This design comes from an exercise in tuning for small area and a short achievable clock period on the open sky130 flow, not from production work.
RTL that was checked went through simulation tests only; none was proved equivalent to the original.
Some runs may be left out. An edit can pass the tests and still lose a function that they never use.
For run 2, only the layout was checked, not whether the RTL still works.

**design/flow/design.v**
```verilog
`timescale 1ns / 1ps
module Control(
    input [31:26] c,
    output RegDst,
    output Branch,
    output MemRead,
    output MemtoReg,
    output [1:0] Alu_op,
    output MemWrite,
    output AluSrc,
    output RegWrite,
    output J
    );
	 assign RegDst = ( ~c[31] & ~c[30] & ~c[29] & ~c[28] & ~c[27] & ~c[26] );
	 assign Branch = ( ~c[31] & ~c[30] & ~c[29] & c[28] & ~c[27] & ~c[26] );
	 assign MemRead = ( c[31] & ~c[30] & ~c[29] & ~c[28] & c[27] & c[26] );
	 assign MemtoReg = ( c[31] & ~c[30] & ~c[28] & c[27] & c[26] );
	 assign Alu_op [1] = ( ~c[31] & ~c[30] & ~c[29] & ~c[28] & ~c[26] );
	 assign Alu_op [0] = ( ~c[31] & ~c[30] & ~c[29] & c[28] & ~c[27] & ~c[26] );
	 assign MemWrite = ( c[31] & ~c[30] & c[29] & ~c[28] & c[27] & c[26] );
	 assign AluSrc = ( ~c[31] & ~c[30] & c[29] & ~c[28] & ~c[27] & c[26] ) | ( c[31] & ~c[30] & ~c[28] & c[27] & c[26] );
	 assign RegWrite = ( ~c[31] & ~c[30] & ~c[29] & ~c[28] & ~c[27] & ~c[26] ) | ( ~c[31] & ~c[30] & c[29] & ~c[28] & ~c[27] & c[26] ) | ( c[31] & ~c[30] & ~c[29] & ~c[28] & c[27] & c[26] );
	 assign J = ( ~c[31] & ~c[30] & ~c[29] & ~c[28] & c[27] );
endmodule
`timescale 1ns / 1ps
module ControlInstructionMemory(
    input [31:0] ReadAddress,
    output RegDst,
    output Branch,
    output MemRead,
    output MemtoReg,
    output [1:0] Alu_op,
    output MemWrite,
    output AluSrc,
    output RegWrite,
    output J,
    output [4:0] Address1,
    output [4:0] Address2,
    output [4:0] Address3,
    output [15:0] extender,
    output [25:0] AddressJ
    );
	assign Address1 = ReadAddress [25:21];
	assign Address2 = ReadAddress [20:16];
	assign Address3 = ReadAddress [15:11];
	assign extender = ReadAddress [15:0];
	assign AddressJ = ReadAddress [25:0];
	Control C1(
	.c(ReadAddress[31:26]),
	.RegDst(RegDst),
	.Branch(Branch),
	.MemRead(MemRead),
	.MemtoReg(MemtoReg),
	.Alu_op(Alu_op),
	.MemWrite(MemWrite),
	.AluSrc(AluSrc),
	.RegWrite(RegWrite),
	.J(J)
	);
endmodule
`timescale 1ns / 1ps
module RegisterBank(
    input RegWrite,
    input [4:0] ReadRegister1,
    input [4:0] ReadRegister2,
    input [4:0] WriteRegister,
    input clk,
	 input rst,
    input [31:0] WriteData,
    output [31:0] ReadData1,
    output [31:0] ReadData2
    );
	 logic  [31:0] reg0, reg1, reg2, reg3, reg4, reg5, reg6, reg7, reg8, reg9, reg10,
					reg11, reg12, reg13, reg14, reg15, reg16, reg17, reg18, reg19, reg20,
					reg21, reg22, reg23, reg24, reg25, reg26, reg27, reg28, reg29, reg30, reg31;
	assign ReadData1 = (ReadRegister1 == 0) ? reg0 :
					       (ReadRegister1 == 1) ? reg1 :
							 (ReadRegister1 == 2) ? reg2 :
					       (ReadRegister1 == 3) ? reg3 :
							 (ReadRegister1 == 4) ? reg4 :
					       (ReadRegister1 == 5) ? reg5 :
							 (ReadRegister1 == 6) ? reg6 :
					       (ReadRegister1 == 7) ? reg7 :
							 (ReadRegister1 == 8) ? reg8 :
					       (ReadRegister1 == 9) ? reg9 :
							 (ReadRegister1 == 10) ? reg10 :
					       (ReadRegister1 == 11) ? reg11 :
							 (ReadRegister1 == 12) ? reg12 :
					       (ReadRegister1 == 13) ? reg13 :
							 (ReadRegister1 == 14) ? reg14 :
					       (ReadRegister1 == 15) ? reg15 :
							 (ReadRegister1 == 16) ? reg16 :
					       (ReadRegister1 == 17) ? reg17 :
							 (ReadRegister1 == 18) ? reg18 :
					       (ReadRegister1 == 19) ? reg19 :
							 (ReadRegister1 == 20) ? reg20 :
					       (ReadRegister1 == 21) ? reg21 :
							 (ReadRegister1 == 22) ? reg22 :
					       (ReadRegister1 == 23) ? reg23 :
							 (ReadRegister1 == 24) ? reg24 :
					       (ReadRegister1 == 25) ? reg25 :
							 (ReadRegister1 == 26) ? reg26 :
					       (ReadRegister1 == 27) ? reg27 :
							 (ReadRegister1 == 28) ? reg28 :
					       (ReadRegister1 == 29) ? reg29 :
							 (ReadRegister1 == 30) ? reg30 :
					       (ReadRegister1 == 31) ? reg31 :0;
	assign ReadData2 = (ReadRegister2 == 0) ? reg0 :
					       (ReadRegister2 == 1) ? reg1 :
							 (ReadRegister2 == 2) ? reg2 :
					       (ReadRegister2 == 3) ? reg3 :
							 (ReadRegister2 == 4) ? reg4 :
					       (ReadRegister2 == 5) ? reg5 :
							 (ReadRegister2 == 6) ? reg6 :
					       (ReadRegister2 == 7) ? reg7 :
							 (ReadRegister2 == 8) ? reg8 :
					       (ReadRegister2 == 9) ? reg9 :
							 (ReadRegister2 == 10) ? reg10 :
					       (ReadRegister2 == 11) ? reg11 :
							 (ReadRegister2 == 12) ? reg12 :
					       (ReadRegister2 == 13) ? reg13 :
							 (ReadRegister2 == 14) ? reg14 :
					       (ReadRegister2 == 15) ? reg15 :
							 (ReadRegister2 == 16) ? reg16 :
					       (ReadRegister2 == 17) ? reg17 :
							 (ReadRegister2 == 18) ? reg18 :
					       (ReadRegister2 == 19) ? reg19 :
							 (ReadRegister2 == 20) ? reg20 :
					       (ReadRegister2 == 21) ? reg21 :
							 (ReadRegister2 == 22) ? reg22 :
					       (ReadRegister2 == 23) ? reg23 :
							 (ReadRegister2 == 24) ? reg24 :
					       (ReadRegister2 == 25) ? reg25 :
							 (ReadRegister2 == 26) ? reg26 :
					       (ReadRegister2 == 27) ? reg27 :
							 (ReadRegister2 == 28) ? reg28 :
					       (ReadRegister2 == 29) ? reg29 :
							 (ReadRegister2 == 30) ? reg30 :
					       (ReadRegister2 == 31) ? reg31 :0;
		always @(posedge clk) begin
			if ( rst == 1 ) begin
				reg0 <= 0;
				reg1 <= 0;
				reg2 <= 0;
				reg3 <= 0;
				reg4 <= 0;
				reg5 <= 0;
				reg6 <= 0;
				reg7 <= 0;
				reg8 <= 0;
				reg9 <= 0;
				reg10 <= 0;
				reg11 <= 0;
				reg12 <= 0;
				reg13 <= 0;
				reg14 <= 0;
				reg15 <= 0;
				reg16 <= 0;
				reg17 <= 0;
				reg18 <= 0;
				reg19 <= 0;
				reg20 <= 0;
				reg21 <= 0;
				reg22 <= 0;
				reg23 <= 0;
				reg24 <= 0;
				reg25 <= 0;
				reg26 <= 0;
				reg27 <= 0;
				reg28 <= 0;
				reg29 <= 0;
				reg30 <= 0;
				reg31 <= 0;
			end
			else begin
				if (RegWrite)
					case(WriteRegister)
						0: reg0 <= WriteData;
						1: reg1 <= WriteData;
						2: reg2 <= WriteData;
						3: reg3 <= WriteData;
						4: reg4 <= WriteData;
						5: reg5 <= WriteData;
						6: reg6 <= WriteData;
						7: reg7 <= WriteData;
						8: reg8 <= WriteData;
						9: reg9 <= WriteData;
						10: reg10 <= WriteData;
						11: reg11 <= WriteData;
						12: reg12 <= WriteData;
						13: reg13 <= WriteData;
						14: reg14 <= WriteData;
						15: reg15 <= WriteData;
						16: reg16 <= WriteData;
						17: reg17 <= WriteData;
						18: reg18 <= WriteData;
						19: reg19 <= WriteData;
						20: reg20 <= WriteData;
						21: reg21 <= WriteData;
						22: reg22 <= WriteData;
						23: reg23 <= WriteData;
						24: reg24 <= WriteData;
						25: reg25 <= WriteData;
						26: reg26 <= WriteData;
						27: reg27 <= WriteData;
						28: reg28 <= WriteData;
						29: reg29 <= WriteData;
						30: reg30 <= WriteData;
						31: reg31 <= WriteData;
				endcase
			end
		end
endmodule
`timescale 1ns / 1ps
module SignExtend_16X32(
    input [15:0] Input_16,
    output [31:0] Output_32
    );
	 assign Output_32 = {{16{Input_16[15]}},Input_16[15:0]};
endmodule
`timescale 1ns / 1ps
module SignExtend_26X32(
    input [25:0] Input_26,
    output [31:0] Output_32
    );
	  assign Output_32 = {{6{Input_26[25]}},Input_26[25:0]};
endmodule
`timescale 1ns / 1ps
module Shifter_2(
    input [31:0] Input,
    output [31:0] Output
    );
	 assign Output = Input ;
endmodule
`timescale 1ns / 1ps
module ALU(
   input [31:0] a,
    input [31:0] b,
    input [3:0] ctrl,
    output zero,
    output reg [31:0] result
    );
	 always @ * begin
		case (ctrl)
			4'b0000: result = a & b;
			4'b0001: result = a | b;
			4'b0010: result = a + b;
			4'b0110: result = a - b;
			4'b0111: result = a < b;
			4'b1100: result = ~a;
			default: result = 0;
		endcase
	end
		assign zero = (result == 0);
endmodule
`timescale 1ns / 1ps
module Alu_ctrl(
    input [1:0] Alu_op,
    input [5:0] funct,
    output logic[3:0] ctrl
    );
	 always @ * begin
		case (Alu_op)
			2'b00: ctrl = 4'b0010;   
			2'b01: ctrl = 4'b0110;   
			2'b10: case (funct)
				6'b100000: ctrl = 4'b0010;  
				6'b100010: ctrl = 4'b0110;  
				6'b100100: ctrl = 4'b0000;  
				6'b100101: ctrl = 4'b0001;  
				6'b101010: ctrl = 4'b0111;  
				default: ctrl = 4'b1111;  
				endcase
			default: ctrl = 4'b1111;
		endcase
	end
endmodule
`timescale 1ns / 1ps
module Alu_final(
    input [31:0] a,
    input [31:0] b,
    input [1:0] Alu_op,
    input [5:0] funct,
    output zero,
    output [31:0] result
    );
	 logic [5:0] control;
	 ALU A1(
	 .a(a),
	 .b(b),
	 .ctrl(control),
	 .zero (zero),
	 .result (result)
	 );
	 Alu_ctrl C2(
	 .Alu_op(Alu_op),
	 .funct(funct),
	 .ctrl(control)
	 );
endmodule
`timescale 1ns / 1ps
module ReadEnable(
    input MemRead,
    input [31:0] read,
    output [31:0] ReadData
    );
	 assign ReadData = MemRead ? read:0; 
endmodule
`timescale 1ns / 1ps
module MIPS(
    input clk,
	 input rst,
	 input [31:0] instr,       
	 input [31:0] mem_rdata,   
	 output [31:0] mem_addr,
	 output [31:0] mem_wdata,
	 output mem_we,
	 output mem_re,
	 output [31:0] direccion,
	 output [31:0] palabra,
	 output [31:0] leer_dato,
	 output wr_en,
	 output [31:0] wr_addr,
	 output [31:0] wr_data
    );
	 logic [31:0] Word;  
	 logic [31:0] Word_4;   
	 logic [31:0] Address_branch;  
	 logic [31:0] Address_final;   
	 logic [25:0] Address_jump;   
	 logic [31:0] Address_jump_final;   
	 logic RegDst;   
	 logic Branch;
	 logic MemRead;
	 logic MemtoReg;
	 logic [1:0] Alu_op;
	 logic AluSrc;
	 logic RegWrite;
	 logic [4:0] Address1;
	 logic [4:0] Address2;
	 logic[4:0] Address3;
	 logic [15:0] extender;
	 logic J;  
	 logic [31:0] ReadData1;   
	 logic [31:0] ReadData2;   
	 logic [4:0] Mux_Address3;  
	 logic [31:0] Extend_32;   
	 logic [31:0] Shifter_32;   
	 logic [31:0] Mux_Alu;   
	 logic zero;  
	 logic [31:0] result;  
	 logic And;  
	 logic [31:0] Data_DataMemory;   
	 logic [31:0] WriteData;   
	 logic [31:0] Address;   
	 logic MemWrite;
	 assign wr_en = RegWrite;
	 assign wr_addr= Mux_Address3;
	 assign wr_data = WriteData;
	 assign Word = instr;
	 ControlInstructionMemory ControlInstructionMemory(
	.ReadAddress(Word),
   .RegDst(RegDst),
   .Branch(Branch),
   .MemRead(MemRead),
	.MemtoReg(MemtoReg),
	.Alu_op(Alu_op),
	.MemWrite(MemWrite),
	.AluSrc(AluSrc),
	.RegWrite(RegWrite),
	.J(J),
	.Address1(Address1),
	.Address2(Address2),
	.Address3(Address3),
	.extender(extender),
	.AddressJ(Address_jump)
	 );
	 SignExtend_26X32 SignExtend_26x32(
	 .Input_26(Address_jump),
	 .Output_32(Address_jump_final)
	 );
	 RegisterBank RegisterBank(
	 .RegWrite(RegWrite),
	 .ReadRegister1(Address1),
	 .ReadRegister2(Address2),
	 .WriteRegister(Mux_Address3),
	 .clk(clk),
	 .rst(rst),
	 .WriteData(WriteData), 
	 .ReadData1(ReadData1),
	 .ReadData2(ReadData2)
	 );
	 SignExtend_16X32 SignExtend_16X32(
	 .Input_16(extender),
	 .Output_32(Extend_32)
	 );
	 Shifter_2 Shifter_2(
	 .Input(Extend_32),
	 .Output(Shifter_32)
	 );
	 Alu_final Alu_final(
	 .a(ReadData1),
	 .b(Mux_Alu),
	 .Alu_op(Alu_op),
	 .funct(extender[5:0]),
	 .zero(zero),
	 .result(result)
	 );
	 assign mem_addr = result;
	 assign mem_wdata = ReadData2;
	 assign mem_we = MemWrite;
	 assign mem_re = MemRead;
	 ReadEnable ReadEnable(
	 .MemRead(MemRead),
	 .read(mem_rdata),
	 .ReadData(Data_DataMemory)
	 );
	 assign Word_4 = Address + 4;
	 assign Address_branch = Word_4 + Shifter_32; 
	 assign Address_final = (And) ? Address_branch:Word_4;               
	 always @(posedge clk) begin
		if (rst == 1 ) Address <= 0;
		else Address <= (J) ? Address_jump_final:Address_final; 
	 end
	 assign Mux_Address3 = (RegDst) ? Address3:Address2;
	 assign Mux_Alu = (AluSrc) ? Extend_32:ReadData2;
	 assign direccion = Address;
	 assign And = (Branch & zero);
	 assign WriteData = (MemtoReg) ? Data_DataMemory:result;
	 assign palabra = Word;
	 assign leer_dato = WriteData;
endmodule
```
**design/flow/run.sh**
```bash
#!/bin/bash
# synth_recipe.tcl (not shown) runs the flow's synth.tcl, then flattens the netlist and writes it again
# the make line also repeats each setting of config.mk as NAME=value (left out here)
make -C /OpenROAD-flow-scripts/flow DESIGN_CONFIG=/design/flow/config.mk WORK_HOME=/design/flow/orfs CLKGATE_MAP_FILE= SYNTH_SCRIPT=/design/flow/synth_recipe.tcl finish
```
**design/flow/config.mk**
```make
export PLATFORM = sky130hd
export DESIGN_NAME = MIPS
export DESIGN_NICKNAME = MIPS
export VERILOG_FILES = /design/flow/design.v
export SDC_FILE = /design/flow/constraint.sdc
export NUM_CORES = 4
export LEC_CHECK = 0
export CAP_MARGIN = 20
export CORE_MARGIN = 2
export CORE_UTILIZATION = 25
export PLACE_DENSITY = 0.5
export SLEW_MARGIN = 20
```
**design/flow/constraint.sdc**
```tcl
create_clock -name core_clock -period 14.0 [get_ports {clk}]
set_input_delay 2.8000 -clock core_clock [delete_from_list [all_inputs] [get_ports {clk}]]
set_output_delay 2.8000 -clock core_clock [all_outputs]
set_load 0.01 [all_outputs]
```
==> qor.yml, run 1 <==
timing:
  final-setup-viol-count: 0
  slew_headroom: 0.129
  clock_skew_ns: 0.0385
  tightest_slew_ns: 1.30
  drv_slew: 0
  fin_crit_ns: 13.83
critical_path:
  cp.required_ns: 11.20
  critPathKind: "primary input to output pin"
clock_network:
  cts_sinks: 1056
  root_buffer: "clkbuf_16"
  cts_max_level: 3
  cts_tree: "done"
  clock_latency_ns: 0.80
placement:
  detailed_place_hpwl_um: 235000
  io_buffer_count: 265
  dp_slack_ns: 0.114
synthesis:
  ys_seq_area_frac: 0.371
  netlist_instances: 7038
  ys.warnings.count: 6
  ys_ff_latch: 1056
route:
  post_drt_wl_per_cell_um: 34.6
  drc: 0
  ant_nets: 0
outcome:
  outcome: "complete, no violations"
cells_and_area:
  nets: 7242
die:
  coreArea_um2: 227000
  die_height_um: 481
  dieArea_um2: 232000
-- run 1: synthesized netlist by cell type (all sizes together) (9+ instances only) --
cell type  number  area (um^2)
mux2           10          113
a21o           38          285
nand2b         24          150
nand3         172          861
o221ai         26          228
nor2         1330         4990
dfxtp        1056        21100
clkbuf        646         2430
nor3           69          345
a22o          157         1380
o21a           26          195
a211oi       1068         8030
and3           46          288
buf           140          942
nand2         210          788
a222oi         26          260
o22ai          61          382
a22oi         459         3450
or2            16          100
nor3b          10         75.1
o32ai          12          105
o21ai         146          731
or3            13         81.3
and2           15         93.8
ha            132         1650
xor2           21          184
nor4           48          349
a31oi          42          263
a21oi         253         1270
a221oi        182         1590
o211ai         18          140
o2111ai         9         78.8
inv           154          578
nor2b          25          156
a2111oi        14          135
xnor2          36          315
o21bai         15          113
o31ai          22          165
mux2i          56          561
nand4          80          500
a221o          13          130
-- run 1: timing repair --
item | CTS | global route
endpoints found under the hold margin | 0 | 0
endpoints found under the setup margin | 0 | 5
setup buffers | 0 | 1
resized for setup | 0 | 1
-- run 1: per-layer routing --
metal  GRT usage  vias up  wire length [um]
li1            -    26500                 -
met1       0.366    30700            136000
met2       0.425     5119            144000
met3      0.0989     1466             46700
met4       0.174       24             25700
met5           0        -               200
-- run 1: path summary, 6_finish.rpt --
| check | startpoint | endpoint | slack, ns |
|---|---|---|---|
| worst max-delay path | instr[18] | leer_dato[0] | 0.17 |
| worst max register to register | RegisterBank.reg30[27]$_SDFFE_PP0P_ | Address[29]$_SDFF_PP0_ | 5.52 |
| worst min register to register | RegisterBank.reg19[17]$_SDFFE_PP0P_ | RegisterBank.reg19[17]$_SDFFE_PP0P_ | 0.52 |
| worst min-delay path | RegisterBank.reg19[17]$_SDFFE_PP0P_ | RegisterBank.reg19[17]$_SDFFE_PP0P_ | 0.52 |
-- run 1: per-stage QoR --
stage / area (um^2) / std cells / util
floorplan: 57100 / 7064 / -
global placement: 64100 / 9928 / 0.282
detailed placement: 64100 / 9929 / 0.282
CTS: 68000 / 10100 / 0.300
global route: 68100 / 10200 / 0.300
finish: 68100 / 10200 / 0.300
-- run 1: kinds of logic (layout without fill, tap and decap cells) --
logic type,count (synthesis),after routing,share of synthesized area
AO/OA/AOI/OAI,2685,2685,0.348
other,1,44,0.0000658
buffers and inverters,940,1016,0.0693
AND/OR/NAND/NOR,2097,2097,0.160
flip-flops,1056,1056,0.371
XOR/XNOR,57,57,0.00876
adder cells (fa/ha/maj),135,135,0.0301
multiplexers,67,67,0.0122
-- run 1: area by class of cell --
class / instances / area (um^2) / area share
Antenna cell: 17 / 42.5 / 0.000625
Clock buffer: 173 / 3400 / 0.0499
Clock inverter: 45 / 522 / 0.00766
Inverter: 154 / 578 / 0.00849
Multi-Input combinational cell: 5068 / 33100 / 0.485
Sequential cell: 1056 / 21100 / 0.310
Tap cell: 3009 / 3760 / 0.0553
Timing Repair Buffer: 644 / 5610 / 0.0823
-- run 1: critical path: cells and delay by family --
family | cells | cell delay, ns
buf+inv | 7 | 2.20
fa+ha+maj | 1 | 0.32
simple gates | 4 | 1.49
compound gates | 13 | 4.15
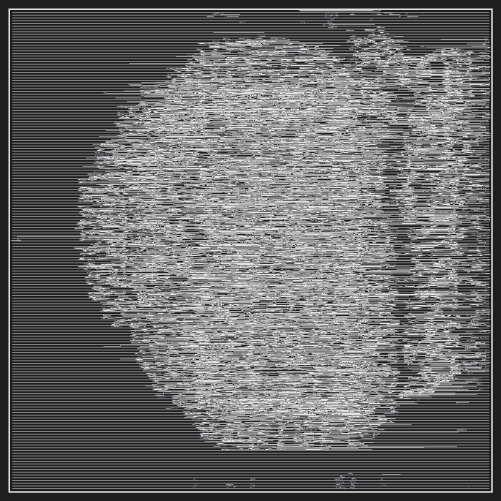
*The metal 1 layer, run 1*
Scale: 1 px per um. Supply wires on this layer in grey.
The layer holds 38% of the routed length. The layer carries 136 mm of wire. 6815 nets have wire on it. The wires run mostly horizontal. The longest straight run is 111 um.
met1 Usage GRT: 0.366
Routed WL: 352000 um
DR vias: 63800

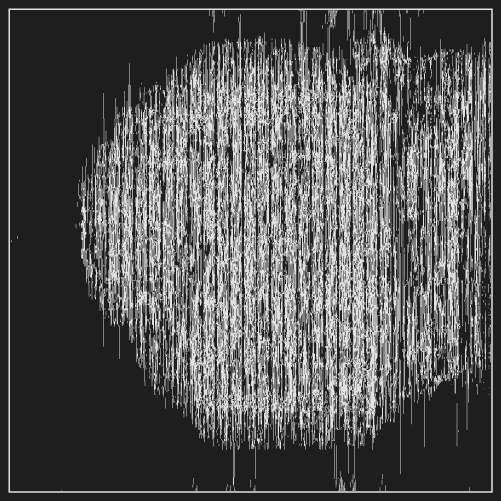
*Metal 2, run 1*
Scale: 1 px per um.
The longest straight run is 156 um. The wires run mostly vertical. The layer holds 41% of the routed length. 5647 nets have wire on it.

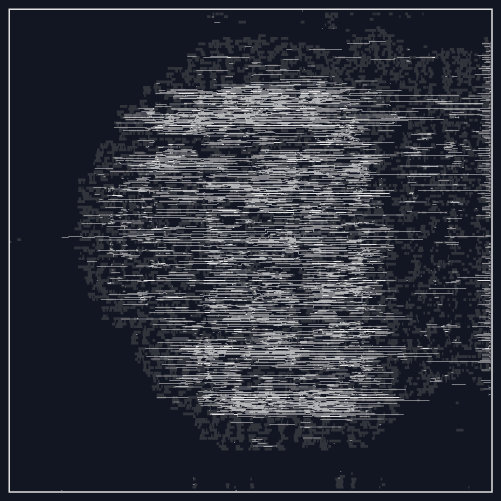
*Signal wires on met3, run 1*
Scale: 1 px per um.
The layer carries 46.7 mm of wire. The layer holds 13% of the routed length. The longest straight run is 238 um.

==> inputs of run 2 (changes only) <==
--- a/design/flow/design.v
+++ b/design/flow/design.v
@@ -308,125 +308,83 @@
 endmodule
-`timescale 1ns / 1ps
 module MIPS(
     input clk,
-	 input rst,
-	 input [31:0] instr,       
-	 input [31:0] mem_rdata,   
-	 output [31:0] mem_addr,
-	 output [31:0] mem_wdata,
-	 output mem_we,
-	 output mem_re,
-	 output [31:0] direccion,
-	 output [31:0] palabra,
-	 output [31:0] leer_dato,
-	 output wr_en,
-	 output [31:0] wr_addr,
-	 output [31:0] wr_data
+    input rst,
+    input [31:0] instr,
+    input [31:0] mem_rdata,
+    output [31:0] mem_addr,
+    output [31:0] mem_wdata,
+    output mem_we,
+    output mem_re,
+    output [31:0] direccion,
+    output [31:0] palabra,
+    output [31:0] leer_dato,
+    output wr_en,
+    output [31:0] wr_addr,
+    output [31:0] wr_data
     );
-	 logic [31:0] Word;  
-	 logic [31:0] Word_4;   
-	 logic [31:0] Address_branch;  
-	 logic [31:0] Address_final;   
-	 logic [25:0] Address_jump;   
-	 logic [31:0] Address_jump_final;   
-	 logic RegDst;   
-	 logic Branch;
-	 logic MemRead;
-	 logic MemtoReg;
-	 logic [1:0] Alu_op;
-	 logic AluSrc;
-	 logic RegWrite;
-	 logic [4:0] Address1;
-	 logic [4:0] Address2;
-	 logic[4:0] Address3;
-	 logic [15:0] extender;
-	 logic J;  
-	 logic [31:0] ReadData1;   
-	 logic [31:0] ReadData2;   
-	 logic [4:0] Mux_Address3;  
-	 logic [31:0] Extend_32;   
-	 logic [31:0] Shifter_32;   
-	 logic [31:0] Mux_Alu;   
-	 logic zero;  
-	 logic [31:0] result;  
-	 logic And;  
-	 logic [31:0] Data_DataMemory;   
-	 logic [31:0] WriteData;   
-	 logic [31:0] Address;   
-	 logic MemWrite;
-	 assign wr_en = RegWrite;
-	 assign wr_addr= Mux_Address3;
-	 assign wr_data = WriteData;
-	 assign Word = instr;
-	 ControlInstructionMemory ControlInstructionMemory(
-	.ReadAddress(Word),
-   .RegDst(RegDst),
-   .Branch(Branch),
-   .MemRead(MemRead),
-	.MemtoReg(MemtoReg),
-	.Alu_op(Alu_op),
-	.MemWrite(MemWrite),
-	.AluSrc(AluSrc),
-	.RegWrite(RegWrite),
-	.J(J),
-	.Address1(Address1),
-	.Address2(Address2),
-	.Address3(Address3),
-	.extender(extender),
-	.AddressJ(Address_jump)
-	 );
-	 SignExtend_26X32 SignExtend_26x32(
-	 .Input_26(Address_jump),
-	 .Output_32(Address_jump_final)
-	 );
-	 RegisterBank RegisterBank(
-	 .RegWrite(RegWrite),
-	 .ReadRegister1(Address1),
-	 .ReadRegister2(Address2),
-	 .WriteRegister(Mux_Address3),
-	 .clk(clk),
-	 .rst(rst),
-	 .WriteData(WriteData), 
-	 .ReadData1(ReadData1),
-	 .ReadData2(ReadData2)
-	 );
-	 SignExtend_16X32 SignExtend_16X32(
-	 .Input_16(extender),
-	 .Output_32(Extend_32)
-	 );
-	 Shifter_2 Shifter_2(
-	 .Input(Extend_32),
-	 .Output(Shifter_32)
-	 );
-	 Alu_final Alu_final(
-	 .a(ReadData1),
-	 .b(Mux_Alu),
-	 .Alu_op(Alu_op),
-	 .funct(extender[5:0]),
-	 .zero(zero),
-	 .result(result)
-	 );
-	 assign mem_addr = result;
-	 assign mem_wdata = ReadData2;
-	 assign mem_we = MemWrite;
-	 assign mem_re = MemRead;
-	 ReadEnable ReadEnable(
-	 .MemRead(MemRead),
-	 .read(mem_rdata),
-	 .ReadData(Data_DataMemory)
-	 );
-	 assign Word_4 = Address + 4;
-	 assign Address_branch = Word_4 + Shifter_32; 
-	 assign Address_final = (And) ? Address_branch:Word_4;               
-	 always @(posedge clk) begin
-		if (rst == 1 ) Address <= 0;
-		else Address <= (J) ? Address_jump_final:Address_final; 
-	 end
-	 assign Mux_Address3 = (RegDst) ? Address3:Address2;
-	 assign Mux_Alu = (AluSrc) ? Extend_32:ReadData2;
-	 assign direccion = Address;
-	 assign And = (Branch & zero);
-	 assign WriteData = (MemtoReg) ? Data_DataMemory:result;
-	 assign palabra = Word;
-	 assign leer_dato = WriteData;
+  wire [5:0] op = instr[31:26];
+  wire [4:0] rs = instr[25:21];
+  wire [4:0] rt = instr[20:16];
+  wire [4:0] rd = instr[15:11];
+  wire [5:0] fn = instr[5:0];
+  wire [31:0] ext = {{16{instr[15]}}, instr[15:0]};
+  wire RegDst   = (op == 6'b000000);
+  wire Branch   = (op == 6'b000100);
+  wire MemRead  = (op == 6'b100011);
+  wire MemtoReg = op[5] & ~op[4] & ~op[2] & op[1] & op[0];
+  wire AluOp1   = ~op[5] & ~op[4] & ~op[3] & ~op[2] & ~op[0];
+  wire MemWrite = (op == 6'b101011);
+  wire AluSrc   = (op == 6'b001001) | MemtoReg;
+  wire RegWrite = RegDst | (op == 6'b001001) | MemRead;
+  wire J        = (op[5:1] == 5'b00001);
+  wire f_add = AluOp1 & (fn == 6'b100000);
+  wire f_sub = AluOp1 & (fn == 6'b100010);
+  wire f_and = AluOp1 & (fn == 6'b100100);
+  wire f_or  = AluOp1 & (fn == 6'b100101);
+  wire f_slt = AluOp1 & (fn == 6'b101010);
+  wire s_add = f_add | (~AluOp1 & ~Branch);
+  wire s_sub = f_sub | Branch;
+  reg [31:0] R [0:31];
+  reg [31:0] PC;
+  wire [31:0] A  = R[rs];
+  wire [31:0] Rt = R[rt];
+  wire [31:0] B  = AluSrc ? ext : Rt;
+  wire [31:0] sum  = A + B;
+  wire [32:0] dif  = {1'b0, A} - {1'b0, Rt};
+  wire [31:0] result = ({32{s_add}} & sum) |
+                       ({32{s_sub}} & dif[31:0]) |
+                       ({32{f_and}} & (A & Rt)) |
+                       ({32{f_or}}  & (A | Rt)) |
+                       {31'b0, f_slt & dif[32]};
+  wire eq = (A == Rt);
+  wire [31:0] WriteData = MemtoReg ? (MemRead ? mem_rdata : 32'b0) : result;
+  wire [4:0]  wa = RegDst ? rd : rt;
+  wire [31:0] pc4 = PC + 32'd4;
+  wire [31:0] pcb = pc4 + ext;
+  wire [31:0] npc = J ? {{6{instr[25]}}, instr[25:0]} : ((Branch & eq) ? pcb : pc4);
+  always @(posedge clk) begin
+    if (rst) PC <= 32'b0;
+    else PC <= npc;
+  end
+  wire [31:0] wdm = WriteData & {32{~rst}};
+  reg  [31:0] wen;
+  integer i;
+  always @* begin
+    for (i = 0; i < 32; i = i + 1)
+      wen[i] = rst | (RegWrite & (wa == i[4:0]));
+  end
+  always @(posedge clk) begin
+    for (i = 0; i < 32; i = i + 1)
+      if (wen[i]) R[i] <= wdm;
+  end
+  assign mem_addr  = result;
+  assign mem_wdata = Rt;
+  assign mem_we    = MemWrite;
+  assign mem_re    = MemRead;
+  assign direccion = PC;
+  assign palabra   = instr;
+  assign leer_dato = WriteData;
+  assign wr_en     = RegWrite;
+  assign wr_addr   = {27'b0, wa};
+  assign wr_data   = WriteData;
 endmodule
--- a/design/flow/config.mk
+++ b/design/flow/config.mk
@@ -7,2 +7,3 @@
 export LEC_CHECK = 0
+export ABC_AREA = 1
 export CAP_MARGIN = 20
==> qor.yml, run 2 <==
outcome:
  outcome: "complete, no violations"
timing:
  hold_viol: 0
  final-setup-viol-count: 0  # unchanged
  clock_skew_ns: 0.0526  # +0.0141 ns
  slew_headroom: 0.109  # -0.0206
  tightest_slew_ns: 1.34  # +0.0417 ns
  fin_crit_ns: 13.65  # -0.180 ns
critical_path:
  path_buf_inv: 6  # -1
  cp.required_ns: 11.20  # about the same
  cp_top_family: "simple AND/OR/NAND/NOR gates"
  critPathKind: "primary input to output pin"
synthesis:
  ys_seq_area_frac: 0.562  # +0.191
  netlist_instances: 5793  # -18%
  ys_top_cells_by_count: "nand2_1 (1309), edfxtp_1 (1024), inv_1 (714)"
  yosysTopAreaCellShare: 0.551  # +0.179
  ys.warnings.count: 2  # -4
  synth_most_common_cell: "nand2_1"
  synth_area_leader_cell: "edfxtp_1"
  ys_ff_latch: 1056  # unchanged
  ys_top_cells_by_area: "edfxtp_1 (55%), nand2_1 (8.8%), inv_1 (4.8%)"
placement:
  io_buffer_count: 265  # unchanged
  detailed_place_hpwl_um: 210000  # -10%
  dp_slack_ns: 0.586  # +0.472 ns
die:
  die_height_um: 477  # -0.96%
clock_network:
  cts_sinks: 1056  # unchanged
  clk_pin_slew_worst_paths_ns: 0.05
  post_cts_buffers: 0  # unchanged
route:
  drc: 0  # unchanged
  dr_wl_met3_um: 37200  # -20%
  drt-met1-wl_um: 114000  # -16%
  wl_um: 292000  # -17%
global_routing:
  grt_max_degree: 45
cells_and_area:
  fillers: 23000
  nets: 6475  # -11%
-- run 2: changes by cell type after synthesis, sizes merged, moves of 74 or more --
| cell | previous run | this run |
|---|---|---|
| o21ai | 146 | 358 |
| dfxtp | 1056 | 32 |
| nand4 | 80 | 154 |
| edfxtp | 0 | 1024 |
| clkbuf | 646 | 129 |
| nor2 | 1330 | 340 |
| inv | 154 | 733 |
| o22ai | 61 | 208 |
| a22o | 157 | 27 |
| nand2 | 210 | 1318 |
| a211oi | 1068 | 10 |
| a22oi | 459 | 55 |
-- run 2: worst reg2reg max path, cell delays in order (launching register included) --
cell       delay, ns
edfxtp_1        0.36
inv_1           0.08
o22ai_1         0.07
a21oi_1         0.15
o2111ai_1       0.55
nor4_1          0.85
nand2_1         0.32
nand2_1         0.12
o21ai_0         0.09
ha_1            0.34
nand2_1         0.08
a21oi_1         0.24
a21boi_0        0.13
buf_4           0.17
o21ai_0         0.20
buf_4           0.20
nand2_1         0.06
nand2_1         0.26
nand2_1         0.09
nand2_1         0.09
o21ai_0         0.28
nand4_1         0.23
nand2_1         0.09
buf_4           0.14
nor2_4          0.82
buf_4           0.35
-- run 2: layout make-up --
class | instances | area [um^2] | share of cell area
antenna | 8 | 20.0 | 0.000294
clock buffer | 134 | 2930 | 0.0430
clock inverter | 72 | 768 | 0.0113
inverter | 738 | 2770 | 0.0407
multi-input combinational | 3722 | 21000 | 0.309
sequential | 1056 | 31400 | 0.461
tap | 2975 | 3720 | 0.0547
timing repair buffer | 616 | 5440 | 0.0799
-- run 2: layer usage --
layer | GRT usage | vias to the layer above
met2 | 0.376 | 3657
met4 | 0.113 | 20
met3 | 0.0755 | 744
met5 | 0.00504 | -
met1 | 0.320 | 25200
li1 | - | 21600
-- run 2: metrics by stage --
| step | instance area (um^2) | instances | hold WS [ns] |
|---|---|---|---|
| finish | 68100 | 9321 | 0.594 |
| global route | 68100 | 9316 | 0.650 |
| CTS | 67900 | 9307 | 0.583 |
| detailed placement | 64200 | 9101 | 0.570 |
| global placement | 64200 | 9100 | 0.548 |
| floorplan | 56000 | 5819 | 0.563 |
-- run 2: cell families (layout without fill, tap and decap cells) --
| kind of cell | Yosys count | after routing | synth area share |
|---|---|---|---|
| buf+inv | 1041 | 1560 | 0.0779 |
| simple gates | 2183 | 2183 | 0.166 |
| xor+xnor | 38 | 38 | 0.00596 |
| compound gates | 1312 | 1312 | 0.151 |
| flops | 1056 | 1056 | 0.562 |
| fa+ha+maj | 162 | 162 | 0.0367 |
| other cells | 1 | 35 | 0.0000671 |
-- run 2: final timing paths --
kind                                    startpoint                   to  slack (ns)  depth (start not counted)
worst max-delay path                     instr[24]          wr_data[26]        0.35                         25
worst min-delay path            PC[0]$_SDFFE_PP0P_   PC[0]$_SDFFE_PP0P_        0.59                          2
worst max register to register  R[17][2]$_DFFE_PP_  R[11][20]$_DFFE_PP_        7.44                         25
worst min register to register  PC[0]$_SDFFE_PP0P_   PC[0]$_SDFFE_PP0P_        0.59                          2
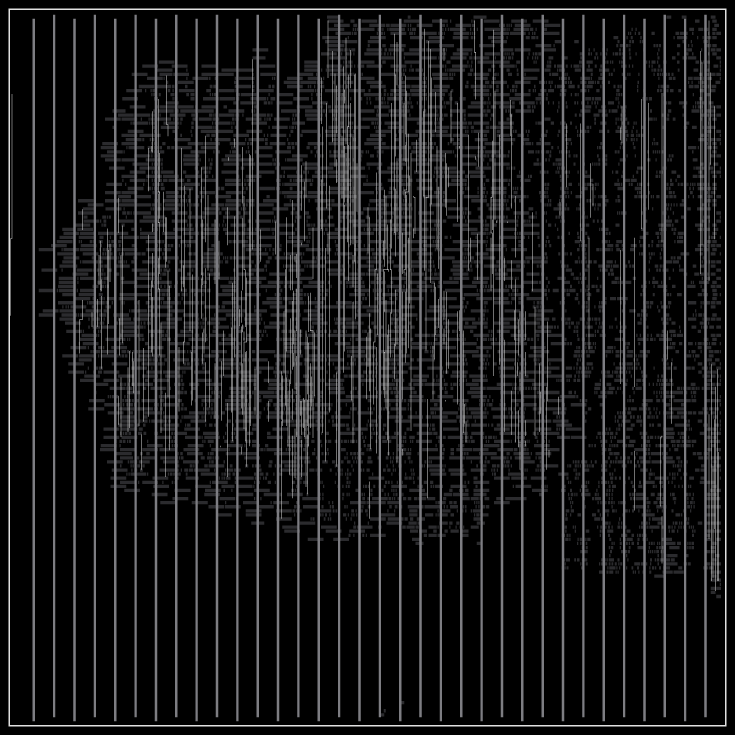
*M4 wires, run 2*
Scale: 1.5 px per um. Supply wires on this layer in grey.
195 nets have wire on it. The layer holds 5.7% of the routed length. The wires run mostly vertical. The layer carries 16600 um of wire.

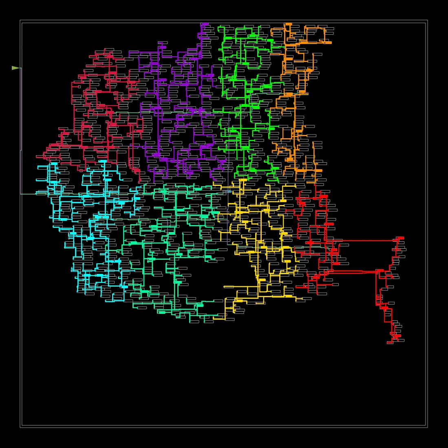
*Clock tree after CTS, run 2*
H-tree Lvls: 3
CTS root buffer: clkbuf_16
Num CTS Buffers: 113

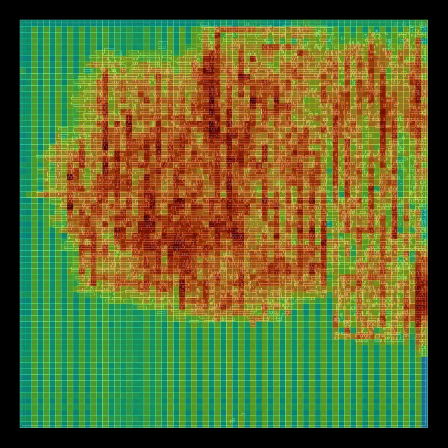
*Routing congestion map, run 2*
M3 GR Usage: 0.0755
Core Util, Final: 0.307
GRT met2 Usage: 0.376
WL/cell: 31.4 um

--- run 3 (changed files replaced; the others as in run 2) ---
==> design/flow/design.v <==
`timescale 1ns / 1ps
module Control(
    input [31:26] c,
    output RegDst,
    output Branch,
    output MemRead,
    output MemtoReg,
    output [1:0] Alu_op,
    output MemWrite,
    output AluSrc,
    output RegWrite,
    output J
    );
	 assign RegDst = ( ~c[31] & ~c[30] & ~c[29] & ~c[28] & ~c[27] & ~c[26] );
	 assign Branch = ( ~c[31] & ~c[30] & ~c[29] & c[28] & ~c[27] & ~c[26] );
	 assign MemRead = ( c[31] & ~c[30] & ~c[29] & ~c[28] & c[27] & c[26] );
	 assign MemtoReg = ( c[31] & ~c[30] & ~c[28] & c[27] & c[26] );
	 assign Alu_op [1] = ( ~c[31] & ~c[30] & ~c[29] & ~c[28] & ~c[26] );
	 assign Alu_op [0] = ( ~c[31] & ~c[30] & ~c[29] & c[28] & ~c[27] & ~c[26] );
	 assign MemWrite = ( c[31] & ~c[30] & c[29] & ~c[28] & c[27] & c[26] );
	 assign AluSrc = ( ~c[31] & ~c[30] & c[29] & ~c[28] & ~c[27] & c[26] ) | ( c[31] & ~c[30] & ~c[28] & c[27] & c[26] );
	 assign RegWrite = ( ~c[31] & ~c[30] & ~c[29] & ~c[28] & ~c[27] & ~c[26] ) | ( ~c[31] & ~c[30] & c[29] & ~c[28] & ~c[27] & c[26] ) | ( c[31] & ~c[30] & ~c[29] & ~c[28] & c[27] & c[26] );
	 assign J = ( ~c[31] & ~c[30] & ~c[29] & ~c[28] & c[27] );
endmodule
`timescale 1ns / 1ps
module ControlInstructionMemory(
    input [31:0] ReadAddress,
    output RegDst,
    output Branch,
    output MemRead,
    output MemtoReg,
    output [1:0] Alu_op,
    output MemWrite,
    output AluSrc,
    output RegWrite,
    output J,
    output [4:0] Address1,
    output [4:0] Address2,
    output [4:0] Address3,
    output [15:0] extender,
    output [25:0] AddressJ
    );
	assign Address1 = ReadAddress [25:21];
	assign Address2 = ReadAddress [20:16];
	assign Address3 = ReadAddress [15:11];
	assign extender = ReadAddress [15:0];
	assign AddressJ = ReadAddress [25:0];
	Control C1(
	.c(ReadAddress[31:26]),
	.RegDst(RegDst),
	.Branch(Branch),
	.MemRead(MemRead),
	.MemtoReg(MemtoReg),
	.Alu_op(Alu_op),
	.MemWrite(MemWrite),
	.AluSrc(AluSrc),
	.RegWrite(RegWrite),
	.J(J)
	);
endmodule
module rb_ao22(input a1, input a2, input b1, input b2, output y);
  assign y = (a1 & a2) | (b1 & b2);
endmodule
module rb_aoi222(input a1, input a2, input b1, input b2, input c1, input c2, output y);
  assign y = ~((a1 & a2) | (b1 & b2) | (c1 & c2));
endmodule
module rb_aoi22(input a1, input a2, input b1, input b2, output y);
  assign y = ~((a1 & a2) | (b1 & b2));
endmodule
module rb_nand4(input a, input b, input c, input d, output y);
  assign y = ~(a & b & c & d);
endmodule
module rb_nand3(input a, input b, input c, output y);
  assign y = ~(a & b & c);
endmodule
module rb_or3(input a, input b, input c, output y);
  assign y = a | b | c;
endmodule
module rb_mux32(input [31:0] d, input [31:0] s, output y);
  wire [10:0] n;
  genvar g;
  generate
    for (g = 0; g < 10; g = g + 1) begin : grp
      rb_aoi222 u(.a1(d[3*g]), .a2(s[3*g]), .b1(d[3*g+1]), .b2(s[3*g+1]),
                  .c1(d[3*g+2]), .c2(s[3*g+2]), .y(n[g]));
    end
  endgenerate
  rb_aoi22 u10(.a1(d[30]), .a2(s[30]), .b1(d[31]), .b2(s[31]), .y(n[10]));
  wire p0, p1, p2;
  rb_nand4 u11(.a(n[0]), .b(n[1]), .c(n[2]), .d(n[3]), .y(p0));
  rb_nand4 u12(.a(n[4]), .b(n[5]), .c(n[6]), .d(n[7]), .y(p1));
  rb_nand3 u13(.a(n[8]), .b(n[9]), .c(n[10]), .y(p2));
  rb_or3 u14(.a(p0), .b(p1), .c(p2), .y(y));
endmodule
`timescale 1ns / 1ps
module SignExtend_16X32(
    input [15:0] Input_16,
    output [31:0] Output_32
    );
	 assign Output_32 = {{16{Input_16[15]}},Input_16[15:0]};
endmodule
`timescale 1ns / 1ps
module SignExtend_26X32(
    input [25:0] Input_26,
    output [31:0] Output_32
    );
	  assign Output_32 = {{6{Input_26[25]}},Input_26[25:0]};
endmodule
`timescale 1ns / 1ps
module Shifter_2(
    input [31:0] Input,
    output [31:0] Output
    );
	 assign Output = Input ;
endmodule
`timescale 1ns / 1ps
module ALU(
   input [31:0] a,
    input [31:0] b,
    input [3:0] ctrl,
    output zero,
    output reg [31:0] result
    );
	 always @ * begin
		case (ctrl)
			4'b0000: result = a & b;
			4'b0001: result = a | b;
			4'b0010: result = a + b;
			4'b0110: result = a - b;
			4'b0111: result = a < b;
			4'b1100: result = ~a;
			default: result = 0;
		endcase
	end
		assign zero = (result == 0);
endmodule
`timescale 1ns / 1ps
module Alu_ctrl(
    input [1:0] Alu_op,
    input [5:0] funct,
    output logic[3:0] ctrl
    );
	 always @ * begin
		case (Alu_op)
			2'b00: ctrl = 4'b0010;   
			2'b01: ctrl = 4'b0110;   
			2'b10: case (funct)
				6'b100000: ctrl = 4'b0010;  
				6'b100010: ctrl = 4'b0110;  
				6'b100100: ctrl = 4'b0000;  
				6'b100101: ctrl = 4'b0001;  
				6'b101010: ctrl = 4'b0111;  
				default: ctrl = 4'b1111;  
				endcase
			default: ctrl = 4'b1111;
		endcase
	end
endmodule
`timescale 1ns / 1ps
module Alu_final(
    input [31:0] a,
    input [31:0] b,
    input [1:0] Alu_op,
    input [5:0] funct,
    output zero,
    output [31:0] result
    );
	 logic [5:0] control;
	 ALU A1(
	 .a(a),
	 .b(b),
	 .ctrl(control),
	 .zero (zero),
	 .result (result)
	 );
	 Alu_ctrl C2(
	 .Alu_op(Alu_op),
	 .funct(funct),
	 .ctrl(control)
	 );
endmodule
`timescale 1ns / 1ps
module ReadEnable(
    input MemRead,
    input [31:0] read,
    output [31:0] ReadData
    );
	 assign ReadData = MemRead ? read:0; 
endmodule
module MIPS(
    input clk,
    input rst,
    input [31:0] instr,
    input [31:0] mem_rdata,
    output [31:0] mem_addr,
    output [31:0] mem_wdata,
    output mem_we,
    output mem_re,
    output [31:0] direccion,
    output [31:0] palabra,
    output [31:0] leer_dato,
    output wr_en,
    output [31:0] wr_addr,
    output [31:0] wr_data
    );
  wire [5:0] op = instr[31:26];
  wire [4:0] rs = instr[25:21];
  wire [4:0] rt = instr[20:16];
  wire [4:0] rd = instr[15:11];
  wire [5:0] fn = instr[5:0];
  wire [31:0] ext = {{16{instr[15]}}, instr[15:0]};
  wire RegDst   = (op == 6'b000000);
  wire Branch   = (op == 6'b000100);
  wire MemRead  = (op == 6'b100011);
  wire MemtoReg = op[5] & ~op[4] & ~op[2] & op[1] & op[0];
  wire AluOp1   = ~op[5] & ~op[4] & ~op[3] & ~op[2] & ~op[0];
  wire MemWrite = (op == 6'b101011);
  wire AluSrc   = (op == 6'b001001) | MemtoReg;
  wire RegWrite = RegDst | (op == 6'b001001) | MemRead;
  wire J        = (op[5:1] == 5'b00001);
  wire f_add = AluOp1 & (fn == 6'b100000);
  wire f_sub = AluOp1 & (fn == 6'b100010);
  wire f_and = AluOp1 & (fn == 6'b100100);
  wire f_or  = AluOp1 & (fn == 6'b100101);
  wire f_slt = AluOp1 & (fn == 6'b101010);
  wire s_add = f_add | (~AluOp1 & ~Branch);
  wire s_sub = f_sub | Branch;
  reg [31:0] R [0:31];
  reg [31:0] PC;
  reg [31:0] sa, sb;
  integer k;
  always @* begin
    for (k = 0; k < 32; k = k + 1) begin
      sa[k] = (rs == k[4:0]);
      sb[k] = (rt == k[4:0]);
    end
  end
  wire [31:0] A, Rt;
  genvar gb, gr;
  generate
    for (gb = 0; gb < 32; gb = gb + 1) begin : rdbit
      wire [31:0] col;
      for (gr = 0; gr < 32; gr = gr + 1) begin : rdreg
        assign col[gr] = R[gr][gb];
      end
      rb_mux32 ma(.d(col), .s(sa), .y(A[gb]));
      rb_mux32 mb(.d(col), .s(sb), .y(Rt[gb]));
    end
  endgenerate
  wire [31:0] B  = AluSrc ? ext : Rt;
  wire [31:0] Bx = B ^ {32{s_sub | f_slt}};
  wire [32:0] sum = {1'b0, A} + {1'b0, Bx} + {32'b0, s_sub | f_slt};
  wire [31:0] result = ({32{s_add | s_sub}} & sum[31:0]) |
                       ({32{f_and}} & (A & Rt)) |
                       ({32{f_or}}  & (A | Rt)) |
                       {31'b0, f_slt & ~sum[32]};
  wire eq = (A == Rt);
  wire [31:0] WriteData = MemtoReg ? (MemRead ? mem_rdata : 32'b0) : result;
  wire [4:0]  wa = RegDst ? rd : rt;
  wire [31:0] pc4 = PC + 32'd4;
  wire [31:0] pcb = pc4 + ext;
  wire [31:0] npc = J ? {{6{instr[25]}}, instr[25:0]} : ((Branch & eq) ? pcb : pc4);
  always @(posedge clk) begin
    if (rst) PC <= 32'b0;
    else PC <= npc;
  end
  wire [31:0] wdm = WriteData & {32{~rst}};
  reg  [31:0] wen, hold;
  integer i;
  always @* begin
    for (i = 0; i < 32; i = i + 1) begin
      wen[i]  = rst | (RegWrite & (wa == i[4:0]));
      hold[i] = ~wen[i];
    end
  end
  wire [31:0] nxt [0:31];
  generate
    for (gr = 0; gr < 32; gr = gr + 1) begin : wrreg
      for (gb = 0; gb < 32; gb = gb + 1) begin : wrbit
        rb_ao22 u(.a1(wen[gr]), .a2(wdm[gb]), .b1(hold[gr]), .b2(R[gr][gb]), .y(nxt[gr][gb]));
      end
    end
  endgenerate
  always @(posedge clk) begin
    for (i = 0; i < 32; i = i + 1)
      R[i] <= nxt[i];
  end
  assign mem_addr  = result;
  assign mem_wdata = Rt;
  assign mem_we    = MemWrite;
  assign mem_re    = MemRead;
  assign direccion = PC;
  assign palabra   = instr;
  assign leer_dato = WriteData;
  assign wr_en     = RegWrite;
  assign wr_addr   = {27'b0, wa};
  assign wr_data   = WriteData;
endmodule
==> design/flow/config.mk <==
export PLATFORM = sky130hd
export DESIGN_NAME = MIPS
export DESIGN_NICKNAME = MIPS
export VERILOG_FILES = /design/flow/design.v
export SDC_FILE = /design/flow/constraint.sdc
export NUM_CORES = 4
export LEC_CHECK = 0
export CAP_MARGIN = 20
export CORE_MARGIN = 2
export CORE_UTILIZATION = 50
export PLACE_DENSITY = 0.65
export SETUP_SLACK_MARGIN = 5
export SLEW_MARGIN = 20
export SYNTH_HIERARCHICAL = 1
export SYNTH_MINIMUM_KEEP_SIZE = 0
==> qor.yml, run 3 <==
timing:
  slew_headroom: 0.137  # +0.0278
  hold_viol: 0  # unchanged
  whs_ns: 0.496  # -0.0985 ns
  clock_skew_ns: 0.0499  # -0.00276 ns
  fin_crit_ns: 10.75  # -2.90 ns
  tightest_slew_ns: 1.29  # -0.0431 ns
  final-setup-viol-count: 0  # unchanged
hold_path:
  min_path_cells: 2  # unchanged
  whs_endpoint: "PC[0]$_SDFFE_PP0P_"
  hp-start: "PC[0]$_SDFFE_PP0P_"
synthesis:
  yosysTopAreaCellShare: 0.437  # -0.113
  ys_seq_area_frac: 0.437  # -0.125
  ys_top_cells_by_count: "dfxtp_1 (1056), a22o_1 (1033), a222oi_1 (640)"
  synth_most_common_cell: "dfxtp_1"
  ys_top_cells_by_area: "dfxtp_1 (44%), a22o_1 (19%), a222oi_1 (13%)"
  synth_area_leader_cell: "dfxtp_1"
  ys_ff_latch: 1056  # unchanged
critical_path:
  r2r_start: "R[6][0]$_DFF_P_"
  reg2reg_depth: 22  # -12%
  critPathKind: "primary input to output pin"
  cp.required_ns: 11.20  # about the same
  rr_endpoint: "R[21][28]$_DFF_P_"
  setup.worst_path.start_class: "primary input"
  worst-r2r-setup-slack_ns: 8.00  # +0.56 ns
cells_and_area:
  multi_input_area_um2: 28400  # +35%
  seqCellArea_um2: 21100  # -33%
  fillers: 7720  # -66%
clock_network:
  clock_latency_ns: 0.75
  clk_pin_slew_worst_paths_ns: 0.06  # about the same
  cts_max_level: 3  # unchanged
  clock_path_buffers: 3
  cts_sinks: 1056  # unchanged
  root_buffer: "clkbuf_16"
global_routing:
  grt_max_degree: 63  # +40%
  use_met3: 0.204  # +0.128
  use_met2: 0.666  # +0.290
route:
  drt_iter0_drc: 12600
  drc: 0  # unchanged
placement:
  gp_congestion: 1.04
  detailed_place_hpwl_um: 154000  # -27%
  io_buffer_count: 265  # unchanged
die:
  die_height_um: 315  # -34%
  coreArea_um2: 96300
outcome:
  outcome: "complete, no violations"
## run 3: cell count changes after synthesis, moves of 105 or more
| cell | delta |
|---|---|
| a22o_1 | +1006 |
| nor2_1 | -139 |
| a222oi_1 | +640 |
| a221oi_1 | -140 |
| edfxtp_1 | -1024 |
| nand3_1 | -105 |
| dfxtp_1 | +1024 |
| o21ai_0 | -270 |
| o22ai_1 | -183 |
| nand2_1 | -1117 |
| a21oi_1 | -143 |
| inv_1 | -587 |
## run 3: how the worst max path moves through the flow
| stage | startpoint | slack [ns] | end |
|---|---|---|---|
| 3_3_place_gp | instr[16] | 1.62 | wr_data[14] |
| 5_1_grt | instr[19] | 3.23 | wr_data[30] |
| 2_1_floorplan | instr[19] | 4.01 | wr_data[30] |
| 6_report | instr[16] | 3.25 | wr_data[5] |
| 4_1_cts | instr[19] | 3.57 | leer_dato[30] |
| 3_5_place_dp | instr[16] | 1.61 | wr_data[14] |
## run 3: metrics by stage
step	util	instance area [um^2]	instances	setup slack (ns)
after floorplan	-	49300	4589	4.01
after global placement	0.560	53900	6133	1.62
after detailed placement	0.560	53900	6133	1.61
after CTS	0.638	61400	6613	3.57
after global routing	0.643	61900	6634	3.23
final	0.643	61900	6648	3.25
## run 3: what timing repair did
action,4_1_cts,5_1_grt
cloned,36,0
buffers inserted,242,19
pin swaps,262,60
resized for setup,650,109
setup endpoints to repair,407,96
## run 3: cells by family after synthesis
kind of cell               count (synthesis)  share of synthesized area
buffers and inverters                    289                     0.0295
AOI/OAI and AO/OA                       2126                      0.388
muxes                                     25                    0.00528
DFF                                     1056                      0.437
xor gates and xnor gates                 105                     0.0190
and+or+nand+nor                          824                     0.0853
other                                      1                  0.0000776
adders and majority gates                137                     0.0358
## run 3: area by class of cell
cell class / instances / share of cell area
timing repair buffer: 699 / 0.104
tap: 1276 / 0.0258
inverter: 127 / 0.00770
clock buffer: 158 / 0.0517
clock inverter: 44 / 0.00992
multi-input combinational: 3273 / 0.459
antenna: 15 / 0.000606
sequential: 1056 / 0.341
## run 3: modules after synthesis, one instance, submodules excluded, a selection
module	flops+latches	area [um^2]	cells	copies in the design
rb_nand3	0	5.00	1	64
rb_aoi22	0	12.5	1	64
rb_or3	0	6.26	1	64
rb_aoi222	0	10.0	1	640
rb_ao22	0	8.76	1	1024
MIPS	1056	30700	2579	1
rb_nand4	0	6.26	1	128
## run 3: worst max-delay path, cell delays in order
cell and delay [ns]:
buf_12 0.11, nand2b_4 0.23, buf_6 0.15, buf_4 0.11, nor2_4 0.08, buf_12 0.17, a222oi_1 0.44, nand4_1 0.49
or3_4 0.52, mux2i_1 0.17, xnor2_1 0.10, ha_2 0.41, a21oi_4 0.09, and2_4 0.18, o2bb2ai_4 0.17, a31oi_1 0.30
xnor2_1 0.12, o22ai_1 0.45, nor2_1 0.10, nor2_2 0.16, clkdlybuf4s50_1 0.56
## run 3: layer usage
metal  share of wire  routed length (um)
met4           0.085               21400
met3            0.16               41500
met1            0.36               90900
met2            0.39               99000
met5         0.00072                 182
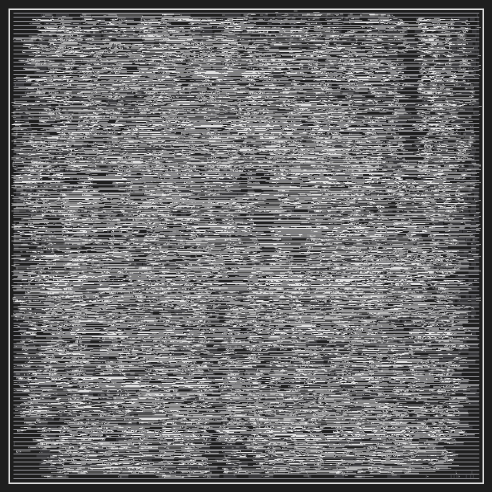
*The metal 1 layer, run 3*
Scale: 1.5 px per um. Supply wires on this layer in grey.
The longest straight run is 75.0 um. The layer carries 90.9 mm of wire. The layer holds 36% of the routed length. The wires run mostly horizontal. 5180 nets have wire on it.
Routed WL: 253000 um
met1 Usage GRT: 0.615

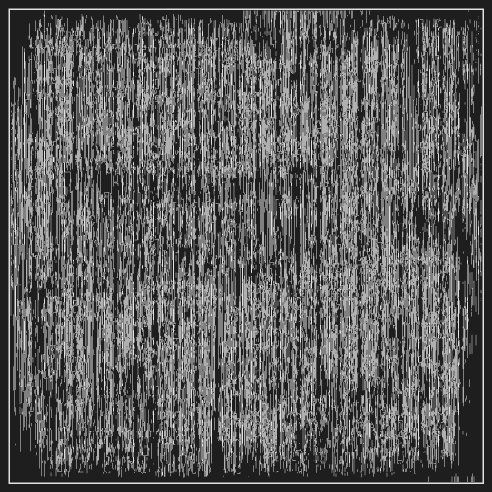
*Metal 2, run 3*
Scale: 1.5 px per um.
The longest straight run is 114 um. The layer holds 39% of the routed length. 4790 nets have wire on it. The layer carries 99.0 mm of wire.

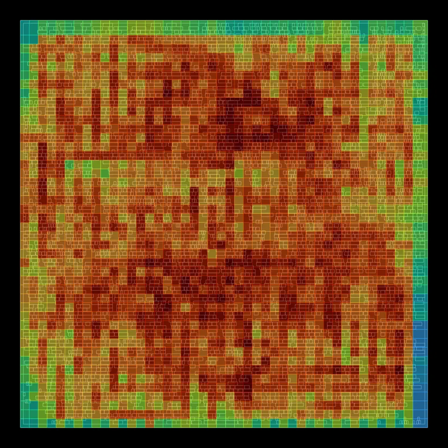
*Routing congestion map, run 3*
GRT busiest layer: met2
WL/cell: 38.0 um
Total GRT Usage: 0.485

==> inputs of run 4 (changes only) <==
--- a/design/flow/config.mk
+++ b/design/flow/config.mk
@@ -9,4 +9,4 @@
 export CORE_MARGIN = 2
-export CORE_UTILIZATION = 50
-export PLACE_DENSITY = 0.65
+export CORE_UTILIZATION = 42
+export PLACE_DENSITY = 0.58
 export SETUP_SLACK_MARGIN = 5
==> qor.yml, run 4 <==
placement:
  dp_slack_ns: 1.38  # -0.234 ns
  gp_congestion: 1.04  # +0.87%
  io_buffer_count: 265  # unchanged
  placed_area_um2: 54400  # +0.88%
  post-place-cells: 6380  # +4.0%
  detailed_place_hpwl_um: 154000  # about the same
synthesis:
  muxShareOfSynthArea: 0.00528  # unchanged
  synthSimpleGateAreaFrac: 0.0853  # unchanged
  yosys.area_share.xor_xnor: 0.0190  # unchanged
  ys_ff_latch: 1056  # unchanged
  ys_types: 86
  yosysTopAreaCellShare: 0.437  # unchanged
  ys.warnings.count: 9
  synth_top_family_by_area: "compound AO/OA/AOI/OAI gates"
  ys_top_cells_by_area: "dfxtp_1 (44%), a22o_1 (19%), a222oi_1 (13%)"
  synth-compound-area-share: 0.388  # unchanged
  synth_area_leader_cell: "dfxtp_1"
  ys_seq_area_frac: 0.437  # unchanged
clock_network:
  clk_pin_slew_worst_paths_ns: 0.06  # about the same
  clock_latency_ns: 0.73  # -0.02 ns
  cts_max_level: 3  # unchanged
  clock_path_buffers: 3  # unchanged
  root_buffer: "clkbuf_16"
critical_path:
  path_buf_inv: 7  # +2
  critPathKind: "primary input to output pin"
  setup.worst_path.start_class: "primary input"
  crit_top_cell: "buf_4"
  endpoint: "leer_dato[30]"
  cp.required_ns: 11.20  # about the same
  cp_top_family: "compound AO/OA/AOI/OAI gates"
  reg2reg_depth: 23  # +4.5%
  critPathSlowestCell: "nor2_4"
  critPathLaunch: "instr[18]"
  cp_slowest_stage_delay_ns: 0.53  # -0.03 ns
  rr_endpoint: "R[12][26]$_DFF_P_"
  cp_num_cells: 27  # +29%
timing:
  whs_ns: 0.499  # +0.00307 ns
  hold_viol: 0  # unchanged
  tightest_slew_ns: 1.22  # -0.0780 ns
  clock_skew_ns: 0.0576  # +0.00776 ns
  setup_slack_ns: 3.29  # +0.0438 ns
  slew_headroom: 0.185  # +0.0480
  fin_crit_ns: 10.71  # -0.0438 ns
  final-setup-viol-count: 0  # unchanged
die:
  coreArea_um2: 114000  # +19%
  die_height_um: 343  # +9.0%
  ios: 293
  dieArea_um2: 118000
global_routing:
  track_usage: 0.396  # -0.0896
  grt_max_degree: 67  # +6.3%
cells_and_area:
  stdcell_count: 6852  # +3.1%
  final_area_um2: 62000  # +0.14%
route:
  vias: 50800
  drt_iter0_drc: 11400  # -9.4%
  drc: 0  # unchanged
outcome:
  outcome: "complete, no violations"
==> run 4: cell counts after synthesis <==
Identical to the previous run, type by type.
==> run 4: kinds of logic after synthesis <==
group,count (synthesis)
mux,25
simple gates,824
fa+ha+maj,137
flops,1056
other cells,1
xor+xnor,105
buf+inv,289
compound gates,2126
==> run 4: worst min path at each step <==
stage          slack, ns         startpoint           endpoint  cells past startpoint
6_report            0.50  R[16][24]$_DFF_P_  R[16][24]$_DFF_P_                      1
5_1_grt             0.51   R[7][13]$_DFF_P_   R[7][13]$_DFF_P_                      1
4_1_cts             0.50   R[1][27]$_DFF_P_   R[1][27]$_DFF_P_                      1
3_5_place_dp        0.48  R[18][28]$_DFF_P_  R[18][28]$_DFF_P_                      1
3_3_place_gp        0.47  R[18][19]$_DFF_P_  R[18][19]$_DFF_P_                      1
2_1_floorplan       0.46   R[12][0]$_DFF_P_   R[12][0]$_DFF_P_                      1
==> run 4: cell type report <==
| class | count | area, um^2 |
|---|---|---|
| timing repair buffer | 705 | 6420 |
| sequential | 1056 | 21100 |
| clock buffer | 163 | 3220 |
| tap | 1512 | 1890 |
| inverter | 127 | 477 |
| multi-input combinational | 3247 | 28300 |
| clock inverter | 37 | 539 |
| fill | 10100 | 52200 |
| antenna | 5 | 12.5 |
==> run 4: per-module statistics from Yosys (local to each module, per instance), excerpt <==
module / times used / flip-flops and latches
rb_or3: 64 / 0
rb_nand3: 64 / 0
rb_aoi22: 64 / 0
rb_nand4: 128 / 0
MIPS: 1 / 1056
rb_aoi222: 640 / 0
rb_ao22: 1024 / 0
==> run 4: layer usage <==
metal | track usage | share of wire | vias up | wire [um]
met4 | 0.260 | 0.077 | 8 | 18800
met2 | 0.546 | 0.40 | 4242 | 97000
met3 | 0.119 | 0.14 | 706 | 34300
li1 | - | - | 21000 | -
met1 | 0.531 | 0.39 | 24800 | 94600
met5 | 0.00441 | 0.00022 | - | 54
==> run 4: what timing repair did <==
action,4_1_cts,5_1_grt
endpoints found under the setup margin,266,96
buffers inserted,204,52
cloned,8,0
pin swaps,231,94
gates resized for setup,675,140
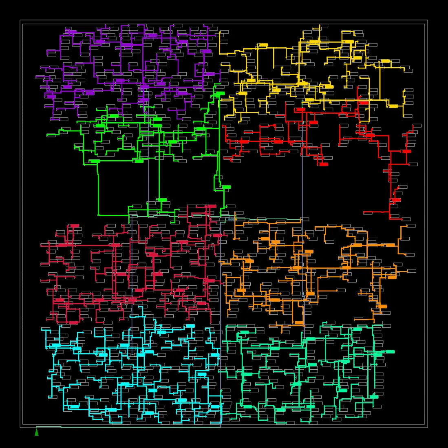
*Clock tree after CTS, run 4*
Num CTS Buffers: 111
clk sink count: 1056
Seq cells: 1056

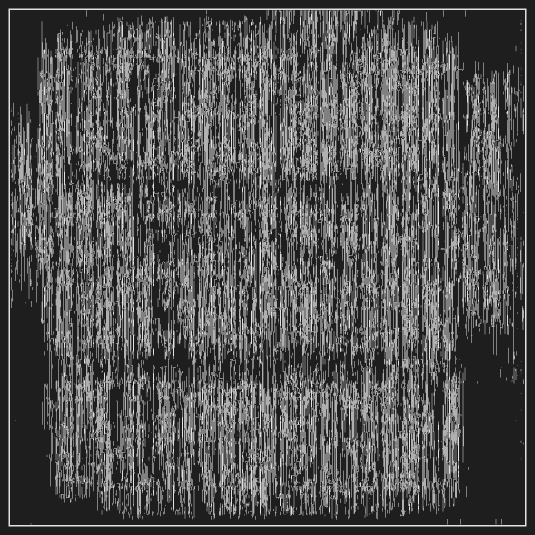
*Metal 2, run 4*
Scale: 1.5 px per um.
4772 nets have wire on it. The wires run mostly vertical.
GRT met2 Usage: 0.546
Routed WL: 245000 um

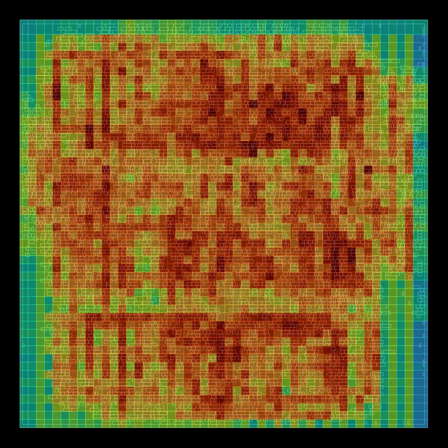
*Routing congestion map, run 4*
WL/cell: 35.7 um
M3 GR Usage: 0.119
Core Util, Final: 0.543
met1 Usage GRT: 0.531

==> inputs of run 5 (changes only) <==
--- a/design/flow/design.v
+++ b/design/flow/design.v
@@ -115,22 +115,84 @@
 endmodule
-`timescale 1ns / 1ps
-module ALU(
-   input [31:0] a,
-    input [31:0] b,
-    input [3:0] ctrl,
-    output zero,
-    output reg [31:0] result
-    );
-	 always @ * begin
-		case (ctrl)
-			4'b0000: result = a & b;
-			4'b0001: result = a | b;
-			4'b0010: result = a + b;
-			4'b0110: result = a - b;
-			4'b0111: result = a < b;
-			4'b1100: result = ~a;
-			default: result = 0;
-		endcase
-	end
-		assign zero = (result == 0);
+module ks_xor(input a, input b, output y);
+  assign y = a ^ b;
+endmodule
+module ks_pa(input gh, input ph, input gl, input pl, output gn, output pn);
+  assign gn = ~(gh | (ph & gl));
+  assign pn = ~(ph & pl);
+endmodule
+module ks_pb(input ghn, input phn, input gln, input pln, output g, output p);
+  assign g = ~(ghn & (phn | gln));
+  assign p = ~(phn | pln);
+endmodule
+module ks_ga(input gh, input ph, input gl, output gn);
+  assign gn = ~(gh | (ph & gl));
+endmodule
+module ks_gb(input ghn, input phn, input gln, output g);
+  assign g = ~(ghn & (phn | gln));
+endmodule
+module ks_inv(input a, output y);
+  assign y = ~a;
+endmodule
+module ks_add32(input [31:0] a, input [31:0] b, input cin, output [31:0] s, output co);
+  wire [31:0] p, g;
+  genvar i;
+  generate
+    for (i = 0; i < 32; i = i + 1) begin : pg
+      ks_xor x(.a(a[i]), .b(b[i]), .y(p[i]));
+      if (i == 0) begin : g0
+        assign g[i] = (a[i] & b[i]) | (a[i] & cin) | (b[i] & cin);
+      end else begin : gi
+        assign g[i] = a[i] & b[i];
+      end
+    end
+  endgenerate
+  wire [31:0] g1, p1, g2, p2, g3, p3, g4, p4, g5;
+  generate
+    for (i = 0; i < 32; i = i + 1) begin : l1
+      if (i >= 1) begin : c
+        ks_pa u(.gh(g[i]), .ph(p[i]), .gl(g[i-1]), .pl(p[i-1]), .gn(g1[i]), .pn(p1[i]));
+      end else begin : t
+        ks_inv ug(.a(g[i]), .y(g1[i]));
+        assign p1[i] = 1'b1;
+      end
+    end
+    for (i = 0; i < 32; i = i + 1) begin : l2
+      if (i >= 2) begin : c
+        ks_pb u(.ghn(g1[i]), .phn(p1[i]), .gln(g1[i-2]), .pln(p1[i-2]), .g(g2[i]), .p(p2[i]));
+      end else begin : t
+        ks_inv ug(.a(g1[i]), .y(g2[i]));
+        assign p2[i] = 1'b0;
+      end
+    end
+    for (i = 0; i < 32; i = i + 1) begin : l3
+      if (i >= 4) begin : c
+        ks_pa u(.gh(g2[i]), .ph(p2[i]), .gl(g2[i-4]), .pl(p2[i-4]), .gn(g3[i]), .pn(p3[i]));
+      end else begin : t
+        ks_inv ug(.a(g2[i]), .y(g3[i]));
+        assign p3[i] = 1'b1;
+      end
+    end
+    for (i = 0; i < 32; i = i + 1) begin : l4
+      if (i >= 8) begin : c
+        ks_pb u(.ghn(g3[i]), .phn(p3[i]), .gln(g3[i-8]), .pln(p3[i-8]), .g(g4[i]), .p(p4[i]));
+      end else begin : t
+        ks_inv ug(.a(g3[i]), .y(g4[i]));
+        assign p4[i] = 1'b0;
+      end
+    end
+    for (i = 0; i < 32; i = i + 1) begin : l5
+      if (i >= 16) begin : c
+        ks_ga u(.gh(g4[i]), .ph(p4[i]), .gl(g4[i-16]), .gn(g5[i]));
+      end else begin : t
+        ks_inv ug(.a(g4[i]), .y(g5[i]));
+      end
+    end
+  endgenerate
+  assign s[0] = p[0] ^ cin;
+  generate
+    for (i = 1; i < 32; i = i + 1) begin : sm
+      assign s[i] = ~(p[i] ^ g5[i-1]);
+    end
+  endgenerate
+  assign co = ~g5[31];
 endmodule
@@ -251,3 +313,4 @@
   wire [31:0] Bx = B ^ {32{s_sub | f_slt}};
-  wire [32:0] sum = {1'b0, A} + {1'b0, Bx} + {32'b0, s_sub | f_slt};
+  wire [32:0] sum;
+  ks_add32 add(.a(A), .b(Bx), .cin(s_sub | f_slt), .s(sum[31:0]), .co(sum[32]));
   wire [31:0] result = ({32{s_add | s_sub}} & sum[31:0]) |
--- a/design/flow/config.mk
+++ b/design/flow/config.mk
@@ -9,5 +9,6 @@
 export CORE_MARGIN = 2
-export CORE_UTILIZATION = 42
-export PLACE_DENSITY = 0.58
-export SETUP_SLACK_MARGIN = 5
+export CORE_UTILIZATION = 50
+export CTS_BUF_LIST = sky130_fd_sc_hd__clkbuf_8
+export PLACE_DENSITY = 0.65
+export SETUP_SLACK_MARGIN = 4
 export SLEW_MARGIN = 20
==> qor.yml, run 5 <==
route:
  vias: 52600  # +3.5%
  wl_um: 250000  # +2.2%
  post_drt_wl_per_cell_um: 36.7  # +2.7%
  drt_iter0_drc: 11900  # +4.0%
timing:
  whs_ns: 0.476  # -0.0232 ns
  hold_viol: 0  # unchanged
  slew_headroom: 0.274  # +0.0897
  tightest_slew_ns: 1.08  # -0.131 ns
  clock_skew_ns: 0.0559  # -0.00171 ns
  fin_crit_ns: 10.35  # -0.353 ns
  final-setup-viol-count: 0  # unchanged
synthesis:
  ys.warnings.count: 9  # unchanged
clock_network:
  cts_sinks: 1056  # unchanged
  clock_path_buffers: 3  # unchanged
  clock_latency_ns: 0.90  # +0.17 ns
critical_path:
  cp.required_ns: 11.20  # about the same
  critPathSlowestCell: "or3_4"
  crit_top_cell: "buf_12"
  critPathKind: "primary input to output pin"
  cp_slowest_stage_delay_ns: 0.62  # +0.09 ns
  path_buf_inv: 7  # unchanged
  setup.worst_path.start_class: "primary input"
  cp_top_family: "simple AND/OR/NAND/NOR gates"
die:
  dieArea_um2: 100000  # -15%
  ios: 293  # unchanged
  coreArea_um2: 96700  # -15%
  die_height_um: 317  # -7.8%
cells_and_area:
  fillers: 7734  # -23%
  multi_input_area_um2: 29100  # +2.9%
placement:
  gp_congestion: 1.01  # -3.6%
  detailed_place_hpwl_um: 146000  # -5.3%
  io_buffer_count: 265  # unchanged
outcome:
  outcome: "complete, no violations"
==> run 5: routing by layer <==
layer	wire, um	GRT usage	vias to the layer above
li1	-	-	21200
met1	88200	0.584	25100
met2	98500	0.641	5117
met3	41700	0.205	1104
met4	21500	0.323	14
met5	437	0.0109	-
==> run 5: worst paths after layout <==
| kind | startpoint | end | slack [ns] | cells after the start |
|---|---|---|---|---|
| worst max-delay path | instr[17] | leer_dato[12] | 3.65 | 23 |
| worst min-delay path | PC[0]$_SDFFE_PP0P_ | PC[0]$_SDFFE_PP0P_ | 0.48 | 2 |
| worst min register to register | PC[0]$_SDFFE_PP0P_ | PC[0]$_SDFFE_PP0P_ | 0.48 | 2 |
| worst max register to register | R[12][5]$_DFF_P_ | R[7][9]$_DFF_P_ | 8.68 | 18 |
==> run 5: stage by stage <==
step	area, um^2	util	setup slack (ns)	cells
finish	62700	0.648	3.65	6822
global route	62700	0.648	3.70	6817
CTS	60700	0.627	3.88	6704
detailed placement	54100	0.559	1.88	6203
global placement	54100	0.559	1.79	6203
floorplan	49000	-	4.01	4644
==> run 5: worst register-to-register path: stages (launching register included) <==
cell and delay (ns):
dfxtp_1 0.34, a222oi_1 0.41, nand4_1 0.54, or3_4 0.58
mux2i_1 0.18, xnor2_1 0.20, xor2_2 0.17, buf_4 0.19
nand2_2 0.13, nor2_4 0.21, nand2_1 0.16, o21ai_4 0.24
inv_1 0.10, xnor2_1 0.20, a22o_1 0.23, nand2_1 0.07
o21ai_1 0.17, and2_2 0.81, a22o_1 0.31
==> run 5: what timing repair did <==
| item | 4_1_cts | 5_1_grt |
|---|---|---|
| buffers inserted | 169 | 103 |
| resized for setup | 558 | 346 |
| setup endpoints to repair | 96 | 95 |
| cloned | 18 | 9 |
| hold buffers | 0 | 0 |
| pin swaps | 222 | 194 |
==> run 5: layout make-up <==
type | count | area share
antenna | 6 | 0.000240
clock buffer | 212 | 0.0466
clock inverter | 102 | 0.0105
inverter | 165 | 0.0100
multi-input combinational | 3287 | 0.464
sequential | 1056 | 0.337
tap | 1276 | 0.0255
timing repair buffer | 718 | 0.105
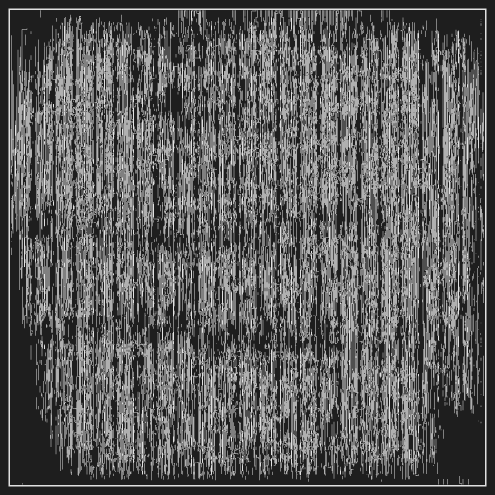
*Metal 2, run 5*
Scale: 1.5 px per um.
The layer holds 39% of the routed length. The layer carries 98.5 mm of wire.

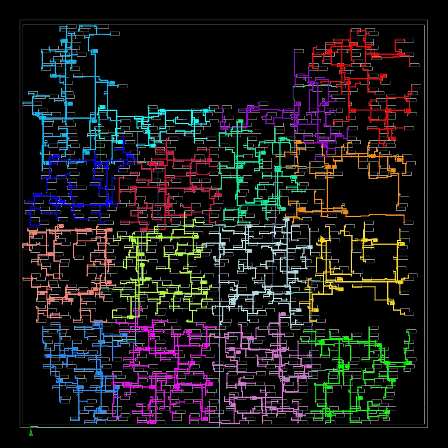
*Clock tree after CTS, run 5*
Num CTS Buffers: 174
CTS root buffer: clkbuf_8
H-tree Lvls: 4

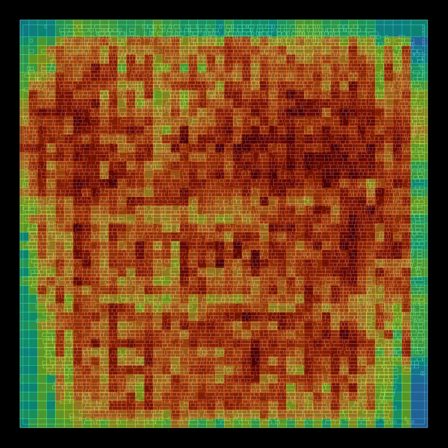
*Routing congestion map, run 5*
GRT met2 Usage: 0.641
met1 Usage GRT: 0.584
Core Util, Final: 0.648
Total GRT Usage: 0.467
M3 GR Usage: 0.205


==> layout pictures side by side <==
The metal 1 layer.
picture 1
Scale: 1.5 px per um. Supply wires on this layer in grey.
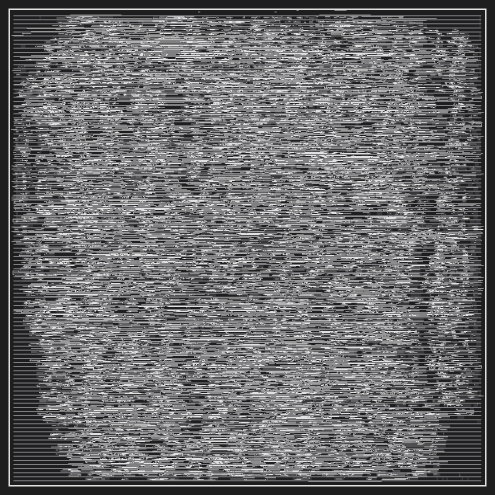
picture 2
Scale: 1 px per um. Supply wires on this layer in grey.
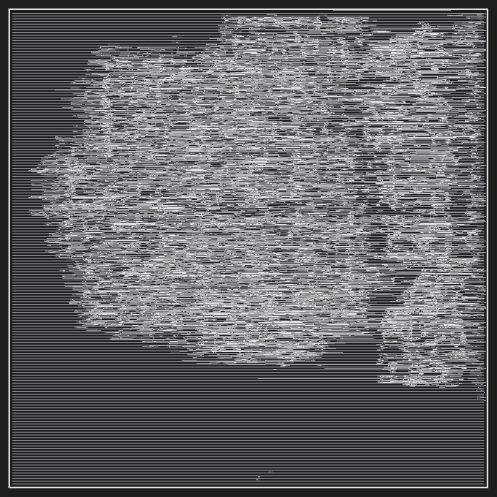
picture 3
Scale: 1.5 px per um. Supply wires on this layer in grey.
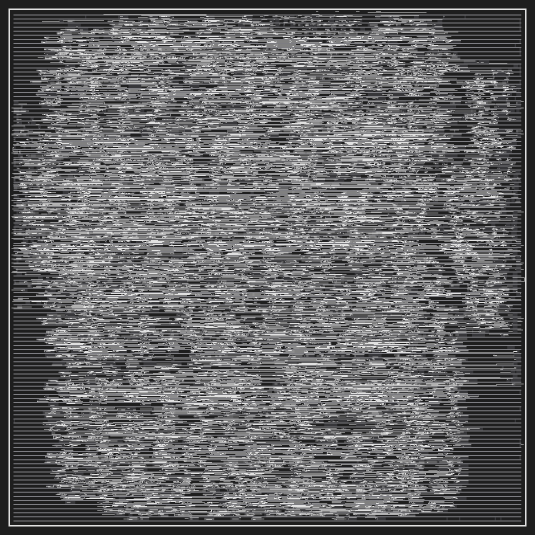
run 2 -> picture 2
run 5 -> picture 1
run 4 -> picture 3
The one with the largest die is picture 2.
The one with the smallest die is picture 1.

Key to picture 2:
6024 nets have wire on it. The layer carries 114 mm of wire.


## Gallery

M4 wires.
image #1
Scale: 2 px per um. Supply wires on this layer in grey.
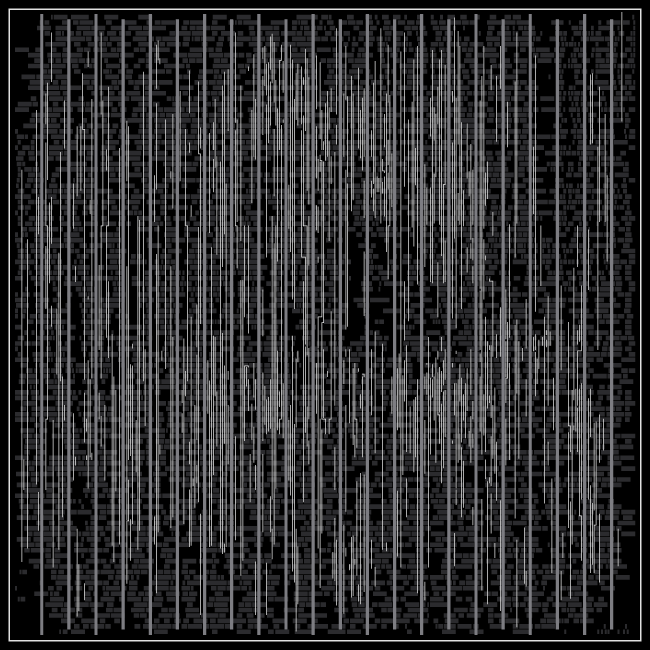
image #2
Scale: 2 px per um. Supply wires on this layer in grey.
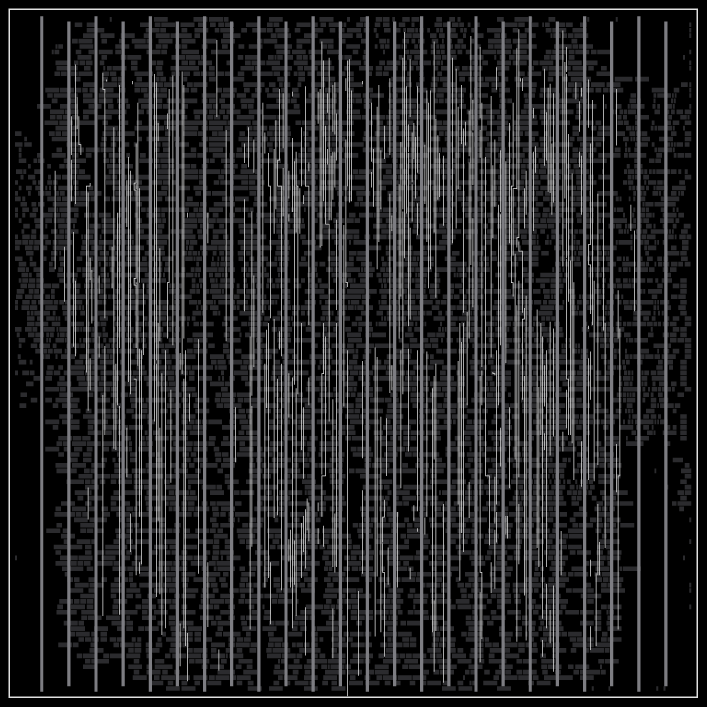
image #3
Scale: 2 px per um. Supply wires on this layer in grey.
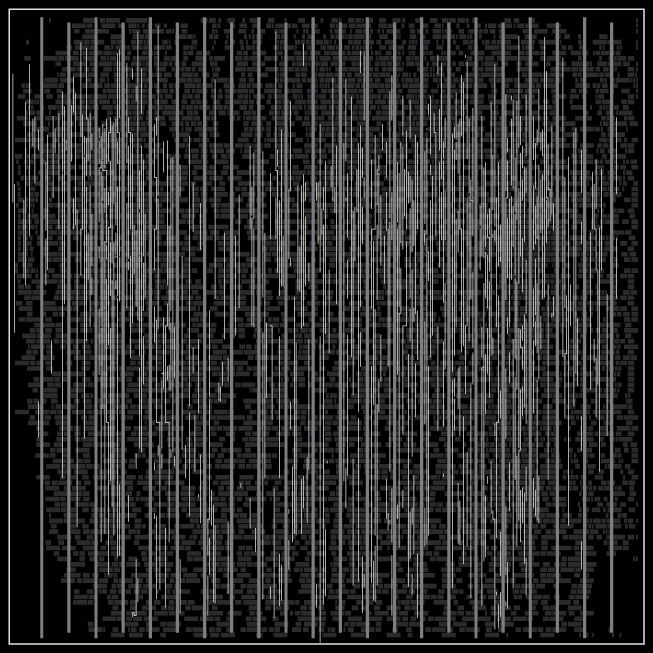
image #4
Scale: 1.5 px per um. Supply wires on this layer in grey.
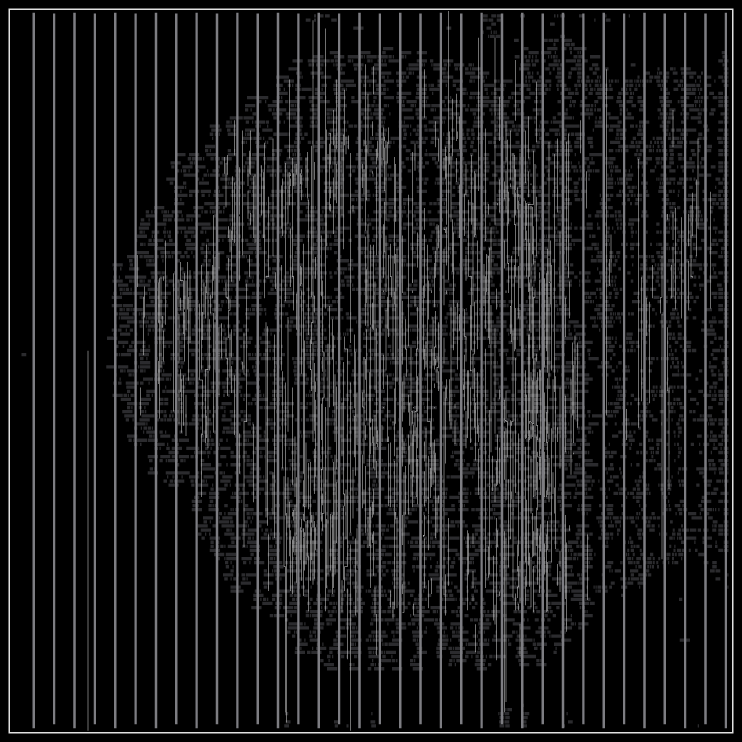
For run 5, see image #3.
For run 3, see image #1.
For run 4, see image #2.
For run 1, see image #4.

Key to image #1:
The wires run mostly vertical. The layer carries 21.4 mm of wire. The layer holds 8.5% of the routed length.

[separate check: timing with driven ports]
Ports are ideal in the flow. The routed layouts listed here were re-timed in OpenROAD.
Step 1 assumes that a clkbuf_16 drives the clock port and a buf_2 every other input.
Step 2 moves the port delays by t, midway between the first and last clock arrival at a register: inputs arrive t later, outputs are due t later. That takes back most of the time a late clock gives input paths.
Slacks: no drivers / after step 1 / after step 2; pairs: no drivers / after step 1.
| run | t (ns) | setup WS [ns] | hold slack, ns | worst slew at a driven data input, ns |
|---|---|---|---|---|
| run 1 | 0.881 | 0.171 / 0.148 / 0.148 | 0.515 / 0.515 / 0.515 | 0.12 |
| run 2 | 0.828 | 0.350 / 0.322 / 0.322 | 0.594 / 0.594 / 0.594 | 0.13 |
| run 3 | 0.809 | 3.250 / 3.185 / 3.185 | 0.496 / 0.496 / 0.496 | 0.07 |
| run 4 | 0.775 | 3.294 / 3.254 / 3.254 | 0.499 / 0.499 / 0.499 | 0.06 |
| run 5 | 0.939 | 3.647 / 3.551 / 3.551 | 0.476 / 0.476 / 0.476 | 0.13 |
After both steps every run listed still meets setup and hold. The setup slack of run 5, which loses most, moves by -0.096 ns with the drivers and by -0.096 ns with both steps.
